This is an optimization exercise on Yosys and OpenROAD, whose aim is small area, not a production implementation.
Function was checked by simulation only, so behaviour that the tests miss may differ from the original.
Not every run is shown, and edits may drop behaviour that the tests do not exercise.

==> flow/design.v <==
module boxing_top(clk, rst_n, ps2k_clk, ps2k_data, state1, state2, led1, led2, p1_tens, p1_ones, p2_tens, p2_ones, win);
  input clk;
  wire clk;
  input rst_n;
  wire rst_n;
  input ps2k_clk;
  wire ps2k_clk;
  input ps2k_data;
  wire ps2k_data;
  output [1:0] state1;
  wire [1:0] state1;
  output [1:0] state2;
  wire [1:0] state2;
  output [4:0] led1;
  wire [4:0] led1;
  output [4:0] led2;
  wire [4:0] led2;
  output [3:0] p1_tens;
  wire [3:0] p1_tens;
  output [3:0] p1_ones;
  wire [3:0] p1_ones;
  output [3:0] p2_tens;
  wire [3:0] p2_tens;
  output [3:0] p2_ones;
  wire [3:0] p2_ones;
  output win;
  wire win;
  reg [1:0] act1;
  reg [1:0] act2;
  reg brk;
  reg [2:0] cd;
  reg [3:0] cnt;
  reg [2:0] lc1;
  reg [2:0] lc2;
  reg [3:0] num;
  reg [2:0] ph;
  reg [4:0] pt;
  reg r0;
  reg r1;
  reg r2;
  reg [2:0] rl;
  reg [1:0] sd1;
  reg [1:0] sd2;
  reg [3:0] tmp;
  reg [4:0] \u_p1.d ;
  wire [2:0] \u_p1.f ;
  reg \u_p1.nw ;
  reg [2:0] \u_p1.o ;
  reg \u_p1.trig ;
  reg [4:0] \u_p2.d ;
  wire [2:0] \u_p2.f ;
  reg \u_p2.nw ;
  reg [2:0] \u_p2.o ;
  reg \u_p2.trig ;
  reg vs;
  wire xg0;
  wire xg1;
  wire xg10;
  wire xg100;
  wire xg101;
  wire xg102;
  wire xg103;
  wire xg104;
  wire xg105;
  wire xg106;
  wire xg107;
  wire xg108;
  wire xg109;
  wire xg11;
  wire xg110;
  wire xg111;
  wire xg112;
  wire xg113;
  wire xg114;
  wire xg115;
  wire xg116;
  wire xg117;
  wire xg118;
  wire xg119;
  wire xg12;
  wire xg120;
  wire xg121;
  wire xg122;
  wire xg123;
  wire xg124;
  wire xg125;
  wire xg126;
  wire xg127;
  wire xg128;
  wire xg129;
  wire xg13;
  wire xg130;
  wire xg131;
  wire xg132;
  wire xg133;
  wire xg134;
  wire xg135;
  wire xg136;
  wire xg137;
  wire xg138;
  wire xg139;
  wire xg14;
  wire xg140;
  wire xg141;
  wire xg142;
  wire xg143;
  wire xg144;
  wire xg145;
  wire xg146;
  wire xg147;
  wire xg148;
  wire xg149;
  wire xg15;
  wire xg150;
  wire xg151;
  wire xg152;
  wire xg153;
  wire xg154;
  wire xg155;
  wire xg156;
  wire xg157;
  wire xg158;
  wire xg159;
  wire xg16;
  wire xg160;
  wire xg161;
  wire xg162;
  wire xg163;
  wire xg164;
  wire xg165;
  wire xg166;
  wire xg167;
  wire xg168;
  wire xg169;
  wire xg17;
  wire xg170;
  wire xg171;
  wire xg172;
  wire xg173;
  wire xg174;
  wire xg175;
  wire xg176;
  wire xg177;
  wire xg178;
  wire xg179;
  wire xg18;
  wire xg180;
  wire xg181;
  wire xg182;
  wire xg183;
  wire xg184;
  wire xg185;
  wire xg186;
  wire xg187;
  wire xg188;
  wire xg189;
  wire xg19;
  wire xg190;
  wire xg191;
  wire xg192;
  wire xg193;
  wire xg194;
  wire xg195;
  wire xg196;
  wire xg197;
  wire xg198;
  wire xg199;
  wire xg2;
  wire xg20;
  wire xg200;
  wire xg201;
  wire xg202;
  wire xg203;
  wire xg204;
  wire xg205;
  wire xg206;
  wire xg207;
  wire xg208;
  wire xg209;
  wire xg21;
  wire xg210;
  wire xg211;
  wire xg212;
  wire xg213;
  wire xg214;
  wire xg215;
  wire xg216;
  wire xg217;
  wire xg218;
  wire xg219;
  wire xg22;
  wire xg220;
  wire xg221;
  wire xg222;
  wire xg223;
  wire xg224;
  wire xg225;
  wire xg226;
  wire xg227;
  wire xg228;
  wire xg229;
  wire xg23;
  wire xg230;
  wire xg231;
  wire xg232;
  wire xg233;
  wire xg234;
  wire xg235;
  wire xg236;
  wire xg237;
  wire xg238;
  wire xg239;
  wire xg24;
  wire xg240;
  wire xg241;
  wire xg242;
  wire xg243;
  wire xg244;
  wire xg245;
  wire xg246;
  wire xg247;
  wire xg248;
  wire xg249;
  wire xg25;
  wire xg250;
  wire xg251;
  wire xg252;
  wire xg253;
  wire xg254;
  wire xg255;
  wire xg256;
  wire xg257;
  wire xg258;
  wire xg259;
  wire xg26;
  wire xg260;
  wire xg261;
  wire xg262;
  wire xg263;
  wire xg264;
  wire xg265;
  wire xg266;
  wire xg267;
  wire xg268;
  wire xg269;
  wire xg27;
  wire xg270;
  wire xg271;
  wire xg272;
  wire xg273;
  wire xg274;
  wire xg275;
  wire xg276;
  wire xg277;
  wire xg278;
  wire xg279;
  wire xg28;
  wire xg280;
  wire xg281;
  wire xg282;
  wire xg283;
  wire xg284;
  wire xg285;
  wire xg286;
  wire xg287;
  wire xg288;
  wire xg289;
  wire xg29;
  wire xg290;
  wire xg291;
  wire xg292;
  wire xg293;
  wire xg294;
  wire xg295;
  wire xg296;
  wire xg297;
  wire xg298;
  wire xg299;
  wire xg3;
  wire xg30;
  wire xg300;
  wire xg301;
  wire xg302;
  wire xg303;
  wire xg304;
  wire xg305;
  wire xg306;
  wire xg307;
  wire xg308;
  wire xg309;
  wire xg31;
  wire xg310;
  wire xg311;
  wire xg312;
  wire xg313;
  wire xg314;
  wire xg315;
  wire xg316;
  wire xg317;
  wire xg318;
  wire xg319;
  wire xg32;
  wire xg320;
  wire xg321;
  wire xg322;
  wire xg323;
  wire xg324;
  wire xg325;
  wire xg326;
  wire xg327;
  wire xg328;
  wire xg329;
  wire xg33;
  wire xg330;
  wire xg331;
  wire xg332;
  wire xg333;
  wire xg334;
  wire xg335;
  wire xg336;
  wire xg337;
  wire xg338;
  wire xg339;
  wire xg34;
  wire xg340;
  wire xg341;
  wire xg342;
  wire xg343;
  wire xg344;
  wire xg345;
  wire xg346;
  wire xg347;
  wire xg348;
  wire xg349;
  wire xg35;
  wire xg350;
  wire xg351;
  wire xg352;
  wire xg353;
  wire xg354;
  wire xg355;
  wire xg356;
  wire xg357;
  wire xg358;
  wire xg359;
  wire xg36;
  wire xg360;
  wire xg361;
  wire xg362;
  wire xg363;
  wire xg364;
  wire xg365;
  wire xg366;
  wire xg367;
  wire xg368;
  wire xg369;
  wire xg37;
  wire xg370;
  wire xg371;
  wire xg372;
  wire xg373;
  wire xg374;
  wire xg375;
  wire xg376;
  wire xg377;
  wire xg378;
  wire xg379;
  wire xg38;
  wire xg380;
  wire xg381;
  wire xg382;
  wire xg383;
  wire xg384;
  wire xg385;
  wire xg386;
  wire xg387;
  wire xg388;
  wire xg389;
  wire xg39;
  wire xg390;
  wire xg391;
  wire xg392;
  wire xg393;
  wire xg394;
  wire xg395;
  wire xg396;
  wire xg397;
  wire xg398;
  wire xg399;
  wire xg4;
  wire xg40;
  wire xg400;
  wire xg401;
  wire xg402;
  wire xg403;
  wire xg404;
  wire xg405;
  wire xg406;
  wire xg407;
  wire xg408;
  wire xg409;
  wire xg41;
  wire xg410;
  wire xg411;
  wire xg412;
  wire xg413;
  wire xg414;
  wire xg415;
  wire xg416;
  wire xg417;
  wire xg418;
  wire xg419;
  wire xg42;
  wire xg420;
  wire xg421;
  wire xg422;
  wire xg423;
  wire xg424;
  wire xg425;
  wire xg426;
  wire xg427;
  wire xg428;
  wire xg429;
  wire xg43;
  wire xg430;
  wire xg431;
  wire xg432;
  wire xg433;
  wire xg434;
  wire xg435;
  wire xg436;
  wire xg437;
  wire xg438;
  wire xg439;
  wire xg44;
  wire xg440;
  wire xg441;
  wire xg442;
  wire xg443;
  wire xg444;
  wire xg445;
  wire xg446;
  wire xg447;
  wire xg448;
  wire xg449;
  wire xg45;
  wire xg450;
  wire xg451;
  wire xg452;
  wire xg453;
  wire xg454;
  wire xg455;
  wire xg456;
  wire xg457;
  wire xg458;
  wire xg459;
  wire xg46;
  wire xg460;
  wire xg461;
  wire xg462;
  wire xg463;
  wire xg464;
  wire xg465;
  wire xg466;
  wire xg467;
  wire xg468;
  wire xg469;
  wire xg47;
  wire xg470;
  wire xg471;
  wire xg472;
  wire xg473;
  wire xg474;
  wire xg475;
  wire xg476;
  wire xg477;
  wire xg478;
  wire xg479;
  wire xg48;
  wire xg480;
  wire xg481;
  wire xg482;
  wire xg483;
  wire xg484;
  wire xg485;
  wire xg486;
  wire xg487;
  wire xg488;
  wire xg489;
  wire xg49;
  wire xg490;
  wire xg491;
  wire xg492;
  wire xg493;
  wire xg494;
  wire xg495;
  wire xg496;
  wire xg497;
  wire xg498;
  wire xg499;
  wire xg5;
  wire xg50;
  wire xg500;
  wire xg501;
  wire xg502;
  wire xg503;
  wire xg504;
  wire xg505;
  wire xg506;
  wire xg507;
  wire xg508;
  wire xg509;
  wire xg51;
  wire xg510;
  wire xg511;
  wire xg512;
  wire xg513;
  wire xg514;
  wire xg515;
  wire xg516;
  wire xg517;
  wire xg518;
  wire xg519;
  wire xg52;
  wire xg520;
  wire xg521;
  wire xg522;
  wire xg523;
  wire xg524;
  wire xg525;
  wire xg526;
  wire xg527;
  wire xg528;
  wire xg529;
  wire xg53;
  wire xg530;
  wire xg531;
  wire xg532;
  wire xg533;
  wire xg534;
  wire xg535;
  wire xg536;
  wire xg537;
  wire xg538;
  wire xg539;
  wire xg54;
  wire xg55;
  wire xg56;
  wire xg57;
  wire xg58;
  wire xg59;
  wire xg6;
  wire xg60;
  wire xg61;
  wire xg62;
  wire xg63;
  wire xg64;
  wire xg65;
  wire xg66;
  wire xg67;
  wire xg68;
  wire xg69;
  wire xg7;
  wire xg70;
  wire xg71;
  wire xg72;
  wire xg73;
  wire xg74;
  wire xg75;
  wire xg76;
  wire xg77;
  wire xg78;
  wire xg79;
  wire xg8;
  wire xg80;
  wire xg81;
  wire xg82;
  wire xg83;
  wire xg84;
  wire xg85;
  wire xg86;
  wire xg87;
  wire xg88;
  wire xg89;
  wire xg9;
  wire xg90;
  wire xg91;
  wire xg92;
  wire xg93;
  wire xg94;
  wire xg95;
  wire xg96;
  wire xg97;
  wire xg98;
  wire xg99;
  assign xg519 = 4'h1 >> { xg147, xg248 };
  assign xg518 = 4'h2 >> { xg247, xg288 };
  assign xg517 = 4'h1 >> { xg518, xg144 };
  assign xg516 = 4'h4 >> { xg517, xg519 };
  assign xg515 = 4'h8 >> { xg516, xg533 };
  assign xg514 = 4'h1 >> { xg515, xg520 };
  assign xg513 = 4'h4 >> { xg514, xg523 };
  assign xg398 = 4'hd >> { xg513, rst_n };
  assign xg512 = 4'h8 >> { xg169, xg183 };
  assign xg511 = 4'h8 >> { xg512, brk };
  assign xg510 = 4'h1 >> { xg512, tmp[3] };
  assign xg509 = 4'h2 >> { xg510, rst_n };
  assign xg397 = 4'h4 >> { xg509, xg511 };
  assign xg508 = 4'h1 >> { xg185, cd[0] };
  assign xg507 = 4'h1 >> { xg182, xg209 };
  assign xg506 = 4'h1 >> { xg507, xg206 };
  assign xg505 = 4'h2 >> { xg506, xg185 };
  assign xg504 = 4'h4 >> { xg222, ps2k_data };
  assign xg503 = 4'h2 >> { xg504, xg505 };
  assign xg396 = 4'h1 >> { xg503, xg508 };
  assign xg502 = 4'h4 >> { xg161, cd[0] };
  assign xg501 = 4'h8 >> { xg502, brk };
  assign xg443 = 4'h1 >> { xg502, tmp[2] };
  assign xg444 = 4'h2 >> { xg443, rst_n };
  assign xg395 = 4'h4 >> { xg444, xg501 };
  assign xg445 = 4'h2 >> { xg505, cd[2] };
  assign xg446 = 4'h8 >> { xg503, xg222 };
  assign xg394 = 4'he >> { xg446, xg445 };
  assign xg447 = 4'h8 >> { xg161, cd[0] };
  assign xg448 = 4'h8 >> { xg447, brk };
  assign xg449 = 4'h1 >> { xg447, tmp[1] };
  assign xg450 = 4'h2 >> { xg449, rst_n };
  assign xg393 = 4'h4 >> { xg450, xg448 };
  assign xg451 = 4'h1 >> { xg178, cnt[0] };
  assign xg392 = 4'hd >> { xg451, rst_n };
  assign xg452 = 4'h4 >> { xg248, pt[1] };
  assign xg453 = 4'h2 >> { xg452, xg149 };
  assign xg454 = 4'h1 >> { xg453, xg355 };
  assign xg455 = 4'h8 >> { xg454, xg533 };
  assign xg456 = 4'h1 >> { xg455, pt[0] };
  assign xg457 = 4'h8 >> { xg530, sd1[1] };
  assign xg458 = 4'h1 >> { xg457, pt[0] };
  assign xg459 = 4'h2 >> { xg458, xg455 };
  assign xg460 = 4'h8 >> { xg131, xg308 };
  assign xg461 = 4'h2 >> { xg460, rst_n };
  assign xg462 = 4'h4 >> { xg461, xg459 };
  assign xg391 = 4'h4 >> { xg462, xg456 };
  assign xg463 = 4'h1 >> { ph[0], ph[1] };
  assign xg464 = 4'h2 >> { xg153, rst_n };
  assign xg390 = 4'h4 >> { xg464, xg463 };
  assign xg389 = 4'h4 >> { rst_n, ph[0] };
  assign xg465 = 4'h4 >> { rl[2], rl[0] };
  assign xg466 = 4'h4 >> { xg157, xg159 };
  assign xg388 = 4'h4 >> { xg466, xg465 };
  assign xg467 = 4'h2 >> { xg361, rst_n };
  assign xg387 = 4'hb >> { xg467, xg179 };
  assign xg468 = 4'h8 >> { xg187, num[1] };
  assign xg469 = 4'h2 >> { xg468, rst_n };
  assign xg470 = 4'h8 >> { num[1], num[3] };
  assign xg471 = 4'h2 >> { xg470, xg187 };
  assign xg472 = 4'h1 >> { xg471, num[0] };
  assign xg473 = 4'h8 >> { xg187, num[0] };
  assign xg474 = 4'h2 >> { xg473, rst_n };
  assign xg384 = 4'h4 >> { xg474, xg472 };
  assign xg475 = 4'h1 >> { xg384, xg469 };
  assign xg476 = 4'h4 >> { rst_n, num[3] };
  assign xg477 = 4'h8 >> { xg476, xg475 };
  assign xg478 = 4'h1 >> { xg477, num[2] };
  assign xg479 = 4'h8 >> { xg475, num[2] };
  assign xg386 = 4'h1 >> { xg479, xg478 };
  assign xg480 = 4'h1 >> { xg473, num[1] };
  assign xg385 = 4'h1 >> { xg480, xg475 };
  assign xg481 = 4'h1 >> { xg82, \u_p1.o [2] };
  assign xg383 = 4'h2 >> { xg481, xg78 };
  assign xg482 = 4'h4 >> { xg109, \u_p1.f [0] };
  assign xg483 = 4'h1 >> { xg482, xg316 };
  assign xg484 = 4'h1 >> { xg483, xg324 };
  assign xg485 = 4'h8 >> { xg99, \u_p1.d [3] };
  assign xg486 = 4'h2 >> { xg357, \u_p1.d [4] };
  assign xg487 = 4'h1 >> { xg486, xg485 };
  assign xg382 = 4'hb >> { xg487, xg484 };
  assign xg488 = 4'h2 >> { xg357, lc1[2] };
  assign xg489 = 4'h8 >> { xg357, \u_p1.o [2] };
  assign xg381 = 4'he >> { xg489, xg488 };
  assign xg490 = 4'h2 >> { xg357, \u_p1.nw  };
  assign xg380 = 4'he >> { xg490, xg316 };
  assign xg379 = 4'h8 >> { state1[1], rst_n };
  assign xg491 = 4'h2 >> { xg120, \u_p1.trig  };
  assign xg492 = 4'h4 >> { \u_p1.o [2], \u_p1.trig  };
  assign xg493 = 4'h4 >> { xg492, lc1[2] };
  assign xg494 = 4'h8 >> { xg493, xg120 };
  assign xg495 = 4'h1 >> { xg494, xg491 };
  assign xg378 = 4'h2 >> { xg495, rst_n };
  assign xg496 = 4'h1 >> { cd[0], cd[1] };
  assign xg497 = 4'h4 >> { xg496, cd[2] };
  assign xg498 = 4'h8 >> { xg470, rst_n };
  assign xg377 = 4'h4 >> { xg498, xg497 };
  assign xg499 = 4'h8 >> { xg469, num[3] };
  assign xg500 = 4'h8 >> { xg477, num[2] };
  assign xg376 = 4'he >> { xg500, xg499 };
  always @(posedge clk)
    sd2[1] <= xg407;
  always @(posedge clk)
    rl[0] <= xg388;
  always @(posedge clk)
    \u_p2.nw  <= xg408;
  always @(posedge clk)
    lc2[2] <= xg409;
  always @(posedge clk)
    \u_p2.d [4] <= xg410;
  always @(posedge clk)
    \u_p2.o [2] <= xg411;
  always @(posedge clk)
    \u_p1.nw  <= xg380;
  always @(posedge clk)
    \u_p2.o [1] <= xg412;
  always @(posedge clk)
    ph[0] <= xg389;
  always @(posedge clk)
    \u_p2.d [0] <= xg413;
  always @(posedge clk)
    \u_p2.d [1] <= xg414;
  always @(posedge clk)
    \u_p2.d [2] <= xg415;
  always @(posedge clk)
    \u_p2.d [3] <= xg416;
  always @(posedge clk)
    lc2[0] <= xg417;
  always @(posedge clk)
    lc2[1] <= xg418;
  reg xg1115;
  always @(posedge clk)
    xg1115 <= xg419;
  assign \u_p2.f [0] = xg1115;
  always @(posedge clk)
    ph[1] <= xg390;
  assign xg372 = 4'h2 >> { sd2[0], sd2[1] };
  always @(posedge clk)
    sd2[0] <= xg420;
  always @(posedge clk)
    pt[0] <= xg391;
  always @(posedge clk)
    \u_p1.o [0] <= xg421;
  always @(posedge clk)
    lc1[2] <= xg381;
  always @(posedge clk)
    \u_p1.o [1] <= xg422;
  always @(posedge clk)
    cnt[0] <= xg392;
  always @(posedge clk)
    \u_p1.d [0] <= xg423;
  always @(posedge clk)
    \u_p1.d [1] <= xg424;
  always @(posedge clk)
    \u_p1.d [2] <= xg425;
  always @(posedge clk)
    \u_p1.d [3] <= xg426;
  always @(posedge clk)
    lc1[0] <= xg427;
  assign xg373 = 4'h4 >> { xg374, lc2[1] };
  always @(posedge clk)
    lc1[1] <= xg428;
  reg xg1131;
  always @(posedge clk)
    xg1131 <= xg429;
  assign \u_p1.f [0] = xg1131;
  always @(posedge clk)
    tmp[1] <= xg393;
  always @(posedge clk)
    sd1[0] <= xg430;
  always @(posedge clk)
    \u_p1.d [4] <= xg382;
  always @(posedge clk)
    pt[4] <= xg431;
  always @(posedge clk)
    cd[2] <= xg394;
  always @(posedge clk)
    ph[2] <= xg432;
  always @(posedge clk)
    rl[1] <= xg433;
  assign xg375 = 4'h2 >> { lc2[2], sd2[0] };
  always @(posedge clk)
    tmp[2] <= xg395;
  always @(posedge clk)
    brk <= xg434;
  always @(posedge clk)
    \u_p1.o [2] <= xg383;
  always @(posedge clk)
    tmp[0] <= xg435;
  always @(posedge clk)
    cd[0] <= xg396;
  always @(posedge clk)
    cnt[3] <= xg436;
  always @(posedge clk)
    act1[1] <= xg437;
  always @(posedge clk)
    tmp[3] <= xg397;
  always @(posedge clk)
    act2[1] <= xg438;
  always @(posedge clk)
    \u_p1.trig  <= xg378;
  always @(posedge clk)
    cd[1] <= xg439;
  always @(posedge clk)
    pt[1] <= xg398;
  always @(posedge clk)
    r0 <= xg440;
  assign xg374 = 4'h1 >> { lc2[0], lc2[2] };
  always @(posedge clk)
    r1 <= xg441;
  always @(posedge clk)
    r2 <= xg442;
  always @(posedge clk)
    num[0] <= xg384;
  always @(posedge clk)
    rl[2] <= xg399;
  always @(posedge clk)
    pt[2] <= xg400;
  always @(posedge clk)
    num[3] <= xg376;
  always @(posedge clk)
    pt[3] <= xg401;
  always @(posedge clk)
    num[1] <= xg385;
  always @(posedge clk)
    act2[0] <= xg402;
  always @(posedge clk)
    sd1[1] <= xg379;
  assign xg371 = 4'h4 >> { xg372, xg373 };
  assign xg370 = 4'h1 >> { xg371, xg375 };
  always @(posedge clk)
    act1[0] <= xg403;
  always @(posedge clk)
    num[2] <= xg386;
  always @(posedge clk)
    cnt[1] <= xg404;
  always @(posedge clk)
    \u_p2.o [0] <= xg405;
  always @(posedge clk)
    vs <= xg377;
  always @(posedge clk)
    \u_p2.trig  <= xg406;
  always @(posedge clk)
    cnt[2] <= xg387;
  assign xg369 = 4'h4 >> { lc2[1], sd2[1] };
  assign xg368 = 4'h8 >> { xg369, lc2[0] };
  assign xg367 = 4'h8 >> lc2[1:0];
  assign xg366 = 4'h8 >> { sd2[0], sd2[1] };
  assign xg365 = 4'h4 >> { xg366, xg367 };
  assign xg364 = 4'h1 >> { xg365, xg368 };
  assign xg363 = 4'h4 >> { xg364, xg370 };
  assign xg362 = 4'h1 >> cnt[1:0];
  assign xg361 = 4'h2 >> { xg362, cnt[2] };
  assign xg360 = 4'h4 >> { cnt[3], cnt[1] };
  assign xg359 = 4'h8 >> { xg360, xg361 };
  assign led2[1] = 4'he >> { xg359, xg363 };
  assign xg358 = 4'h2 >> { ph[2], ph[0] };
  assign xg357 = 4'h4 >> { xg358, ph[1] };
  assign xg356 = 4'h4 >> { sd2[0], \u_p2.f [0] };
  assign xg355 = 4'h1 >> { sd2[0], sd2[1] };
  assign xg354 = 4'h4 >> { xg355, \u_p2.f [0] };
  assign xg353 = 4'h1 >> { xg354, \u_p2.nw  };
  assign xg352 = 4'h8 >> { xg353, \u_p2.trig  };
  assign xg351 = 4'h1 >> act2;
  assign xg350 = 4'h2 >> { xg351, xg354 };
  assign xg349 = 4'h1 >> { sd2[1], \u_p2.trig  };
  assign xg348 = 4'h8 >> { xg349, xg356 };
  assign xg347 = 4'h8 >> { xg348, xg351 };
  assign xg346 = 4'h1 >> { xg347, xg350 };
  assign xg345 = 4'h4 >> { xg346, xg352 };
  assign xg344 = 4'h2 >> { xg345, xg356 };
  assign xg343 = 4'h8 >> { xg344, xg357 };
  assign xg342 = 4'h2 >> { \u_p2.nw , \u_p2.trig  };
  assign xg341 = 4'h8 >> { xg342, xg357 };
  assign xg340 = 4'h8 >> { xg341, sd2[1] };
  assign xg339 = 4'h4 >> { xg357, sd2[1] };
  assign xg338 = 4'h2 >> { \u_p2.f [0], act2[0] };
  assign xg337 = 4'h8 >> { xg338, xg339 };
  assign xg336 = 4'h1 >> { xg337, sd2[0] };
  assign xg335 = 4'h4 >> { xg336, xg340 };
  assign state2[0] = 4'h1 >> { xg335, xg343 };
  assign xg334 = 4'h1 >> { act1[1], \u_p1.trig  };
  assign xg333 = 4'h2 >> { xg334, sd1[0] };
  assign xg332 = 4'h1 >> { \u_p1.f [0], act1[0] };
  assign xg331 = 4'h4 >> { xg332, xg333 };
  assign xg330 = 4'h8 >> { xg331, act1[1] };
  assign xg329 = 4'h2 >> { \u_p1.nw , \u_p1.trig  };
  assign xg328 = 4'h8 >> { xg329, sd1[0] };
  assign xg327 = 4'h2 >> { xg328, sd1[1] };
  assign xg326 = 4'h8 >> { xg328, \u_p1.f [0] };
  assign xg325 = 4'h1 >> { xg326, xg327 };
  assign xg324 = 4'h4 >> { xg325, xg330 };
  assign xg323 = 4'h8 >> { xg324, xg331 };
  assign xg322 = 4'h1 >> { \u_p1.f [0], sd1[1] };
  assign xg321 = 4'h4 >> { xg322, sd1[0] };
  assign xg320 = 4'h1 >> { xg321, xg329 };
  assign xg319 = 4'h2 >> { xg320, xg323 };
  assign xg318 = 4'h4 >> { xg320, xg323 };
  assign xg317 = 4'h1 >> { xg318, xg319 };
  assign xg316 = 4'h8 >> { xg317, xg357 };
  assign xg315 = 4'h2 >> { sd1[0], sd1[1] };
  assign xg314 = 4'h8 >> { xg321, act1[0] };
  assign xg313 = 4'h1 >> { xg314, xg315 };
  assign xg312 = 4'h2 >> { xg313, xg316 };
  assign xg311 = 4'h8 >> { xg316, xg325 };
  assign xg310 = 4'h2 >> { xg311, sd1[0] };
  assign state1[0] = 4'he >> { xg310, xg312 };
  assign xg309 = 4'h4 >> pt[4:3];
  assign xg308 = 4'h4 >> { xg309, pt[2] };
  assign p1_tens[1] = 4'h2 >> { xg308, pt[4] };
  assign xg307 = 4'h1 >> pt[2:1];
  assign xg306 = 4'h8 >> { xg307, xg309 };
  assign xg305 = 4'h2 >> pt[4:3];
  assign xg304 = 4'h4 >> { xg305, pt[1] };
  assign xg303 = 4'h2 >> { pt[4], pt[2] };
  assign xg302 = 4'h4 >> { xg303, xg304 };
  assign p1_ones[2] = 4'he >> { xg302, xg306 };
  assign p1_ones[0] = 4'h2 >> { p1_tens[1], pt[0] };
  assign xg301 = 4'h4 >> { xg375, lc2[1] };
  assign xg300 = 4'h2 >> { xg374, sd2[0] };
  assign xg299 = 4'h2 >> { xg300, lc2[1] };
  assign xg298 = 4'h1 >> { xg299, xg301 };
  assign xg297 = 4'h8 >> { lc2[0], sd2[1] };
  assign xg296 = 4'h4 >> { xg297, xg298 };
  assign xg295 = 4'h8 >> { xg372, lc2[2] };
  assign xg294 = 4'h1 >> { xg295, xg359 };
  assign xg293 = 4'h4 >> { xg375, sd2[1] };
  assign xg292 = 4'h8 >> { xg293, xg373 };
  assign xg291 = 4'h2 >> { xg292, xg294 };
  assign led2[3] = 4'hb >> { xg291, xg296 };
  assign xg290 = 4'h8 >> { xg315, lc1[2] };
  assign xg289 = 4'h1 >> { xg290, xg359 };
  assign xg288 = 4'h4 >> { sd1[0], sd1[1] };
  assign xg287 = 4'h4 >> { xg288, lc1[2] };
  assign xg286 = 4'h4 >> { xg287, lc1[1] };
  assign xg285 = 4'h1 >> { lc1[0], lc1[2] };
  assign xg284 = 4'h2 >> { xg285, sd1[0] };
  assign xg283 = 4'h2 >> { xg284, sd1[1] };
  assign xg282 = 4'h8 >> { xg283, lc1[1] };
  assign xg281 = 4'h1 >> { xg282, xg286 };
  assign led1[2] = 4'h7 >> { xg281, xg289 };
  assign xg280 = 4'h4 >> { lc1[0], sd1[1] };
  assign xg279 = 4'h2 >> { lc1[2], sd1[0] };
  assign xg278 = 4'h4 >> { xg279, lc1[1] };
  assign xg277 = 4'h4 >> { xg278, xg280 };
  assign xg276 = 4'h4 >> { xg277, xg283 };
  assign xg275 = 4'h8 >> { lc1[0], lc1[1] };
  assign xg274 = 4'h8 >> { xg275, xg315 };
  assign xg273 = 4'h2 >> { xg274, xg289 };
  assign led1[3] = 4'hb >> { xg273, xg276 };
  assign xg272 = 4'h2 >> { xg375, sd2[1] };
  assign xg271 = 4'h2 >> { xg293, xg294 };
  assign led2[0] = 4'hb >> { xg271, xg272 };
  assign xg270 = 4'h4 >> { xg285, lc1[1] };
  assign xg269 = 4'h2 >> { xg270, xg315 };
  assign xg268 = 4'h1 >> { xg269, xg279 };
  assign xg267 = 4'h4 >> { xg275, sd1[1] };
  assign xg266 = 4'h8 >> { sd1[0], sd1[1] };
  assign xg265 = 4'h4 >> { xg266, xg275 };
  assign xg264 = 4'h1 >> { xg265, xg267 };
  assign xg263 = 4'h4 >> { xg264, xg268 };
  assign led1[1] = 4'he >> { xg263, xg359 };
  assign xg262 = 4'h2 >> { xg279, sd1[1] };
  assign xg261 = 4'h2 >> { xg287, xg289 };
  assign led1[0] = 4'hb >> { xg261, xg262 };
  assign xg260 = 4'h1 >> { xg293, xg299 };
  assign xg259 = 4'h1 >> { xg260, xg369 };
  assign led2[2] = 4'hd >> { xg259, xg294 };
  assign xg258 = 4'h1 >> pt[1:0];
  assign xg257 = 4'h4 >> { xg258, pt[3] };
  assign xg256 = 4'h2 >> { xg257, p1_tens[1] };
  assign win = 4'h4 >> { xg257, p1_ones[2] };
  assign xg255 = 4'h4 >> { win, pt[2] };
  assign p2_tens[1] = 4'he >> { xg255, xg256 };
  assign xg254 = 4'h8 >> pt[1:0];
  assign xg253 = 4'h1 >> { xg254, pt[2] };
  assign xg252 = 4'h2 >> { xg253, pt[3] };
  assign xg251 = 4'h1 >> { xg252, pt[4] };
  assign p2_tens[0] = 4'h4 >> { xg251, p2_tens[1] };
  assign xg250 = 4'h8 >> { xg270, sd1[0] };
  assign led1[4] = 4'hd >> { xg250, xg261 };
  assign xg249 = 4'h1 >> pt[4:3];
  assign xg248 = 4'h4 >> { xg249, pt[2] };
  assign xg247 = 4'h1 >> { xg254, xg258 };
  assign xg246 = 4'h8 >> { xg247, xg248 };
  assign xg245 = 4'h8 >> { xg249, pt[1] };
  assign xg244 = 4'h4 >> { xg305, xg307 };
  assign p1_tens[0] = 4'he >> { xg244, xg308 };
  assign xg243 = 4'h4 >> { p1_tens[0], pt[1] };
  assign p1_ones[1] = 4'he >> { xg243, xg245 };
  assign xg242 = 4'h8 >> { p1_ones[1], pt[0] };
  assign xg241 = 4'h1 >> { xg242, p1_ones[2] };
  assign xg240 = 4'h1 >> { xg253, pt[4] };
  assign xg239 = 4'h8 >> { xg240, xg241 };
  assign p2_ones[3] = 4'he >> { xg239, xg246 };
  assign xg238 = 4'h8 >> { xg242, p1_ones[2] };
  assign p2_ones[2] = 4'h1 >> { xg238, xg241 };
  assign xg237 = 4'h2 >> { xg324, xg357 };
  assign xg236 = 4'h2 >> { xg357, sd1[1] };
  assign state1[1] = 4'he >> { xg236, xg237 };
  assign xg235 = 4'h2 >> { xg247, p2_tens[0] };
  assign xg234 = 4'h4 >> { xg247, p2_tens[1] };
  assign xg233 = 4'h4 >> { xg234, p2_tens[0] };
  assign p2_ones[1] = 4'he >> { xg233, xg235 };
  assign xg232 = 4'h4 >> { xg301, lc2[0] };
  assign led2[4] = 4'hd >> { xg232, xg271 };
  assign xg231 = 4'h1 >> { xg304, xg308 };
  assign p1_ones[3] = 4'h1 >> { xg231, xg243 };
  assign xg230 = 4'h2 >> { xg357, sd2[1] };
  assign xg229 = 4'h1 >> { \u_p2.f [0], act2[0] };
  assign xg228 = 4'h1 >> { xg229, sd2[0] };
  assign xg227 = 4'h1 >> { xg228, xg345 };
  assign xg226 = 4'h1 >> { xg227, sd2[1] };
  assign xg225 = 4'h1 >> { xg226, xg344 };
  assign xg224 = 4'h8 >> { xg225, xg357 };
  assign state2[1] = 4'he >> { xg224, xg230 };
  assign xg442 = 4'h8 >> { r1, rst_n };
  assign xg441 = 4'h8 >> { r0, rst_n };
  assign xg440 = 4'h8 >> { ps2k_clk, rst_n };
  assign xg223 = 4'h1 >> num[2:1];
  assign xg222 = 4'h8 >> { xg223, num[0] };
  assign xg221 = 4'h4 >> { xg222, num[3] };
  assign xg220 = 4'h4 >> { cd[0], num[0] };
  assign xg219 = 4'h8 >> { xg220, cd[2] };
  assign xg218 = 4'h2 >> { xg219, num[1] };
  assign xg217 = 4'h1 >> { xg218, cd[1] };
  assign xg216 = 4'h2 >> { xg217, num[2] };
  assign xg215 = 4'h1 >> { cd[0], num[1] };
  assign xg214 = 4'h2 >> { cd[1], num[0] };
  assign xg213 = 4'h1 >> { xg214, xg215 };
  assign xg212 = 4'h1 >> { xg213, cd[2] };
  assign xg211 = 4'h4 >> cd[2:1];
  assign xg210 = 4'h4 >> num[1:0];
  assign xg209 = 4'h8 >> { xg210, xg211 };
  assign xg208 = 4'h1 >> { xg209, num[2] };
  assign xg207 = 4'h4 >> { xg208, xg212 };
  assign xg206 = 4'h1 >> { xg207, xg216 };
  assign xg205 = 4'h2 >> num[2:1];
  assign xg204 = 4'h8 >> { xg205, xg220 };
  assign xg203 = 4'h2 >> { cd[0], num[0] };
  assign xg202 = 4'h1 >> { xg203, num[1] };
  assign xg201 = 4'h2 >> { xg220, num[2] };
  assign xg200 = 4'h4 >> { xg201, xg202 };
  assign xg199 = 4'h1 >> { xg200, xg204 };
  assign xg198 = 4'h2 >> cd[2:1];
  assign xg197 = 4'h4 >> { xg198, xg199 };
  assign xg196 = 4'h1 >> { xg197, xg206 };
  assign xg195 = 4'h4 >> { xg196, ps2k_data };
  assign xg194 = 4'h2 >> { num[0], num[3] };
  assign xg193 = 4'h2 >> { xg194, xg223 };
  assign xg192 = 4'h2 >> { xg196, ps2k_data };
  assign xg191 = 4'h1 >> { xg192, xg193 };
  assign xg190 = 4'h4 >> { xg191, xg195 };
  assign xg189 = 4'h1 >> { xg190, xg221 };
  assign xg188 = 4'h2 >> { xg223, num[3] };
  assign xg187 = 4'h2 >> { r1, r2 };
  assign xg186 = 4'h4 >> { xg187, xg188 };
  assign xg185 = 4'h4 >> { xg186, xg189 };
  assign xg184 = 4'h2 >> { cd[2], cd[0] };
  assign xg183 = 4'h4 >> { xg184, cd[1] };
  assign xg182 = 4'h8 >> { xg183, xg205 };
  assign xg181 = 4'h2 >> { xg182, xg185 };
  assign xg180 = 4'h1 >> { xg185, cd[1] };
  assign xg439 = 4'h1 >> { xg180, xg181 };
  assign xg179 = 4'h4 >> { xg362, cnt[2] };
  assign xg178 = 4'h4 >> { xg179, cnt[3] };
  assign xg177 = 4'h4 >> { xg178, tmp[1] };
  assign xg176 = 4'h1 >> { xg178, act2[1] };
  assign xg175 = 4'h2 >> { xg176, rst_n };
  assign xg438 = 4'h4 >> { xg175, xg177 };
  assign xg174 = 4'h4 >> { xg178, tmp[3] };
  assign xg173 = 4'h1 >> { xg178, act1[1] };
  assign xg172 = 4'h2 >> { xg173, rst_n };
  assign xg437 = 4'h4 >> { xg172, xg174 };
  assign xg171 = 4'h2 >> { xg178, rst_n };
  assign xg170 = 4'h2 >> { xg179, cnt[3] };
  assign xg436 = 4'hd >> { xg170, xg171 };
  assign xg169 = 4'h8 >> rl[1:0];
  assign xg168 = 4'h8 >> { xg169, xg184 };
  assign xg167 = 4'h8 >> { xg168, cd[1] };
  assign xg166 = 4'h8 >> { xg167, brk };
  assign xg165 = 4'h1 >> { xg167, tmp[0] };
  assign xg164 = 4'h2 >> { xg165, rst_n };
  assign xg435 = 4'h4 >> { xg164, xg166 };
  assign xg163 = 4'h2 >> { xg168, rst_n };
  assign xg162 = 4'h1 >> { xg169, brk };
  assign xg161 = 4'h8 >> { xg169, xg211 };
  assign xg160 = 4'h1 >> { xg161, xg162 };
  assign xg434 = 4'h8 >> { xg160, xg163 };
  assign xg159 = 4'h2 >> { rl[2], rl[0] };
  assign xg158 = 4'h8 >> { xg159, rl[1] };
  assign xg157 = 4'h8 >> { rst_n, vs };
  assign xg156 = 4'h1 >> { xg159, rl[1] };
  assign xg155 = 4'h2 >> { xg156, xg157 };
  assign xg433 = 4'h4 >> { xg155, xg158 };
  assign xg154 = 4'h8 >> { xg358, ph[1] };
  assign xg153 = 4'h8 >> { ph[0], ph[1] };
  assign xg152 = 4'h2 >> { xg153, ph[2] };
  assign xg151 = 4'h1 >> { xg152, xg154 };
  assign xg432 = 4'h2 >> { xg151, rst_n };
  assign xg150 = 4'h8 >> { xg247, sd1[1] };
  assign xg149 = 4'h1 >> { sd1[0], sd1[1] };
  assign xg148 = 4'h4 >> { xg149, pt[1] };
  assign xg147 = 4'h1 >> { xg148, xg150 };
  assign xg146 = 4'h4 >> { xg147, xg258 };
  assign xg145 = 4'h8 >> { xg266, \u_p1.nw  };
  assign xg144 = 4'h8 >> { xg145, xg154 };
  assign xg143 = 4'h1 >> { xg144, xg146 };
  assign xg142 = 4'h8 >> { xg366, \u_p2.nw  };
  assign xg141 = 4'h8 >> { xg142, xg154 };
  assign xg140 = 4'h4 >> { xg141, pt[2] };
  assign xg139 = 4'h8 >> { xg140, xg143 };
  assign xg138 = 4'h8 >> { xg139, xg309 };
  assign xg137 = 4'h2 >> { xg138, rst_n };
  assign xg136 = 4'h8 >> { sd2[1], pt[0] };
  assign xg135 = 4'h1 >> { xg136, pt[1] };
  assign xg134 = 4'h1 >> { sd2[1], pt[0] };
  assign xg133 = 4'h8 >> { xg134, sd2[0] };
  assign xg132 = 4'h1 >> { xg133, xg135 };
  assign xg131 = 4'h8 >> { xg132, xg144 };
  assign xg130 = 4'h8 >> { xg131, pt[2] };
  assign xg129 = 4'h8 >> { xg130, pt[3] };
  assign xg128 = 4'h1 >> { xg129, pt[4] };
  assign xg127 = 4'h8 >> { xg129, pt[4] };
  assign xg126 = 4'h1 >> { xg127, xg128 };
  assign xg431 = 4'h8 >> { xg126, xg137 };
  assign xg430 = 4'h8 >> { state1[0], rst_n };
  assign xg125 = 4'h2 >> { xg322, xg357 };
  assign xg124 = 4'h2 >> { xg125, xg329 };
  assign xg123 = 4'h2 >> { xg329, \u_p1.f [0] };
  assign xg122 = 4'h1 >> { xg123, xg124 };
  assign xg121 = 4'h4 >> { xg122, xg323 };
  assign xg120 = 4'h2 >> { xg321, xg357 };
  assign xg119 = 4'h1 >> { xg120, \u_p1.f [0] };
  assign xg118 = 4'h2 >> { xg119, rst_n };
  assign xg429 = 4'h4 >> { xg118, xg121 };
  assign xg117 = 4'h2 >> { xg357, lc1[1] };
  assign xg116 = 4'h8 >> { xg357, \u_p1.o [1] };
  assign xg428 = 4'he >> { xg116, xg117 };
  assign xg115 = 4'h2 >> { xg357, lc1[0] };
  assign xg114 = 4'h8 >> { xg357, \u_p1.o [0] };
  assign xg427 = 4'he >> { xg114, xg115 };
  assign xg113 = 4'h1 >> { \u_p1.d [4], \u_p1.d [2] };
  assign xg112 = 4'h1 >> { \u_p1.d [3], \u_p1.d [1] };
  assign xg111 = 4'h8 >> { xg112, xg113 };
  assign xg110 = 4'h8 >> { xg111, \u_p1.d [0] };
  assign xg109 = 4'h8 >> { xg110, xg357 };
  assign xg108 = 4'h4 >> { xg266, \u_p1.f [0] };
  assign xg107 = 4'h2 >> { xg108, xg109 };
  assign xg106 = 4'h4 >> { xg107, xg317 };
  assign xg105 = 4'h1 >> { xg106, xg311 };
  assign xg104 = 4'h1 >> { xg328, \u_p1.f [0] };
  assign xg103 = 4'h4 >> { xg104, xg323 };
  assign xg102 = 4'h4 >> { xg103, xg105 };
  assign xg101 = 4'h8 >> { xg102, xg324 };
  assign xg100 = 4'h2 >> { xg357, \u_p1.d [3] };
  assign xg99 = 4'h2 >> { xg317, xg357 };
  assign xg98 = 4'h8 >> { xg99, \u_p1.d [2] };
  assign xg97 = 4'h1 >> { xg98, xg100 };
  assign xg426 = 4'hb >> { xg97, xg101 };
  assign xg96 = 4'h2 >> { xg357, \u_p1.d [2] };
  assign xg95 = 4'h8 >> { xg99, \u_p1.d [1] };
  assign xg94 = 4'h1 >> { xg95, xg96 };
  assign xg425 = 4'hb >> { xg94, xg102 };
  assign xg93 = 4'h2 >> { xg111, \u_p1.d [0] };
  assign xg92 = 4'h8 >> { xg93, xg99 };
  assign xg91 = 4'h2 >> { xg357, \u_p1.d [1] };
  assign xg90 = 4'h1 >> { xg91, xg92 };
  assign xg424 = 4'hb >> { xg90, xg102 };
  assign xg89 = 4'h8 >> { \u_p1.d [4], \u_p1.d [2] };
  assign xg88 = 4'h1 >> { xg89, xg113 };
  assign xg87 = 4'h8 >> { xg88, xg99 };
  assign xg86 = 4'h2 >> { xg357, \u_p1.d [0] };
  assign xg85 = 4'h1 >> { xg86, xg87 };
  assign xg423 = 4'h7 >> { xg85, xg105 };
  assign xg84 = 4'h8 >> { xg109, \u_p1.o [0] };
  assign xg83 = 4'h1 >> { xg84, \u_p1.o [1] };
  assign xg82 = 4'h8 >> { xg84, \u_p1.o [1] };
  assign xg81 = 4'h1 >> { xg321, \u_p1.nw  };
  assign xg80 = 4'h2 >> { xg81, xg357 };
  assign xg79 = 4'h8 >> { xg109, \u_p1.o [2] };
  assign xg78 = 4'h1 >> { xg79, xg80 };
  assign xg77 = 4'h4 >> { xg78, xg82 };
  assign xg422 = 4'h4 >> { xg77, xg83 };
  assign xg76 = 4'h1 >> { \u_p1.o [2], \u_p1.o [0] };
  assign xg75 = 4'h1 >> { xg76, \u_p1.nw  };
  assign xg74 = 4'h2 >> { xg75, xg120 };
  assign xg73 = 4'h8 >> { xg74, xg110 };
  assign xg72 = 4'h2 >> { xg109, \u_p1.o [0] };
  assign xg71 = 4'h4 >> { xg72, xg80 };
  assign xg421 = 4'he >> { xg71, xg73 };
  assign xg420 = 4'h8 >> { state2[0], rst_n };
  assign xg70 = 4'h2 >> { xg341, \u_p2.f [0] };
  assign xg69 = 4'h8 >> { xg339, xg344 };
  assign xg68 = 4'h1 >> { xg69, xg70 };
  assign xg419 = 4'h2 >> { xg68, rst_n };
  assign xg67 = 4'h2 >> { xg357, lc2[1] };
  assign xg66 = 4'h8 >> { xg357, \u_p2.o [1] };
  assign xg418 = 4'he >> { xg66, xg67 };
  assign xg65 = 4'h8 >> { xg357, \u_p2.o [0] };
  assign xg64 = 4'h2 >> { xg357, lc2[0] };
  assign xg417 = 4'he >> { xg64, xg65 };
  assign xg63 = 4'h4 >> { \u_p2.d [0], \u_p2.d [1] };
  assign xg62 = 4'h4 >> { xg63, \u_p2.d [3] };
  assign xg61 = 4'h1 >> { \u_p2.d [4], \u_p2.d [2] };
  assign xg60 = 4'h8 >> { xg61, xg62 };
  assign xg59 = 4'h4 >> { xg60, \u_p2.f [0] };
  assign xg58 = 4'h2 >> { xg59, xg345 };
  assign xg57 = 4'h2 >> { xg58, xg357 };
  assign xg56 = 4'h8 >> { xg57, state2[0] };
  assign xg55 = 4'h4 >> { xg56, xg225 };
  assign xg54 = 4'h2 >> { xg357, \u_p2.d [3] };
  assign xg53 = 4'h8 >> { xg345, xg357 };
  assign xg52 = 4'h8 >> { xg53, \u_p2.d [2] };
  assign xg51 = 4'h1 >> { xg52, xg54 };
  assign xg416 = 4'hb >> { xg51, xg55 };
  assign xg50 = 4'h8 >> { xg57, xg225 };
  assign xg49 = 4'h8 >> { xg50, xg335 };
  assign xg48 = 4'h1 >> { xg49, xg55 };
  assign xg47 = 4'h8 >> { xg53, \u_p2.d [1] };
  assign xg46 = 4'h2 >> { xg357, \u_p2.d [2] };
  assign xg45 = 4'h1 >> { xg46, xg47 };
  assign xg415 = 4'h7 >> { xg45, xg48 };
  assign xg44 = 4'h2 >> { xg60, \u_p2.d [0] };
  assign xg43 = 4'h8 >> { xg44, xg53 };
  assign xg42 = 4'h2 >> { xg357, \u_p2.d [1] };
  assign xg41 = 4'h1 >> { xg42, xg43 };
  assign xg414 = 4'h7 >> { xg41, xg48 };
  assign xg40 = 4'h8 >> { xg50, state2[0] };
  assign xg39 = 4'h1 >> { xg357, \u_p2.d [0] };
  assign xg38 = 4'h8 >> { \u_p2.d [4], \u_p2.d [2] };
  assign xg37 = 4'h4 >> { xg61, xg62 };
  assign xg36 = 4'h1 >> { xg37, xg38 };
  assign xg35 = 4'h2 >> { xg36, xg53 };
  assign xg34 = 4'h1 >> { xg35, xg39 };
  assign xg413 = 4'h4 >> { xg34, xg40 };
  assign xg33 = 4'h2 >> { xg60, xg353 };
  assign xg32 = 4'h2 >> { xg33, xg357 };
  assign xg31 = 4'h2 >> { xg32, \u_p2.o [1] };
  assign xg30 = 4'h8 >> { \u_p2.o [0], \u_p2.o [1] };
  assign xg29 = 4'h8 >> { xg60, xg65 };
  assign xg28 = 4'h1 >> { xg29, \u_p2.o [1] };
  assign xg27 = 4'h4 >> { xg353, \u_p2.o [2] };
  assign xg26 = 4'h4 >> { xg27, xg28 };
  assign xg25 = 4'h4 >> { xg26, xg30 };
  assign xg412 = 4'he >> { xg25, xg31 };
  assign xg24 = 4'h2 >> { xg32, \u_p2.o [2] };
  assign xg23 = 4'h2 >> { xg412, xg26 };
  assign xg411 = 4'he >> { xg23, xg24 };
  assign xg22 = 4'h8 >> { xg53, \u_p2.d [3] };
  assign xg21 = 4'h2 >> { xg357, \u_p2.d [4] };
  assign xg20 = 4'h1 >> { xg21, xg22 };
  assign xg410 = 4'hb >> { xg20, xg50 };
  assign xg19 = 4'h2 >> { xg357, lc2[2] };
  assign xg18 = 4'h8 >> { xg357, \u_p2.o [2] };
  assign xg409 = 4'he >> { xg18, xg19 };
  assign xg17 = 4'h1 >> { xg357, \u_p2.nw  };
  assign xg408 = 4'h1 >> { xg17, xg53 };
  assign xg407 = 4'h8 >> { state2[1], rst_n };
  assign xg16 = 4'h2 >> { xg354, xg357 };
  assign xg15 = 4'h2 >> { xg16, \u_p2.trig  };
  assign xg14 = 4'h1 >> { lc2[2], \u_p2.trig  };
  assign xg13 = 4'h8 >> { xg14, \u_p2.o [2] };
  assign xg12 = 4'h8 >> { xg13, xg16 };
  assign xg11 = 4'h1 >> { xg12, xg15 };
  assign xg406 = 4'h2 >> { xg11, rst_n };
  assign xg10 = 4'h2 >> { xg32, \u_p2.o [0] };
  assign xg9 = 4'h1 >> { \u_p2.o [2], \u_p2.o [0] };
  assign xg8 = 4'h1 >> { xg9, \u_p2.nw  };
  assign xg7 = 4'h2 >> { xg8, xg60 };
  assign xg6 = 4'h8 >> { xg7, xg16 };
  assign xg405 = 4'he >> { xg6, xg10 };
  assign xg5 = 4'h8 >> cnt[1:0];
  assign xg4 = 4'h1 >> { xg5, xg362 };
  assign xg404 = 4'h2 >> { xg4, xg171 };
  assign xg3 = 4'h4 >> { xg178, tmp[2] };
  assign xg2 = 4'h1 >> { xg178, act1[0] };
  assign xg1 = 4'h2 >> { xg2, rst_n };
  assign xg403 = 4'h4 >> { xg1, xg3 };
  assign xg0 = 4'h4 >> { xg178, tmp[0] };
  assign xg539 = 4'h1 >> { xg178, act2[0] };
  assign xg538 = 4'h2 >> { xg539, rst_n };
  assign xg402 = 4'h4 >> { xg538, xg0 };
  assign xg537 = 4'h1 >> { xg130, pt[3] };
  assign xg536 = 4'h1 >> { xg537, xg129 };
  assign xg535 = 4'h4 >> { xg536, xg139 };
  assign xg401 = 4'hd >> { xg535, xg137 };
  assign xg534 = 4'h1 >> { xg141, xg144 };
  assign xg533 = 4'h1 >> { xg534, win };
  assign xg532 = 4'h1 >> { xg131, xg143 };
  assign xg531 = 4'h2 >> { xg532, xg533 };
  assign xg530 = 4'h2 >> { xg144, xg248 };
  assign xg529 = 4'h1 >> { xg530, pt[2] };
  assign xg528 = 4'h2 >> { xg529, xg531 };
  assign xg527 = 4'h1 >> { xg531, pt[2] };
  assign xg526 = 4'h2 >> { xg527, rst_n };
  assign xg400 = 4'h4 >> { xg526, xg528 };
  assign xg525 = 4'h1 >> { xg169, rl[2] };
  assign xg399 = 4'h2 >> { xg525, xg157 };
  assign xg524 = 4'h4 >> { xg533, xg133 };
  assign xg523 = 4'h1 >> { xg524, pt[1] };
  assign xg522 = 4'h2 >> { xg308, sd2[1] };
  assign xg521 = 4'h4 >> { xg522, xg247 };
  assign xg520 = 4'h2 >> { xg521, xg131 };
  assign \u_p2.f [2:1] = sd2;
  assign \u_p1.f [2:1] = sd1;
  assign p2_ones[0] = p1_ones[0];
  assign p2_tens[3:2] = 2'h0;
  assign p1_tens[3:2] = 2'h0;
endmodule
==> flow/flow/run.sh <==
#!/bin/bash
# Standard ORFS layout with two changes: the port buffers are buf_1 cells
# and clock tree synthesis adds no dummy loads.
set -euo pipefail
cat >> config.mk <<'EOC'
export BUFFER_PORTS_ARGS = -buffer_cell sky130_fd_sc_hd__buf_1
export RECOVER_POWER = 100
export CTS_ARGS = -sink_clustering_enable -repair_clock_nets -dont_use_dummy_load -buf_list sky130_fd_sc_hd__clkbuf_4 -sink_clustering_size 16 -sink_clustering_max_diameter 100
EOC
bash standard.sh finish > standard_flow.log 2>&1
==> flow/standard.sh <==
#!/bin/bash
# synth_recipe.tcl (not shown) runs the flow's synth.tcl, then flattens the netlist and writes it again
# the make line also repeats each setting of config.mk as NAME=value (left out here)
make -C /OpenROAD-flow-scripts/flow DESIGN_CONFIG=/design/flow/config.mk WORK_HOME=/design/flow/orfs CLKGATE_MAP_FILE= SYNTH_SCRIPT=/design/flow/synth_recipe.tcl "${@:-finish}"
==> flow/config.mk <==
export PLATFORM = sky130hd
export DESIGN_NAME = boxing_top
export DESIGN_NICKNAME = boxing_top
export VERILOG_FILES = /design/flow/design.v
export SDC_FILE = /design/flow/constraint.sdc
export NUM_CORES = 4
export LEC_CHECK = 0
export ABC_AREA = 1
export CAP_MARGIN = 20
export CORE_MARGIN = 2
export CORE_UTILIZATION = 60
export SLEW_MARGIN = 20
export BUFFER_PORTS_ARGS = -buffer_cell sky130_fd_sc_hd__buf_1
export RECOVER_POWER = 100
export CTS_ARGS = -sink_clustering_enable -repair_clock_nets -dont_use_dummy_load -buf_list sky130_fd_sc_hd__clkbuf_4 -sink_clustering_size 16 -sink_clustering_max_diameter 100
==> flow/constraint.sdc <==
create_clock -name core_clock -period 10.0 [get_ports {clk}]
set_input_delay 2.0000 -clock core_clock [delete_from_list [all_inputs] [get_ports {clk}]]
set_output_delay 2.0000 -clock core_clock [all_outputs]
set_load 0.01 [all_outputs]
==> results.yml, run 1 <==
outcome:
  status: "finished clean"
layout:
  syn_to_final_growth_pct: 4.765
  final_common_cell: "nand2_1"
  nNetsFinal: 576
  drive_gt1_frac: 0.07447
  mostFrequentLayoutCells: "nand2_1 (111), inv_1 (76), dfxtp_1 (67)"
  diodes: 0
  fillCellCount: 561
clocking:
  holdBufCountCts: 0
  clock_latency_ns: 0.42
  clk_pin_slew_ns: 0.10
  cts.sinks: 67
  cts_root_buffer: "clkbuf_4"
  max-clock-path-buffers: 2
  cts_tree: "built"
  cts_made_buffers: 9
  htree_num_levels: 3
  cts_resized: 0
  postCtsSetupBuffers: 0
min_path:
  hp-class: "flop to flop"
  hold_start: "r0"
  whs_path_depth: 2
  min_to: "r1"
setup_path:
  setup.worst_path.end_class: "output pin"
  critPathTopFamily: "simple AND/OR/NAND/NOR gates"
  crit_start: "ph[0]"
  worstReg2RegStart: "ph[0]"
  crit_arrival_ns: 3.36
  cpPeakStageDelay_ns: 0.99
  critical_path_required_ns: 8.00
  worstSetupStartpointType: "flop"
  worstSetupPathType: "flop to output pin"
  cp_max_fo: 24
  slowest_stage: "nor2_1"
  crit_buf_inv: 3
  r2r-end: "u_p2.d[3]"
  reg2regPathDepth: 7
  ff2ff_setup_slack_ns: 6.81
  cp-endpoint: "state2[0]"
  cp.depth: 6
  path_cells: "nand2_1 > nor2_1 > inv_1 > o21ai_0 > clkinv_1 > buf_1"
synth:
  synthFlopType: "dfxtp_1"
  synthArstFlopShare: 0
  ys_types: 48
  yosys_warnings: 1
  synth_edf_count: 0
  postSynthCellCount: 536
  synth_area_leaders: "dfxtp_1 (36%), nand2_1 (11%), inv_1 (7.5%), o21ai_0 (6.9%), nor2_1 (4.4%)"
  syn-cell-area_um2: 3702
  syn_avg_cell_area_um2: 6.907
  synth.most_common_cell: "nand2_1"
  synth_seq_cells: 67
  yosysTopAreaCellShare: 0.3623
  netlist_top_cells_count: "nand2_1 (109), inv_1 (74), dfxtp_1 (67), o21ai_0 (51), nor2_1 (43)"
  yosys.area.top_type: "dfxtp_1"
  yosysSeqAreaShare: 0.3623
sta:
  final-hold-violation-count: 0
  finalSetupViolCount: 0
  tightest_slew_ns: 1.323
  slew_viol_final: 0
  maxSlewHeadroom: 0.1145
  period_share: 0.5361
  grt_setup_unrepaired: "false"
  fin_hold_ws_ns: 0.4368
  fin_crit_ns: 5.361
  setup_tns_ns: 0
  setup_slack_ns: 4.639
  fmax_mhz: 186.5
  finClkSkew_ns: 0.02890
place:
  dp.cells: 630
  post-place-ws_ns: 6.002
  gp_congestion: 0.8801
  place_area_um2: 3831
  dpl.hpwl_um: 6030
  port_buffers: 30
grt:
  grt_max_degree: 25
  grt_pass1_vias: 3007
  grt.total_usage: 0.2548
  antenna_found_initial: 0
  grt-ovfl-total: 0
  grt_pass1_wl_um: 13300
detailed_routing:
  antenna_left: 0
  routedWlPerCell_um: 12.65
  drtIter0Drc: 244
  first_pass_iters: 5
  vias_per_cell: 5.490
  drc: 0
  via_count: 3508
flow_run:
  drv_cap: 0
floorplanning:
  start_util: 0.6216
run 1: cells by family (layout without fill, tap and decap cells):
family,Yosys count,count (layout),synth area share
DFF,67,67,0.3623
buffers and inverters,105,130,0.1183
xor gates and xnor gates,5,5,0.01589
and+or+nand+nor,232,232,0.2903
AOI/OAI and AO/OA,120,120,0.1920
adders and majority gates,6,6,0.02028
other,1,4,0.001013
run 1: final cells by class:
class,instances,area (um^2),share of cell area
Tap cell,75,93.84,0.02419
Inverter,91,349.1,0.09000
Sequential cell,67,1341,0.3458
Timing Repair Buffer,30,112.6,0.02903
Multi-Input combinational cell,367,1914,0.4935
Clock buffer,9,67.56,0.01742
run 1: per-layer routing:
layer	share of wire	GRT usage
met3	0.054	0.05326
met2	0.44	0.4032
met1	0.50	0.3430
met4	0.014	0.09344
met5	0	0
run 1: flip-flops by register name (all words and copies together), names as in the netlist, 4 cells and up:
| signal | flops |
|---|---|
| cnt | 4 |
| num | 4 |
| pt | 5 |
| tmp | 4 |
| u_p1.d | 5 |
| u_p2.d | 5 |
==> run_1/chip.png <==
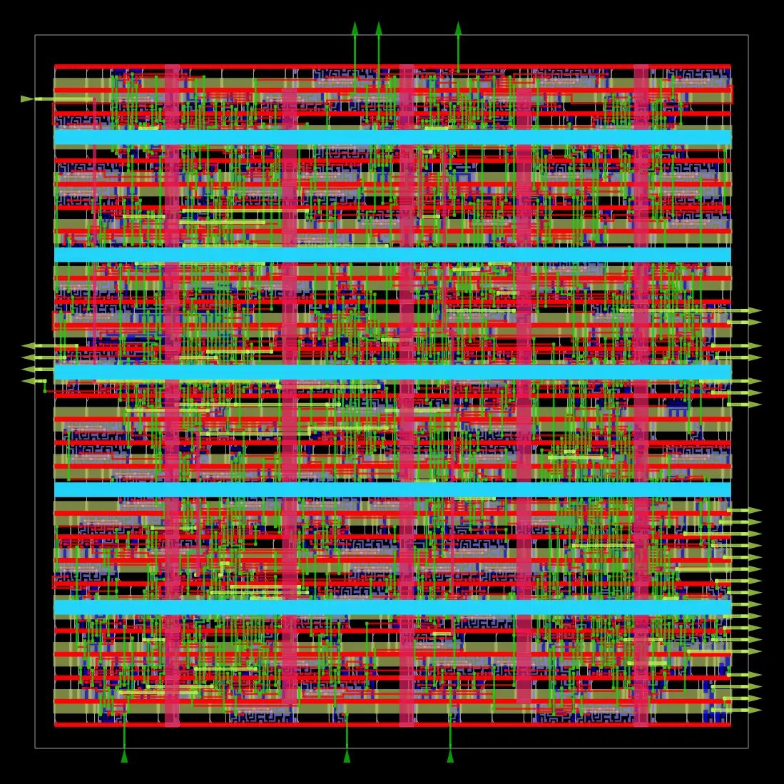
fin area: 3879 um^2
io pins: 35
Layout Cells excl Fill: 639
final wirelength: 8085 um
Die ar.: 6815 um^2

==> run_1/power_grid.png <==
Bar = 20 um. Pins as bars on the die edge. Tap cells in gray.
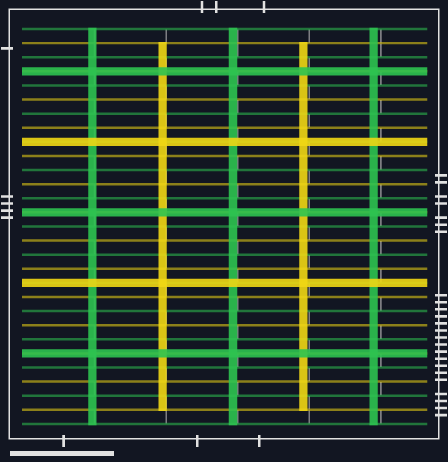
[green] VSS
[yellow] VDD
rows: 28
met1 rails: 29
core area: 5956 um^2
Die Span X: 82.55 um
Die Y: 82.55 um

==> run_1/placement_by_type.png <==
Fill, decap, tap and diode cells in gray.
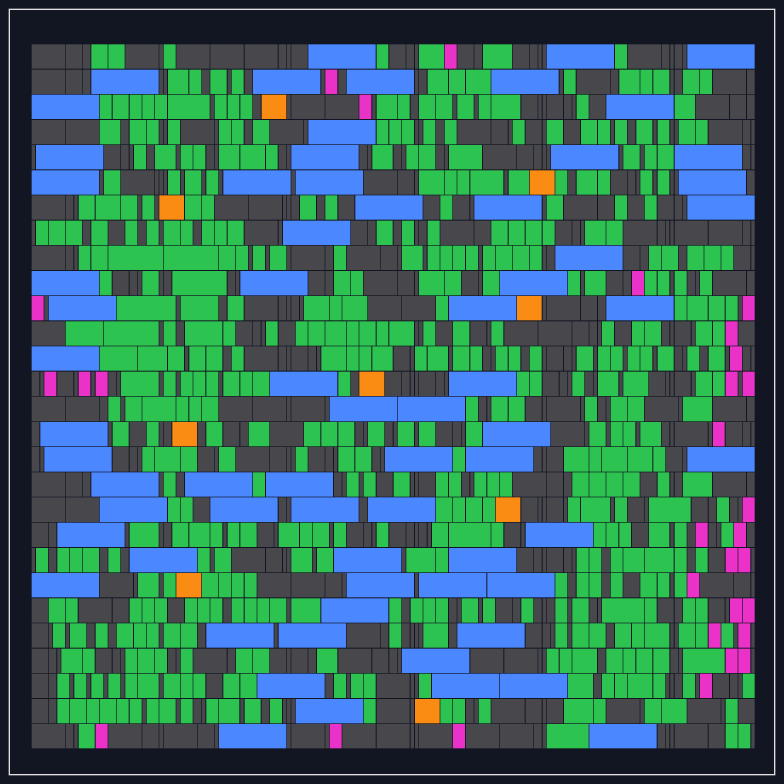
[magenta] remaining buffers and delay cells | cells: 30 | share of their area: 3.0%
[blue] sequential cells | cells: 67 | share of their area: 35%
[green] combinational and other logic | cells: 458 | share of their area: 60%
[orange] clock drivers | cells: 9 | share of their area: 1.8%
Seq area share: 0.3458
num rows: 28
final core utilization: 0.6513

==> run_1/detail.png <==
Window x 6 to 36, y 6 to 36 um. Cells in gray, sequential cells in the stronger gray; small squares are vias.
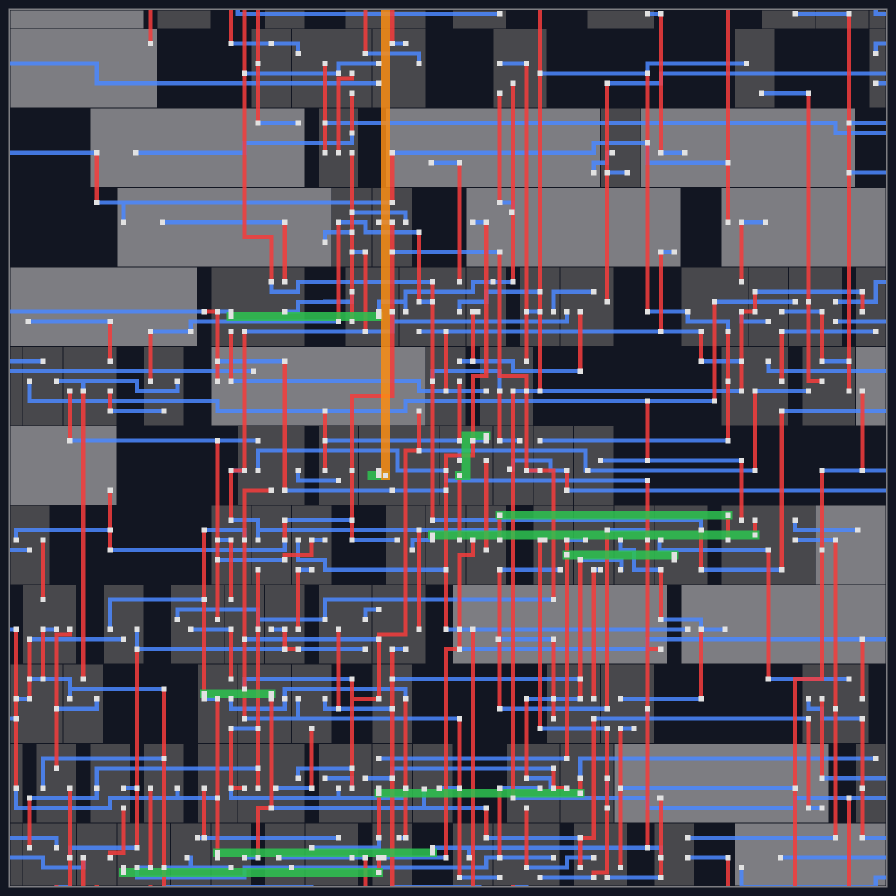

--- run 2 (diff from run 1) ---
--- a/flow/flow/run.sh
+++ b/flow/flow/run.sh
@@ -4,7 +4,6 @@
 set -euo pipefail
 cat >> config.mk <<'EOC'
 export BUFFER_PORTS_ARGS = -buffer_cell sky130_fd_sc_hd__buf_1
-export RECOVER_POWER = 100
 export CTS_ARGS = -sink_clustering_enable -repair_clock_nets -dont_use_dummy_load -buf_list sky130_fd_sc_hd__clkbuf_4 -sink_clustering_size 16 -sink_clustering_max_diameter 100
 EOC
 bash standard.sh finish > standard_flow.log 2>&1
--- a/flow/config.mk
+++ b/flow/config.mk
@@ -11,5 +11,4 @@
 export CORE_UTILIZATION = 60
 export SLEW_MARGIN = 20
 export BUFFER_PORTS_ARGS = -buffer_cell sky130_fd_sc_hd__buf_1
-export RECOVER_POWER = 100
 export CTS_ARGS = -sink_clustering_enable -repair_clock_nets -dont_use_dummy_load -buf_list sky130_fd_sc_hd__clkbuf_4 -sink_clustering_size 16 -sink_clustering_max_diameter 100
==> run_2/detail.png <==
Window x 6 to 36, y 6 to 36 um. Cells in gray, sequential cells in the stronger gray; small squares are vias.
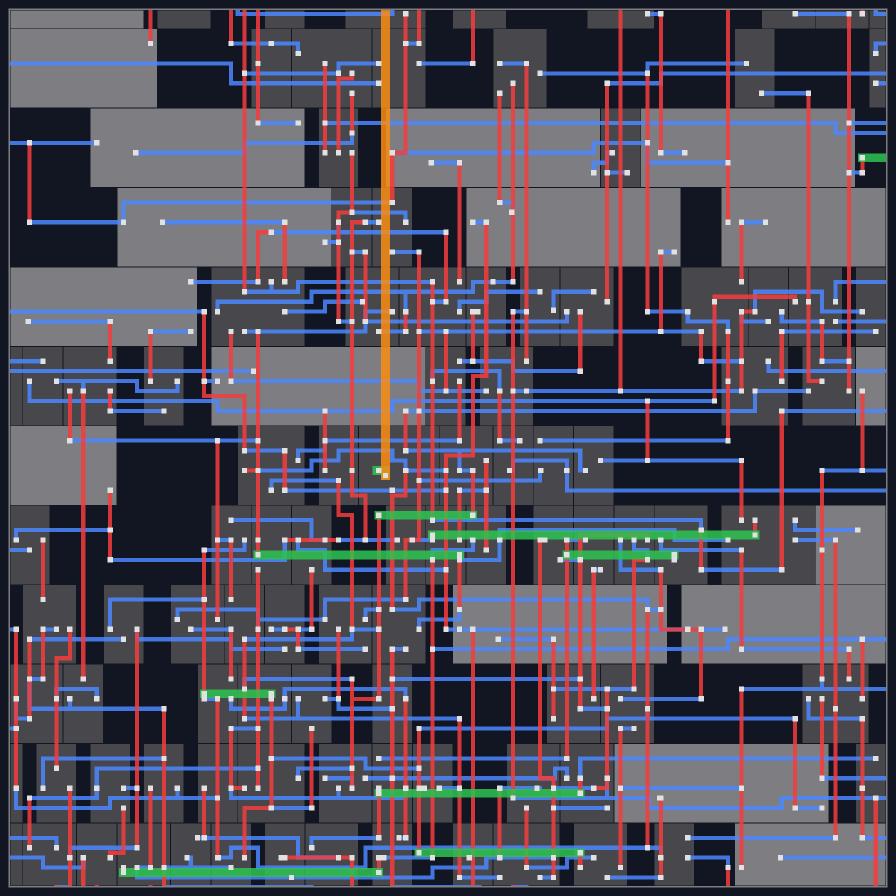
[blue] metal 1
[green] metal 3
[red] metal 2
[orange] metal 4
sequential cells in the window: 13
cells with their middle in the window: 97
most frequent: nand2_1 (23)
netlist names of flops here include: num (3), tmp (3), cd (2)

==> run 2 against run 1 <==
- still clean
- non-clock buffer count stayed put
- core utilization is 0.34 points higher
- die area stayed put
- synthesized cell count stayed put
- first-iteration DRC count is 4.1% lower
- final area is 0.52% higher
- setup slack better by 0.91 ns
- clock skew is 0.0051 ns lower
- flip-flop and latch count stayed put
- global-route usage stayed put
- critical path type unchanged
==> results.yml, run 2 <==
outcome:
  status: "finished clean"
setup_path:
  critPathTopFamily: "simple AND/OR/NAND/NOR gates"
  worstSetupPathType: "flop to output pin"
  setup.worst_path.end_class: "output pin"
  crit_buf_inv: 2
  critical_path_required_ns: 8.00
  worstSetupStartpointType: "flop"
  path_cells: "nand2_1 > nor2_2 > nand3_1 > o211ai_1 > o21ai_2 > inv_2 > buf_1"
  slowest_stage: "nor2_2"
  cp_max_fo: 22
  crit_arrival_ns: 2.45
  cpPeakStageDelay_ns: 0.66
sta:
  slew_viol_final: 0
  finalSetupViolCount: 0
  fmax_mhz: 224.6
  finClkSkew_ns: 0.02384
  final-hold-violation-count: 0
  setup_tns_ns: 0
  setup_slack_ns: 5.547
  grt_setup_unrepaired: "false"
  period_share: 0.4453
  maxSlewHeadroom: 0.3659
  fin_hold_ws_ns: 0.4347
  tightest_slew_ns: 0.9511
  fin_crit_ns: 4.453
clocking:
  cts_made_buffers: 9
  cts_tree: "built"
  cts.sinks: 67
  postCtsSetupBuffers: 0
  holdBufCountCts: 0
  max-clock-path-buffers: 2
  clk_pin_slew_ns: 0.10
  cts_resized: 0
  cts_root_buffer: "clkbuf_4"
  htree_num_levels: 3
  clock_latency_ns: 0.42
synth:
  postSynthCellCount: 536
  synth.most_common_cell: "nand2_1"
  syn-cell-area_um2: 3702
  synth_seq_cells: 67
  synthArstFlopShare: 0
  ys_types: 48
  yosysSeqAreaShare: 0.3623
  syn_avg_cell_area_um2: 6.907
  yosys.area.top_type: "dfxtp_1"
  synth_edf_count: 0
  synthFlopType: "dfxtp_1"
  synth_area_leaders: "dfxtp_1 (36%), nand2_1 (11%), inv_1 (7.5%), o21ai_0 (6.9%), nor2_1 (4.4%)"
  yosys_warnings: 1
  yosysTopAreaCellShare: 0.3623
  netlist_top_cells_count: "nand2_1 (109), inv_1 (74), dfxtp_1 (67), o21ai_0 (51), nor2_1 (43)"
detailed_routing:
  via_count: 3500
  vias_per_cell: 5.477
  drc: 0
  drtIter0Drc: 234
  first_pass_iters: 5
  antenna_left: 0
  wl_um: 8073
  routedWlPerCell_um: 12.63
layout:
  mostFrequentLayoutCells: "nand2_1 (109), inv_1 (74), dfxtp_1 (67)"
  drive_gt1_frac: 0.09220
  syn_to_final_growth_pct: 5.306
  final_common_cell: "nand2_1"
  diodes: 0
  reg.largest.list: "pt (5), u_p1.d (5), u_p2.d (5)"
  final_cells: 639
  nNetsFinal: 576
grt:
  grt_pass1_wl_um: 13300
  grt_max_degree: 25
  grt.total_usage: 0.2548
  antenna_found_initial: 0
  grt_pass1_vias: 3007
  grt-ovfl-total: 0
min_path:
  hp-class: "flop to flop"
place:
  place_area_um2: 3831
  port_buffers: 30
  dpl.hpwl_um: 6030
  dp.cells: 630
  gp_congestion: 0.8801
  post-place-ws_ns: 6.002
floorplanning:
  coreArea_um2: 5956
  die_area_um2: 6815
  die_y_um: 82.55
  start_util: 0.6216
  rows: 28
  die_width_um: 82.55
flow_run:
  drv_cap: 0
==> run_2/placement_by_type.png <==
Fill, decap, tap and diode cells in gray.
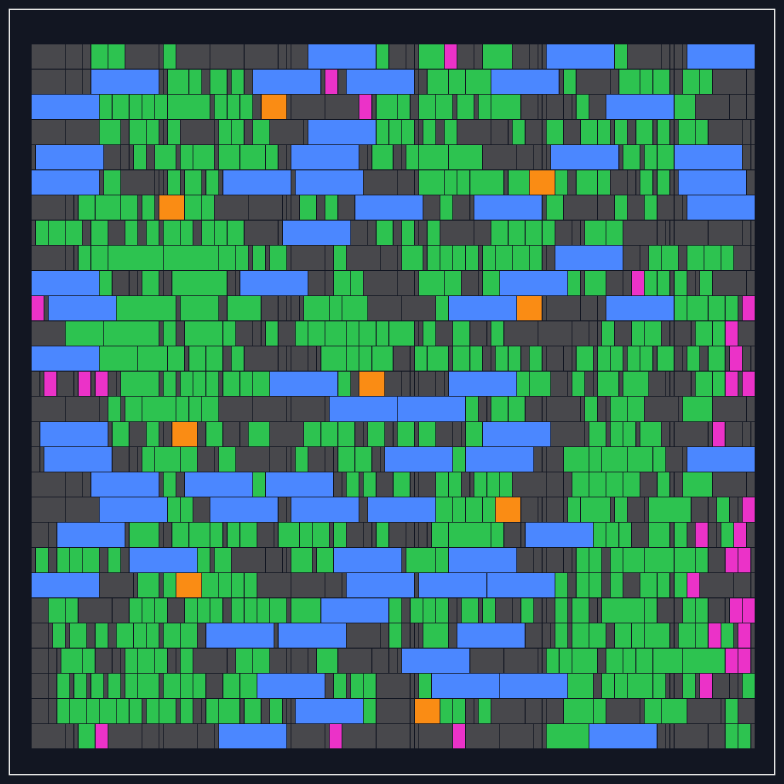
[blue] sequential cells | cells: 67 | share of their area: 35%
[green] combinational and other logic | cells: 458 | share of their area: 60%
[magenta] remaining buffers and delay cells | cells: 30 | share of their area: 3.0%
[orange] clock drivers | cells: 9 | share of their area: 1.8%
final core utilization: 0.6546
fin area: 3899 um^2
Seq area share: 0.3440

==> run 2: kinds of logic after synthesis <==
family / after synthesis / synth area share
other: 1 / 0.001013
buffers and inverters: 105 / 0.1183
AO/OA/AOI/OAI: 120 / 0.1920
adder cells (fa/ha/maj): 6 / 0.02028
XOR/XNOR: 5 / 0.01589
AND/OR/NAND/NOR: 232 / 0.2903
flip-flops: 67 / 0.3623
==> run 2: path summary, 6_finish.rpt <==
check / to / slack [ns] / cells past startpoint / start
setup / recovery: state2[0] / 5.55 / 7 / ph[0]
hold / removal: r1 / 0.43 / 2 / r0
setup reg to reg: u_p1.d[2] / 7.56 / 10 / ph[0]
hold reg to reg: r1 / 0.43 / 2 / r0
==> run 2: layout make-up <==
type	instances	area (um^2)
fill	554	2057
inverter	91	349.1
multi-input combinational	367	1934
tap	75	93.84
clock buffer	9	67.56
timing repair buffer	30	112.6
sequential	67	1341
==> run 2: per-layer routing <==
metal | global-route usage | share of wire | vias up
met3 | 0.05326 | 0.056 | 8
met5 | 0 | 0 | -
met1 | 0.3430 | 0.50 | 1555
li1 | - | - | 1824
met2 | 0.4032 | 0.44 | 113
met4 | 0.09344 | 0.011 | 0
==> run_2/sizes.png <==
Bar = 20 um.
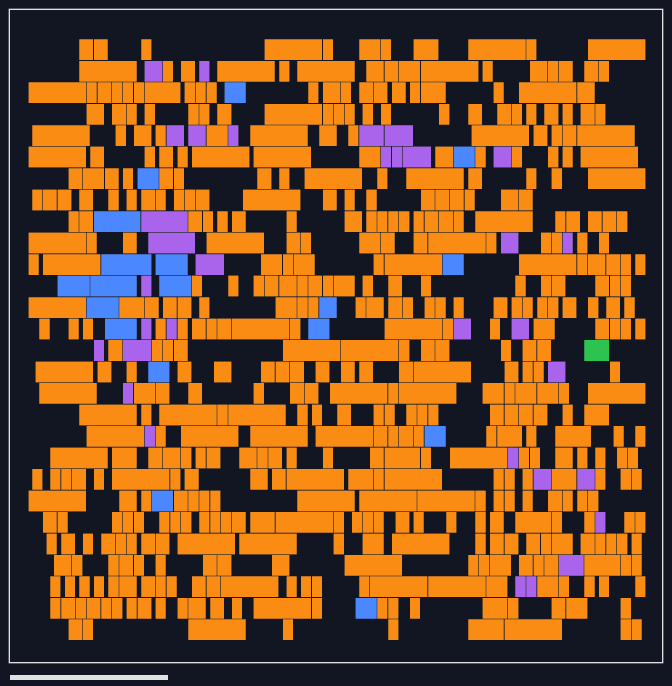

## Run 3: large edit since run 2, in outline
flow/design.v: 1305 -> 1287 lines; modules unchanged: 0
  boxing_top: edited, 1305 -> 1287 lines
==> flow/flow/run.sh (replaced) <==
#!/bin/bash
# Standard ORFS layout (standard.sh) with three settings changed: the
# port buffers are buf_1 cells, clock tree synthesis uses clkbuf_4 and adds no
# dummy loads, and global routing's repair recovers power on paths with slack
# (downsizing cells). The whole flow's output goes to standard_flow.log; ORFS
# keeps each step's log under orfs/logs.
set -euo pipefail
cat >> config.mk <<'EOC'
export BUFFER_PORTS_ARGS = -buffer_cell sky130_fd_sc_hd__buf_1
export RECOVER_POWER = 100
export CTS_ARGS = -sink_clustering_enable -repair_clock_nets -dont_use_dummy_load -buf_list sky130_fd_sc_hd__clkbuf_4 -sink_clustering_size 16 -sink_clustering_max_diameter 100
EOC
bash standard.sh finish > standard_flow.log 2>&1
--- a/flow/config.mk
+++ b/flow/config.mk
@@ -12,3 +12,4 @@
 export SLEW_MARGIN = 20
 export BUFFER_PORTS_ARGS = -buffer_cell sky130_fd_sc_hd__buf_1
+export RECOVER_POWER = 100
 export CTS_ARGS = -sink_clustering_enable -repair_clock_nets -dont_use_dummy_load -buf_list sky130_fd_sc_hd__clkbuf_4 -sink_clustering_size 16 -sink_clustering_max_diameter 100
==> run_3/sizes.png <==
Bar = 20 um.
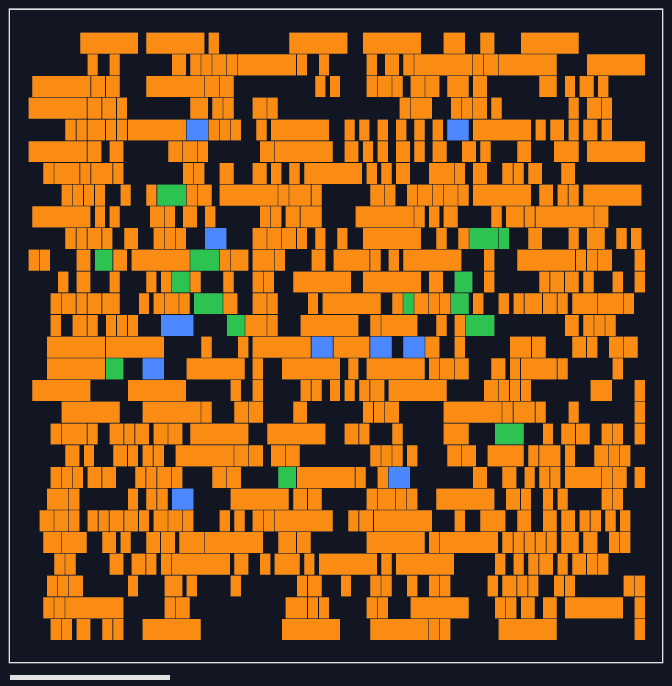
[green] _2 cells | cells: 15
[blue] _3 and _4 cells | cells: 10 | most used: clkbuf_4
[orange] _0 and _1 cells | cells: 546 | most used: nand2_1
fin area: 3789 um^2
Signal buffers: 30
slack of the critical path: 5.149 ns
area delta synth->final: 4.666%

==> run 3 against run 2 <==
- still clean on timing, DRC and antenna
- clock skew is 0.0054 ns higher
- critical path depth is 1 higher
- register-to-register slack worse by 0.28 ns
- sequential share of layout area is 1.0 points higher
- hold slack better by 0.0024 ns
==> results.yml, run 3 <==
outcome:
  status: "finished clean"
sta:
  finalSetupViolCount: 0
  setup_tns_ns: 0
  fin_crit_ns: 4.851
  maxSlewHeadroom: 0.4497
  tightest_slew_ns: 0.8255
  slew_viol_final: 0
  fin_hold_ws_ns: 0.4370
  fmax_mhz: 206.1
  period_share: 0.4851
  grt_setup_unrepaired: "false"
synth:
  synth_edf_count: 0
  synth_seq_cells: 67
  syn_avg_cell_area_um2: 6.666
  yosysTopAreaCellShare: 0.3705
  synthArstFlopShare: 0
  yosys.area.top_type: "dfxtp_1"
  yosys_warnings: 1
  syn-cell-area_um2: 3620
  ys_types: 42
  netlist_top_cells_count: "nand2_1 (111), inv_1 (81), dfxtp_1 (67), nor2_1 (63), o21ai_0 (46)"
  synth_area_leaders: "dfxtp_1 (37%), nand2_1 (12%), inv_1 (8.4%), nor2_1 (6.5%), o21ai_0 (6.4%)"
  synthFlopType: "dfxtp_1"
  postSynthCellCount: 543
  yosysSeqAreaShare: 0.3705
layout:
  diodes: 0
  fillCellCount: 588
  inverters: 86
  mostFrequentLayoutCells: "nand2_1 (113), inv_1 (82), dfxtp_1 (67)"
  multi_input_area_share: 0.4884
  biggestCellCategory: "multi-input gates"
  nFlopsAndLatches: 67
  final_cells: 646
  multi_input_cells: 379
  final_common_cell: "nand2_1"
  reg.largest.list: "pt (5), u_p1.d (5), u_p2.d (5)"
  seq_share: 0.3540
  drive_gt1_frac: 0.04378
  multi_input_area_um2: 1851
  regArea_um2: 1341
  clkbuf_count: 9
  clk_share: 0.01783
  nNetsFinal: 583
flow_run:
  drv_cap: 0
clocking:
  cts_tree: "built"
  max-clock-path-buffers: 2
  clock_latency_ns: 0.40
  clk_pin_slew_ns: 0.12
  cts_resized: 0
  cts_made_buffers: 9
  cts_root_buffer: "clkbuf_4"
  cts.sinks: 67
  holdBufCountCts: 0
  postCtsSetupBuffers: 0
grt:
  grt_use_met1: 0.3049
  use_met2: 0.4320
  grt_busiest_layer: "met2"
  grt_pass1_wl_um: 13070
  grt.total_usage: 0.2499
  grt-ovfl-total: 0
  antenna_found_initial: 0
  grt_pass1_vias: 3146
detailed_routing:
  routedWlPerCell_um: 12.22
  wl_met2_um: 3663
  drc: 0
  vias_per_cell: 5.435
  first_pass_iters: 4
  dr_wl_met3_um: 254
  via_count: 3511
  drtIter0Drc: 191
  wl_met1_um: 3873
  wl_um: 7894
  antenna_left: 0
setup_path:
  cp_max_fo: 25
  crit_start: "ph[0]"
  critical_path_required_ns: 8.00
  worstSetupPathType: "flop to output pin"
  worstSetupStartpointType: "flop"
  setup.worst_path.end_class: "output pin"
  cp-endpoint: "state2[0]"
  ff2ff_setup_slack_ns: 7.28
  worstReg2RegStart: "ph[0]"
  crit_arrival_ns: 2.85
  reg2regPathDepth: 10
min_path:
  hold_start: "r1"
  min_to: "r2"
  whs_path_depth: 2
  hp-class: "flop to flop"
floorplanning:
  rows: 28
  ioPinCount: 35
  nWellTaps: 75
  coreArea_um2: 5886
  start_util: 0.6150
  die_area_um2: 6670
  die_width_um: 81.67
place:
  gp_congestion: 0.8531
  port_buffers: 30
  place_area_um2: 3754
  dp.cells: 637
  dpl.hpwl_um: 5961
==> run_3/detail.png <==
Window x 5 to 35, y 5 to 35 um. Cells in gray, sequential cells in the stronger gray; small squares are vias.
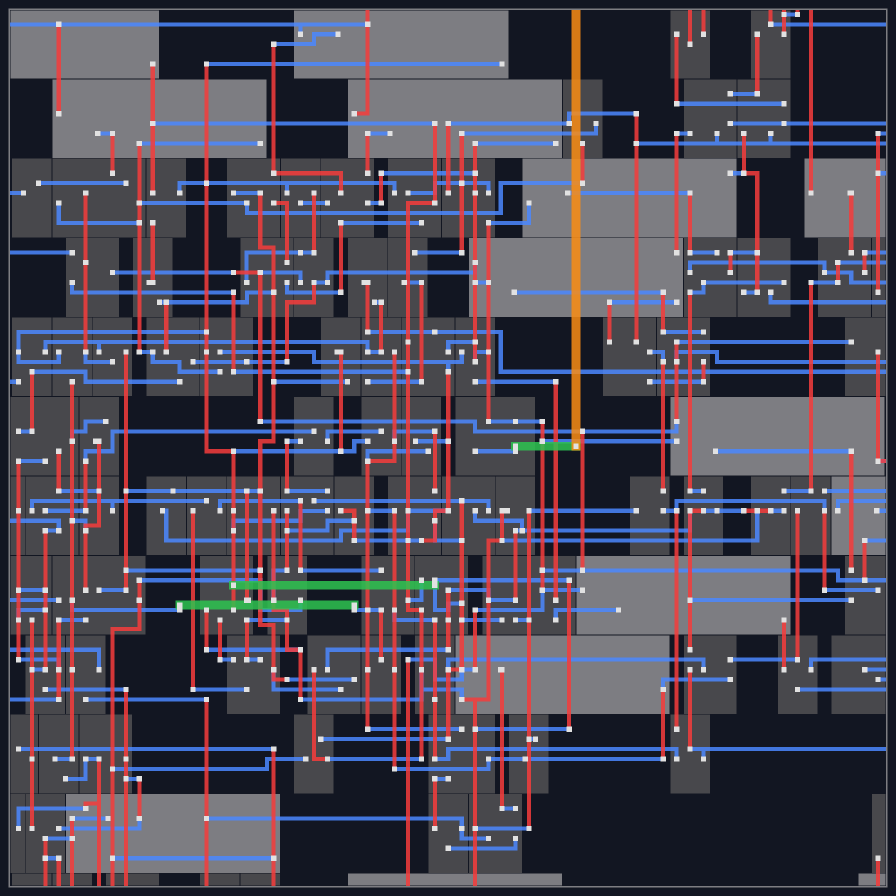
[blue] metal 1
[green] metal 3
[orange] metal 4
[red] metal 2
netlist names of flops here include: num (4), cd (2), tmp (2)
most frequent: nand2_1 (21), inv_1 (12), nand3_1 (12)
cells with their middle in the window: 91
sequential cells in the window: 10

-- run 3: through the flow --
step / util / setup slack, ns
2_1_floorplan: - / 6.467
3_3_place_gp: 0.6378 / 5.770
3_5_place_dp: 0.6378 / 5.661
4_1_cts: 0.6492 / 5.207
5_1_grt: 0.6437 / 4.907
6_report: 0.6437 / 5.149
-- run 3: logic make-up after synthesis --
| kind of cell | Yosys count | synth area share |
|---|---|---|
| compound gates | 110 | 0.1708 |
| xor+xnor | 3 | 0.007260 |
| fa+ha+maj | 6 | 0.02074 |
| buf+inv | 100 | 0.1123 |
| flops | 67 | 0.3706 |
| other cells | 1 | 0.001036 |
| simple gates | 256 | 0.3173 |
-- run 3: worst max-delay path, stage by stage, from the launching register on --
cell and delay (ns):
dfxtp_1 0.37, ha_1 0.16, nand2_1 0.36, inv_1 0.67, nand3_1 0.25, o21ai_0 0.30
inv_1 0.09, nor2_1 0.10, buf_1 0.16
==> run_3/chip.png <==
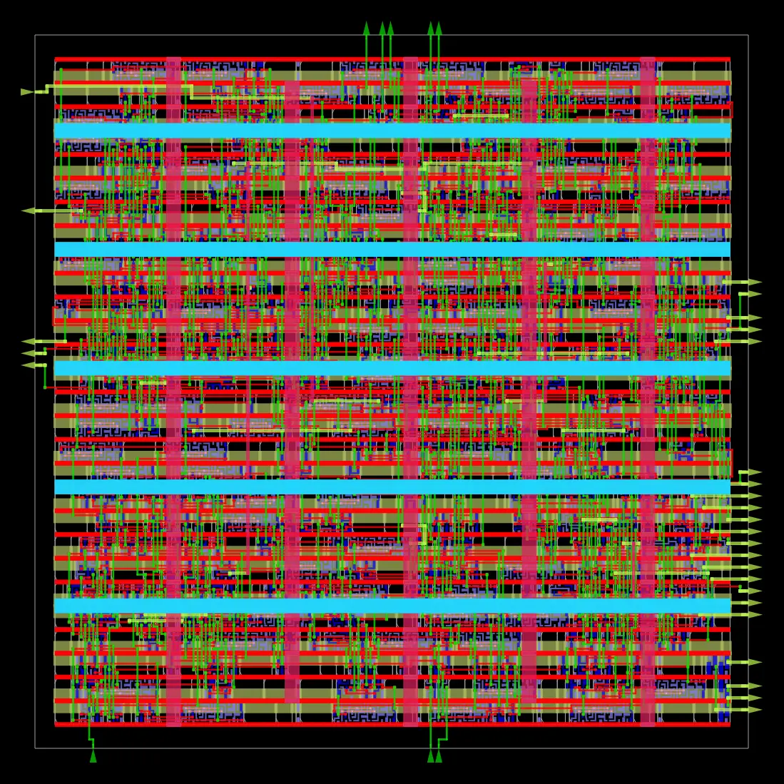

## Run 4: large edit since run 3, in outline
flow/design.v: 1287 -> 1299 lines; modules unchanged: 0
  boxing_top: edited, 1287 -> 1299 lines
==> run_4/chip.png <==
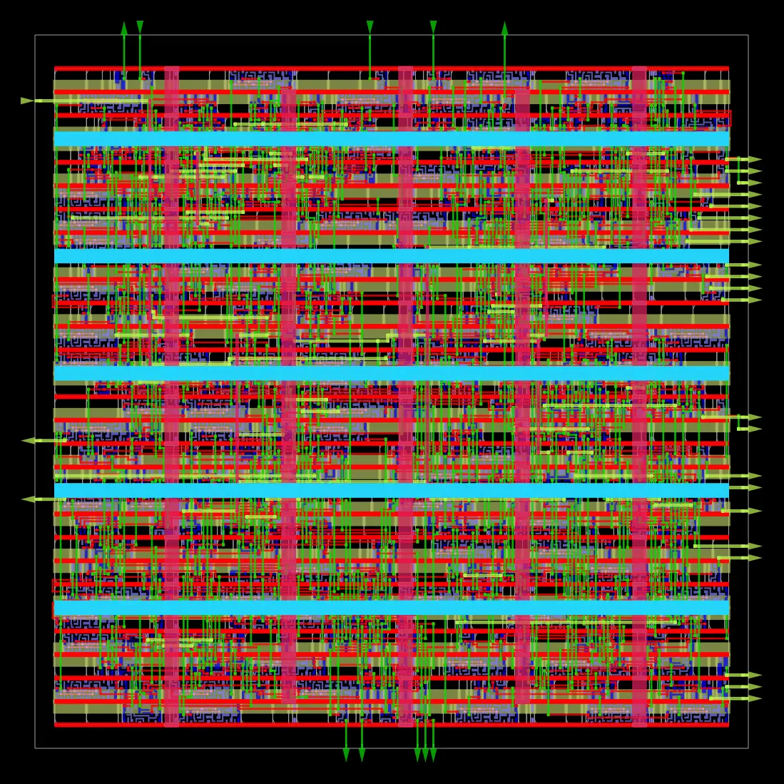
Die Span X: 82.78 um
Layout Cells excl Fill: 650
final wirelength: 8226 um
fin area: 3839 um^2
final core utilization: 0.6445

==> run_4/placement_by_type.png <==
Fill, decap, tap and diode cells in gray.
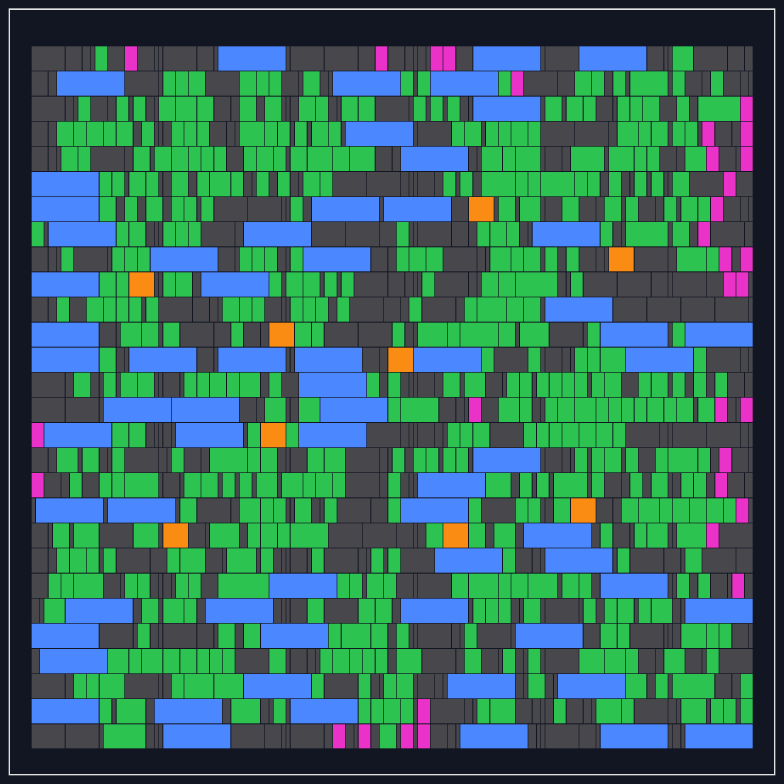
[blue] sequential cells | cells: 65 | share of their area: 35%
[orange] clock drivers | cells: 9 | share of their area: 1.8%
[magenta] remaining buffers and delay cells | cells: 32 | share of their area: 3.2%
[green] combinational and other logic | cells: 469 | share of their area: 60%
Seq area share: 0.3390

==> run 4 against run 3 <==
- setup slack got worse by 0.13 ns
- largest cell class unchanged
- critical path type unchanged
- core utilization rose by 0.083 points
- still clean
- die area rose by 2.7%
==> results.yml, run 4 <==
clocking:
  max-clock-path-buffers: 2
  clk_pin_slew_ns: 0.08
  postCtsSetupBuffers: 0
  cts_root_buffer: "clkbuf_4"
  cts_resized: 0
  cts_tree: "built"
  htree_num_levels: 3
  cts.sinks: 65
layout:
  nNetsFinal: 586
  reg.largest.list: "pt (5), u_p1.d (5), u_p2.d (5)"
  diodes: 0
  final_common_cell: "nand2_1"
  syn_to_final_growth_pct: 3.091
  drive_gt1_frac: 0.05565
  mostFrequentLayoutCells: "nand2_1 (115), inv_1 (96), dfxtp_1 (65)"
synth:
  synth-simple-area-share: 0.3152
  synth_xor_area_frac: 0.002352
  postSynthCellCount: 547
  netlist_top_cells_count: "nand2_1 (114), inv_1 (93), dfxtp_1 (65), nor2_1 (46), nand3_1 (43)"
  synth_area_leaders: "dfxtp_1 (35%), nand2_1 (11%), inv_1 (9.4%), nand3_1 (5.8%), o21ai_0 (5.6%)"
  synth-compound-area-share: 0.1872
  yosys_warnings: 1
  yosysTopAreaCellShare: 0.3495
  synth_seq_cells: 65
  yosys.area.top_type: "dfxtp_1"
  ys_types: 49
  syn_avg_cell_area_um2: 6.807
  synthArstFlopShare: 0
  synth_mux_area_frac: 0
  yosysSeqAreaShare: 0.3495
  synthFlopType: "dfxtp_1"
sta:
  tightest_slew_ns: 1.184
  maxSlewHeadroom: 0.2109
  period_share: 0.4982
  finalSetupViolCount: 0
  final-hold-violation-count: 0
  slew_viol_final: 0
  grt_setup_unrepaired: "false"
  fin_crit_ns: 4.982
place:
  dpl.hpwl_um: 6144
  place_area_um2: 3855
  gp_congestion: 0.8902
  dp.cells: 641
  port_buffers: 30
detailed_routing:
  first_pass_iters: 5
  via_count: 3564
  antenna_left: 0
  drc: 0
  drtIter0Drc: 135
  vias_per_cell: 5.483
floorplanning:
  start_util: 0.6252
  ioPinCount: 35
  coreArea_um2: 5956
  die_area_um2: 6852
outcome:
  status: "finished clean"
setup_path:
  cp.depth: 8
  setup.worst_path.end_class: "output pin"
  cp_max_fo: 21
  critPathTopFamily: "buffers and inverters"
  path_cells: "inv_1 > nor3_1 > clkbuf_1 > inv_1 > o21ai_0 > nand3_1 > inv_1 > buf_1"
  cpPeakStageDelay_ns: 0.73
  worstReg2RegStart: "ph[0]"
  ff2ff_setup_slack_ns: 6.92
  crit_start: "ph[0]"
  crit_top_cell: "inv_1"
min_path:
  hp-class: "flop to flop"
grt:
  grt_max_degree: 29
  grt_pass1_wl_um: 13720
  grt-ovfl-total: 0
  grt_pass1_vias: 3100
-- run 4: changes by cell type after synthesis, moves of 6 or more --
cell and change:
inv_1 +12, nor2_1 -17, nor3_1 -7, o211ai_1 -6
o21ai_1 -10, o22ai_1 +7
-- run 4: layout make-up --
class	instances	area (um^2)
Sequential cell	65	1301
Inverter	100	375.4
Timing Repair Buffer	32	120.1
Tap cell	75	93.84
Fill cell	556	2117
Clock buffer	9	67.56
Multi-Input combinational cell	369	1881
-- run 4: worst min path at each step --
stage | slack, ns | endpoint | start | cells past startpoint
after global placement | 0.39 | r1 | r0 | 2
after detailed placement | 0.41 | r1 | r0 | 2
after CTS | 0.43 | r1 | r0 | 2
after global routing | 0.45 | r1 | r0 | 2
final | 0.43 | r1 | r0 | 2
after floorplan | 0.39 | e2 | e1 | 2
-- run 4: metal layers --
metal / wire length [um] / up-vias / GRT usage
met3: 523 / 16 / 0.06926
met2: 3829 / 128 / 0.4460
met1: 3752 / 1586 / 0.3261
li1: - / 1834 / -
met5: 0 / - / 0
met4: 121 / 0 / 0.06721

## what the ideal ports hide
How much do the figures lean on ideal ports? The routed layouts below were timed once more, with nothing changed but the port constraints. Step 1 (the two cells are an assumption about what drives the block):
set clk [get_ports {clk}]
set_driving_cell -lib_cell sky130_fd_sc_hd__clkbuf_16 $clk
set_driving_cell -lib_cell sky130_fd_sc_hd__buf_2 [delete_from_list [all_inputs] $clk]
Step 2 adds t to the input delays and takes it off the output delays; t is the mean of the earliest and latest rising clock arrival at the registers after step 1. Input paths then give back, and output paths get back, about the clock's delay inside the block. a / b / c = ideal / step 1 / step 2; a / b = the first two.
| run | t (ns) | setup WS [ns] | clock arrival spread, ns | worst register clock-pin slew, ns | worst slew at a driven data input, ns |
|---|---|---|---|---|---|
| run 1 | 0.434 | 4.639 / 4.611 / 5.046 | 0.029 / 0.029 | 0.11 / 0.11 | 0.03 |
| run 2 | 0.434 | 5.547 / 5.519 / 5.953 | 0.024 / 0.024 | 0.11 / 0.11 | 0.03 |
| run 3 | 0.412 | 5.149 / 5.119 / 5.531 | 0.029 / 0.029 | 0.12 / 0.12 | 0.03 |
| run 4 | 0.419 | 5.018 / 4.991 / 5.410 | 0.023 / 0.024 | 0.10 / 0.10 | 0.03 |
After both steps setup and hold are still met in every run listed.
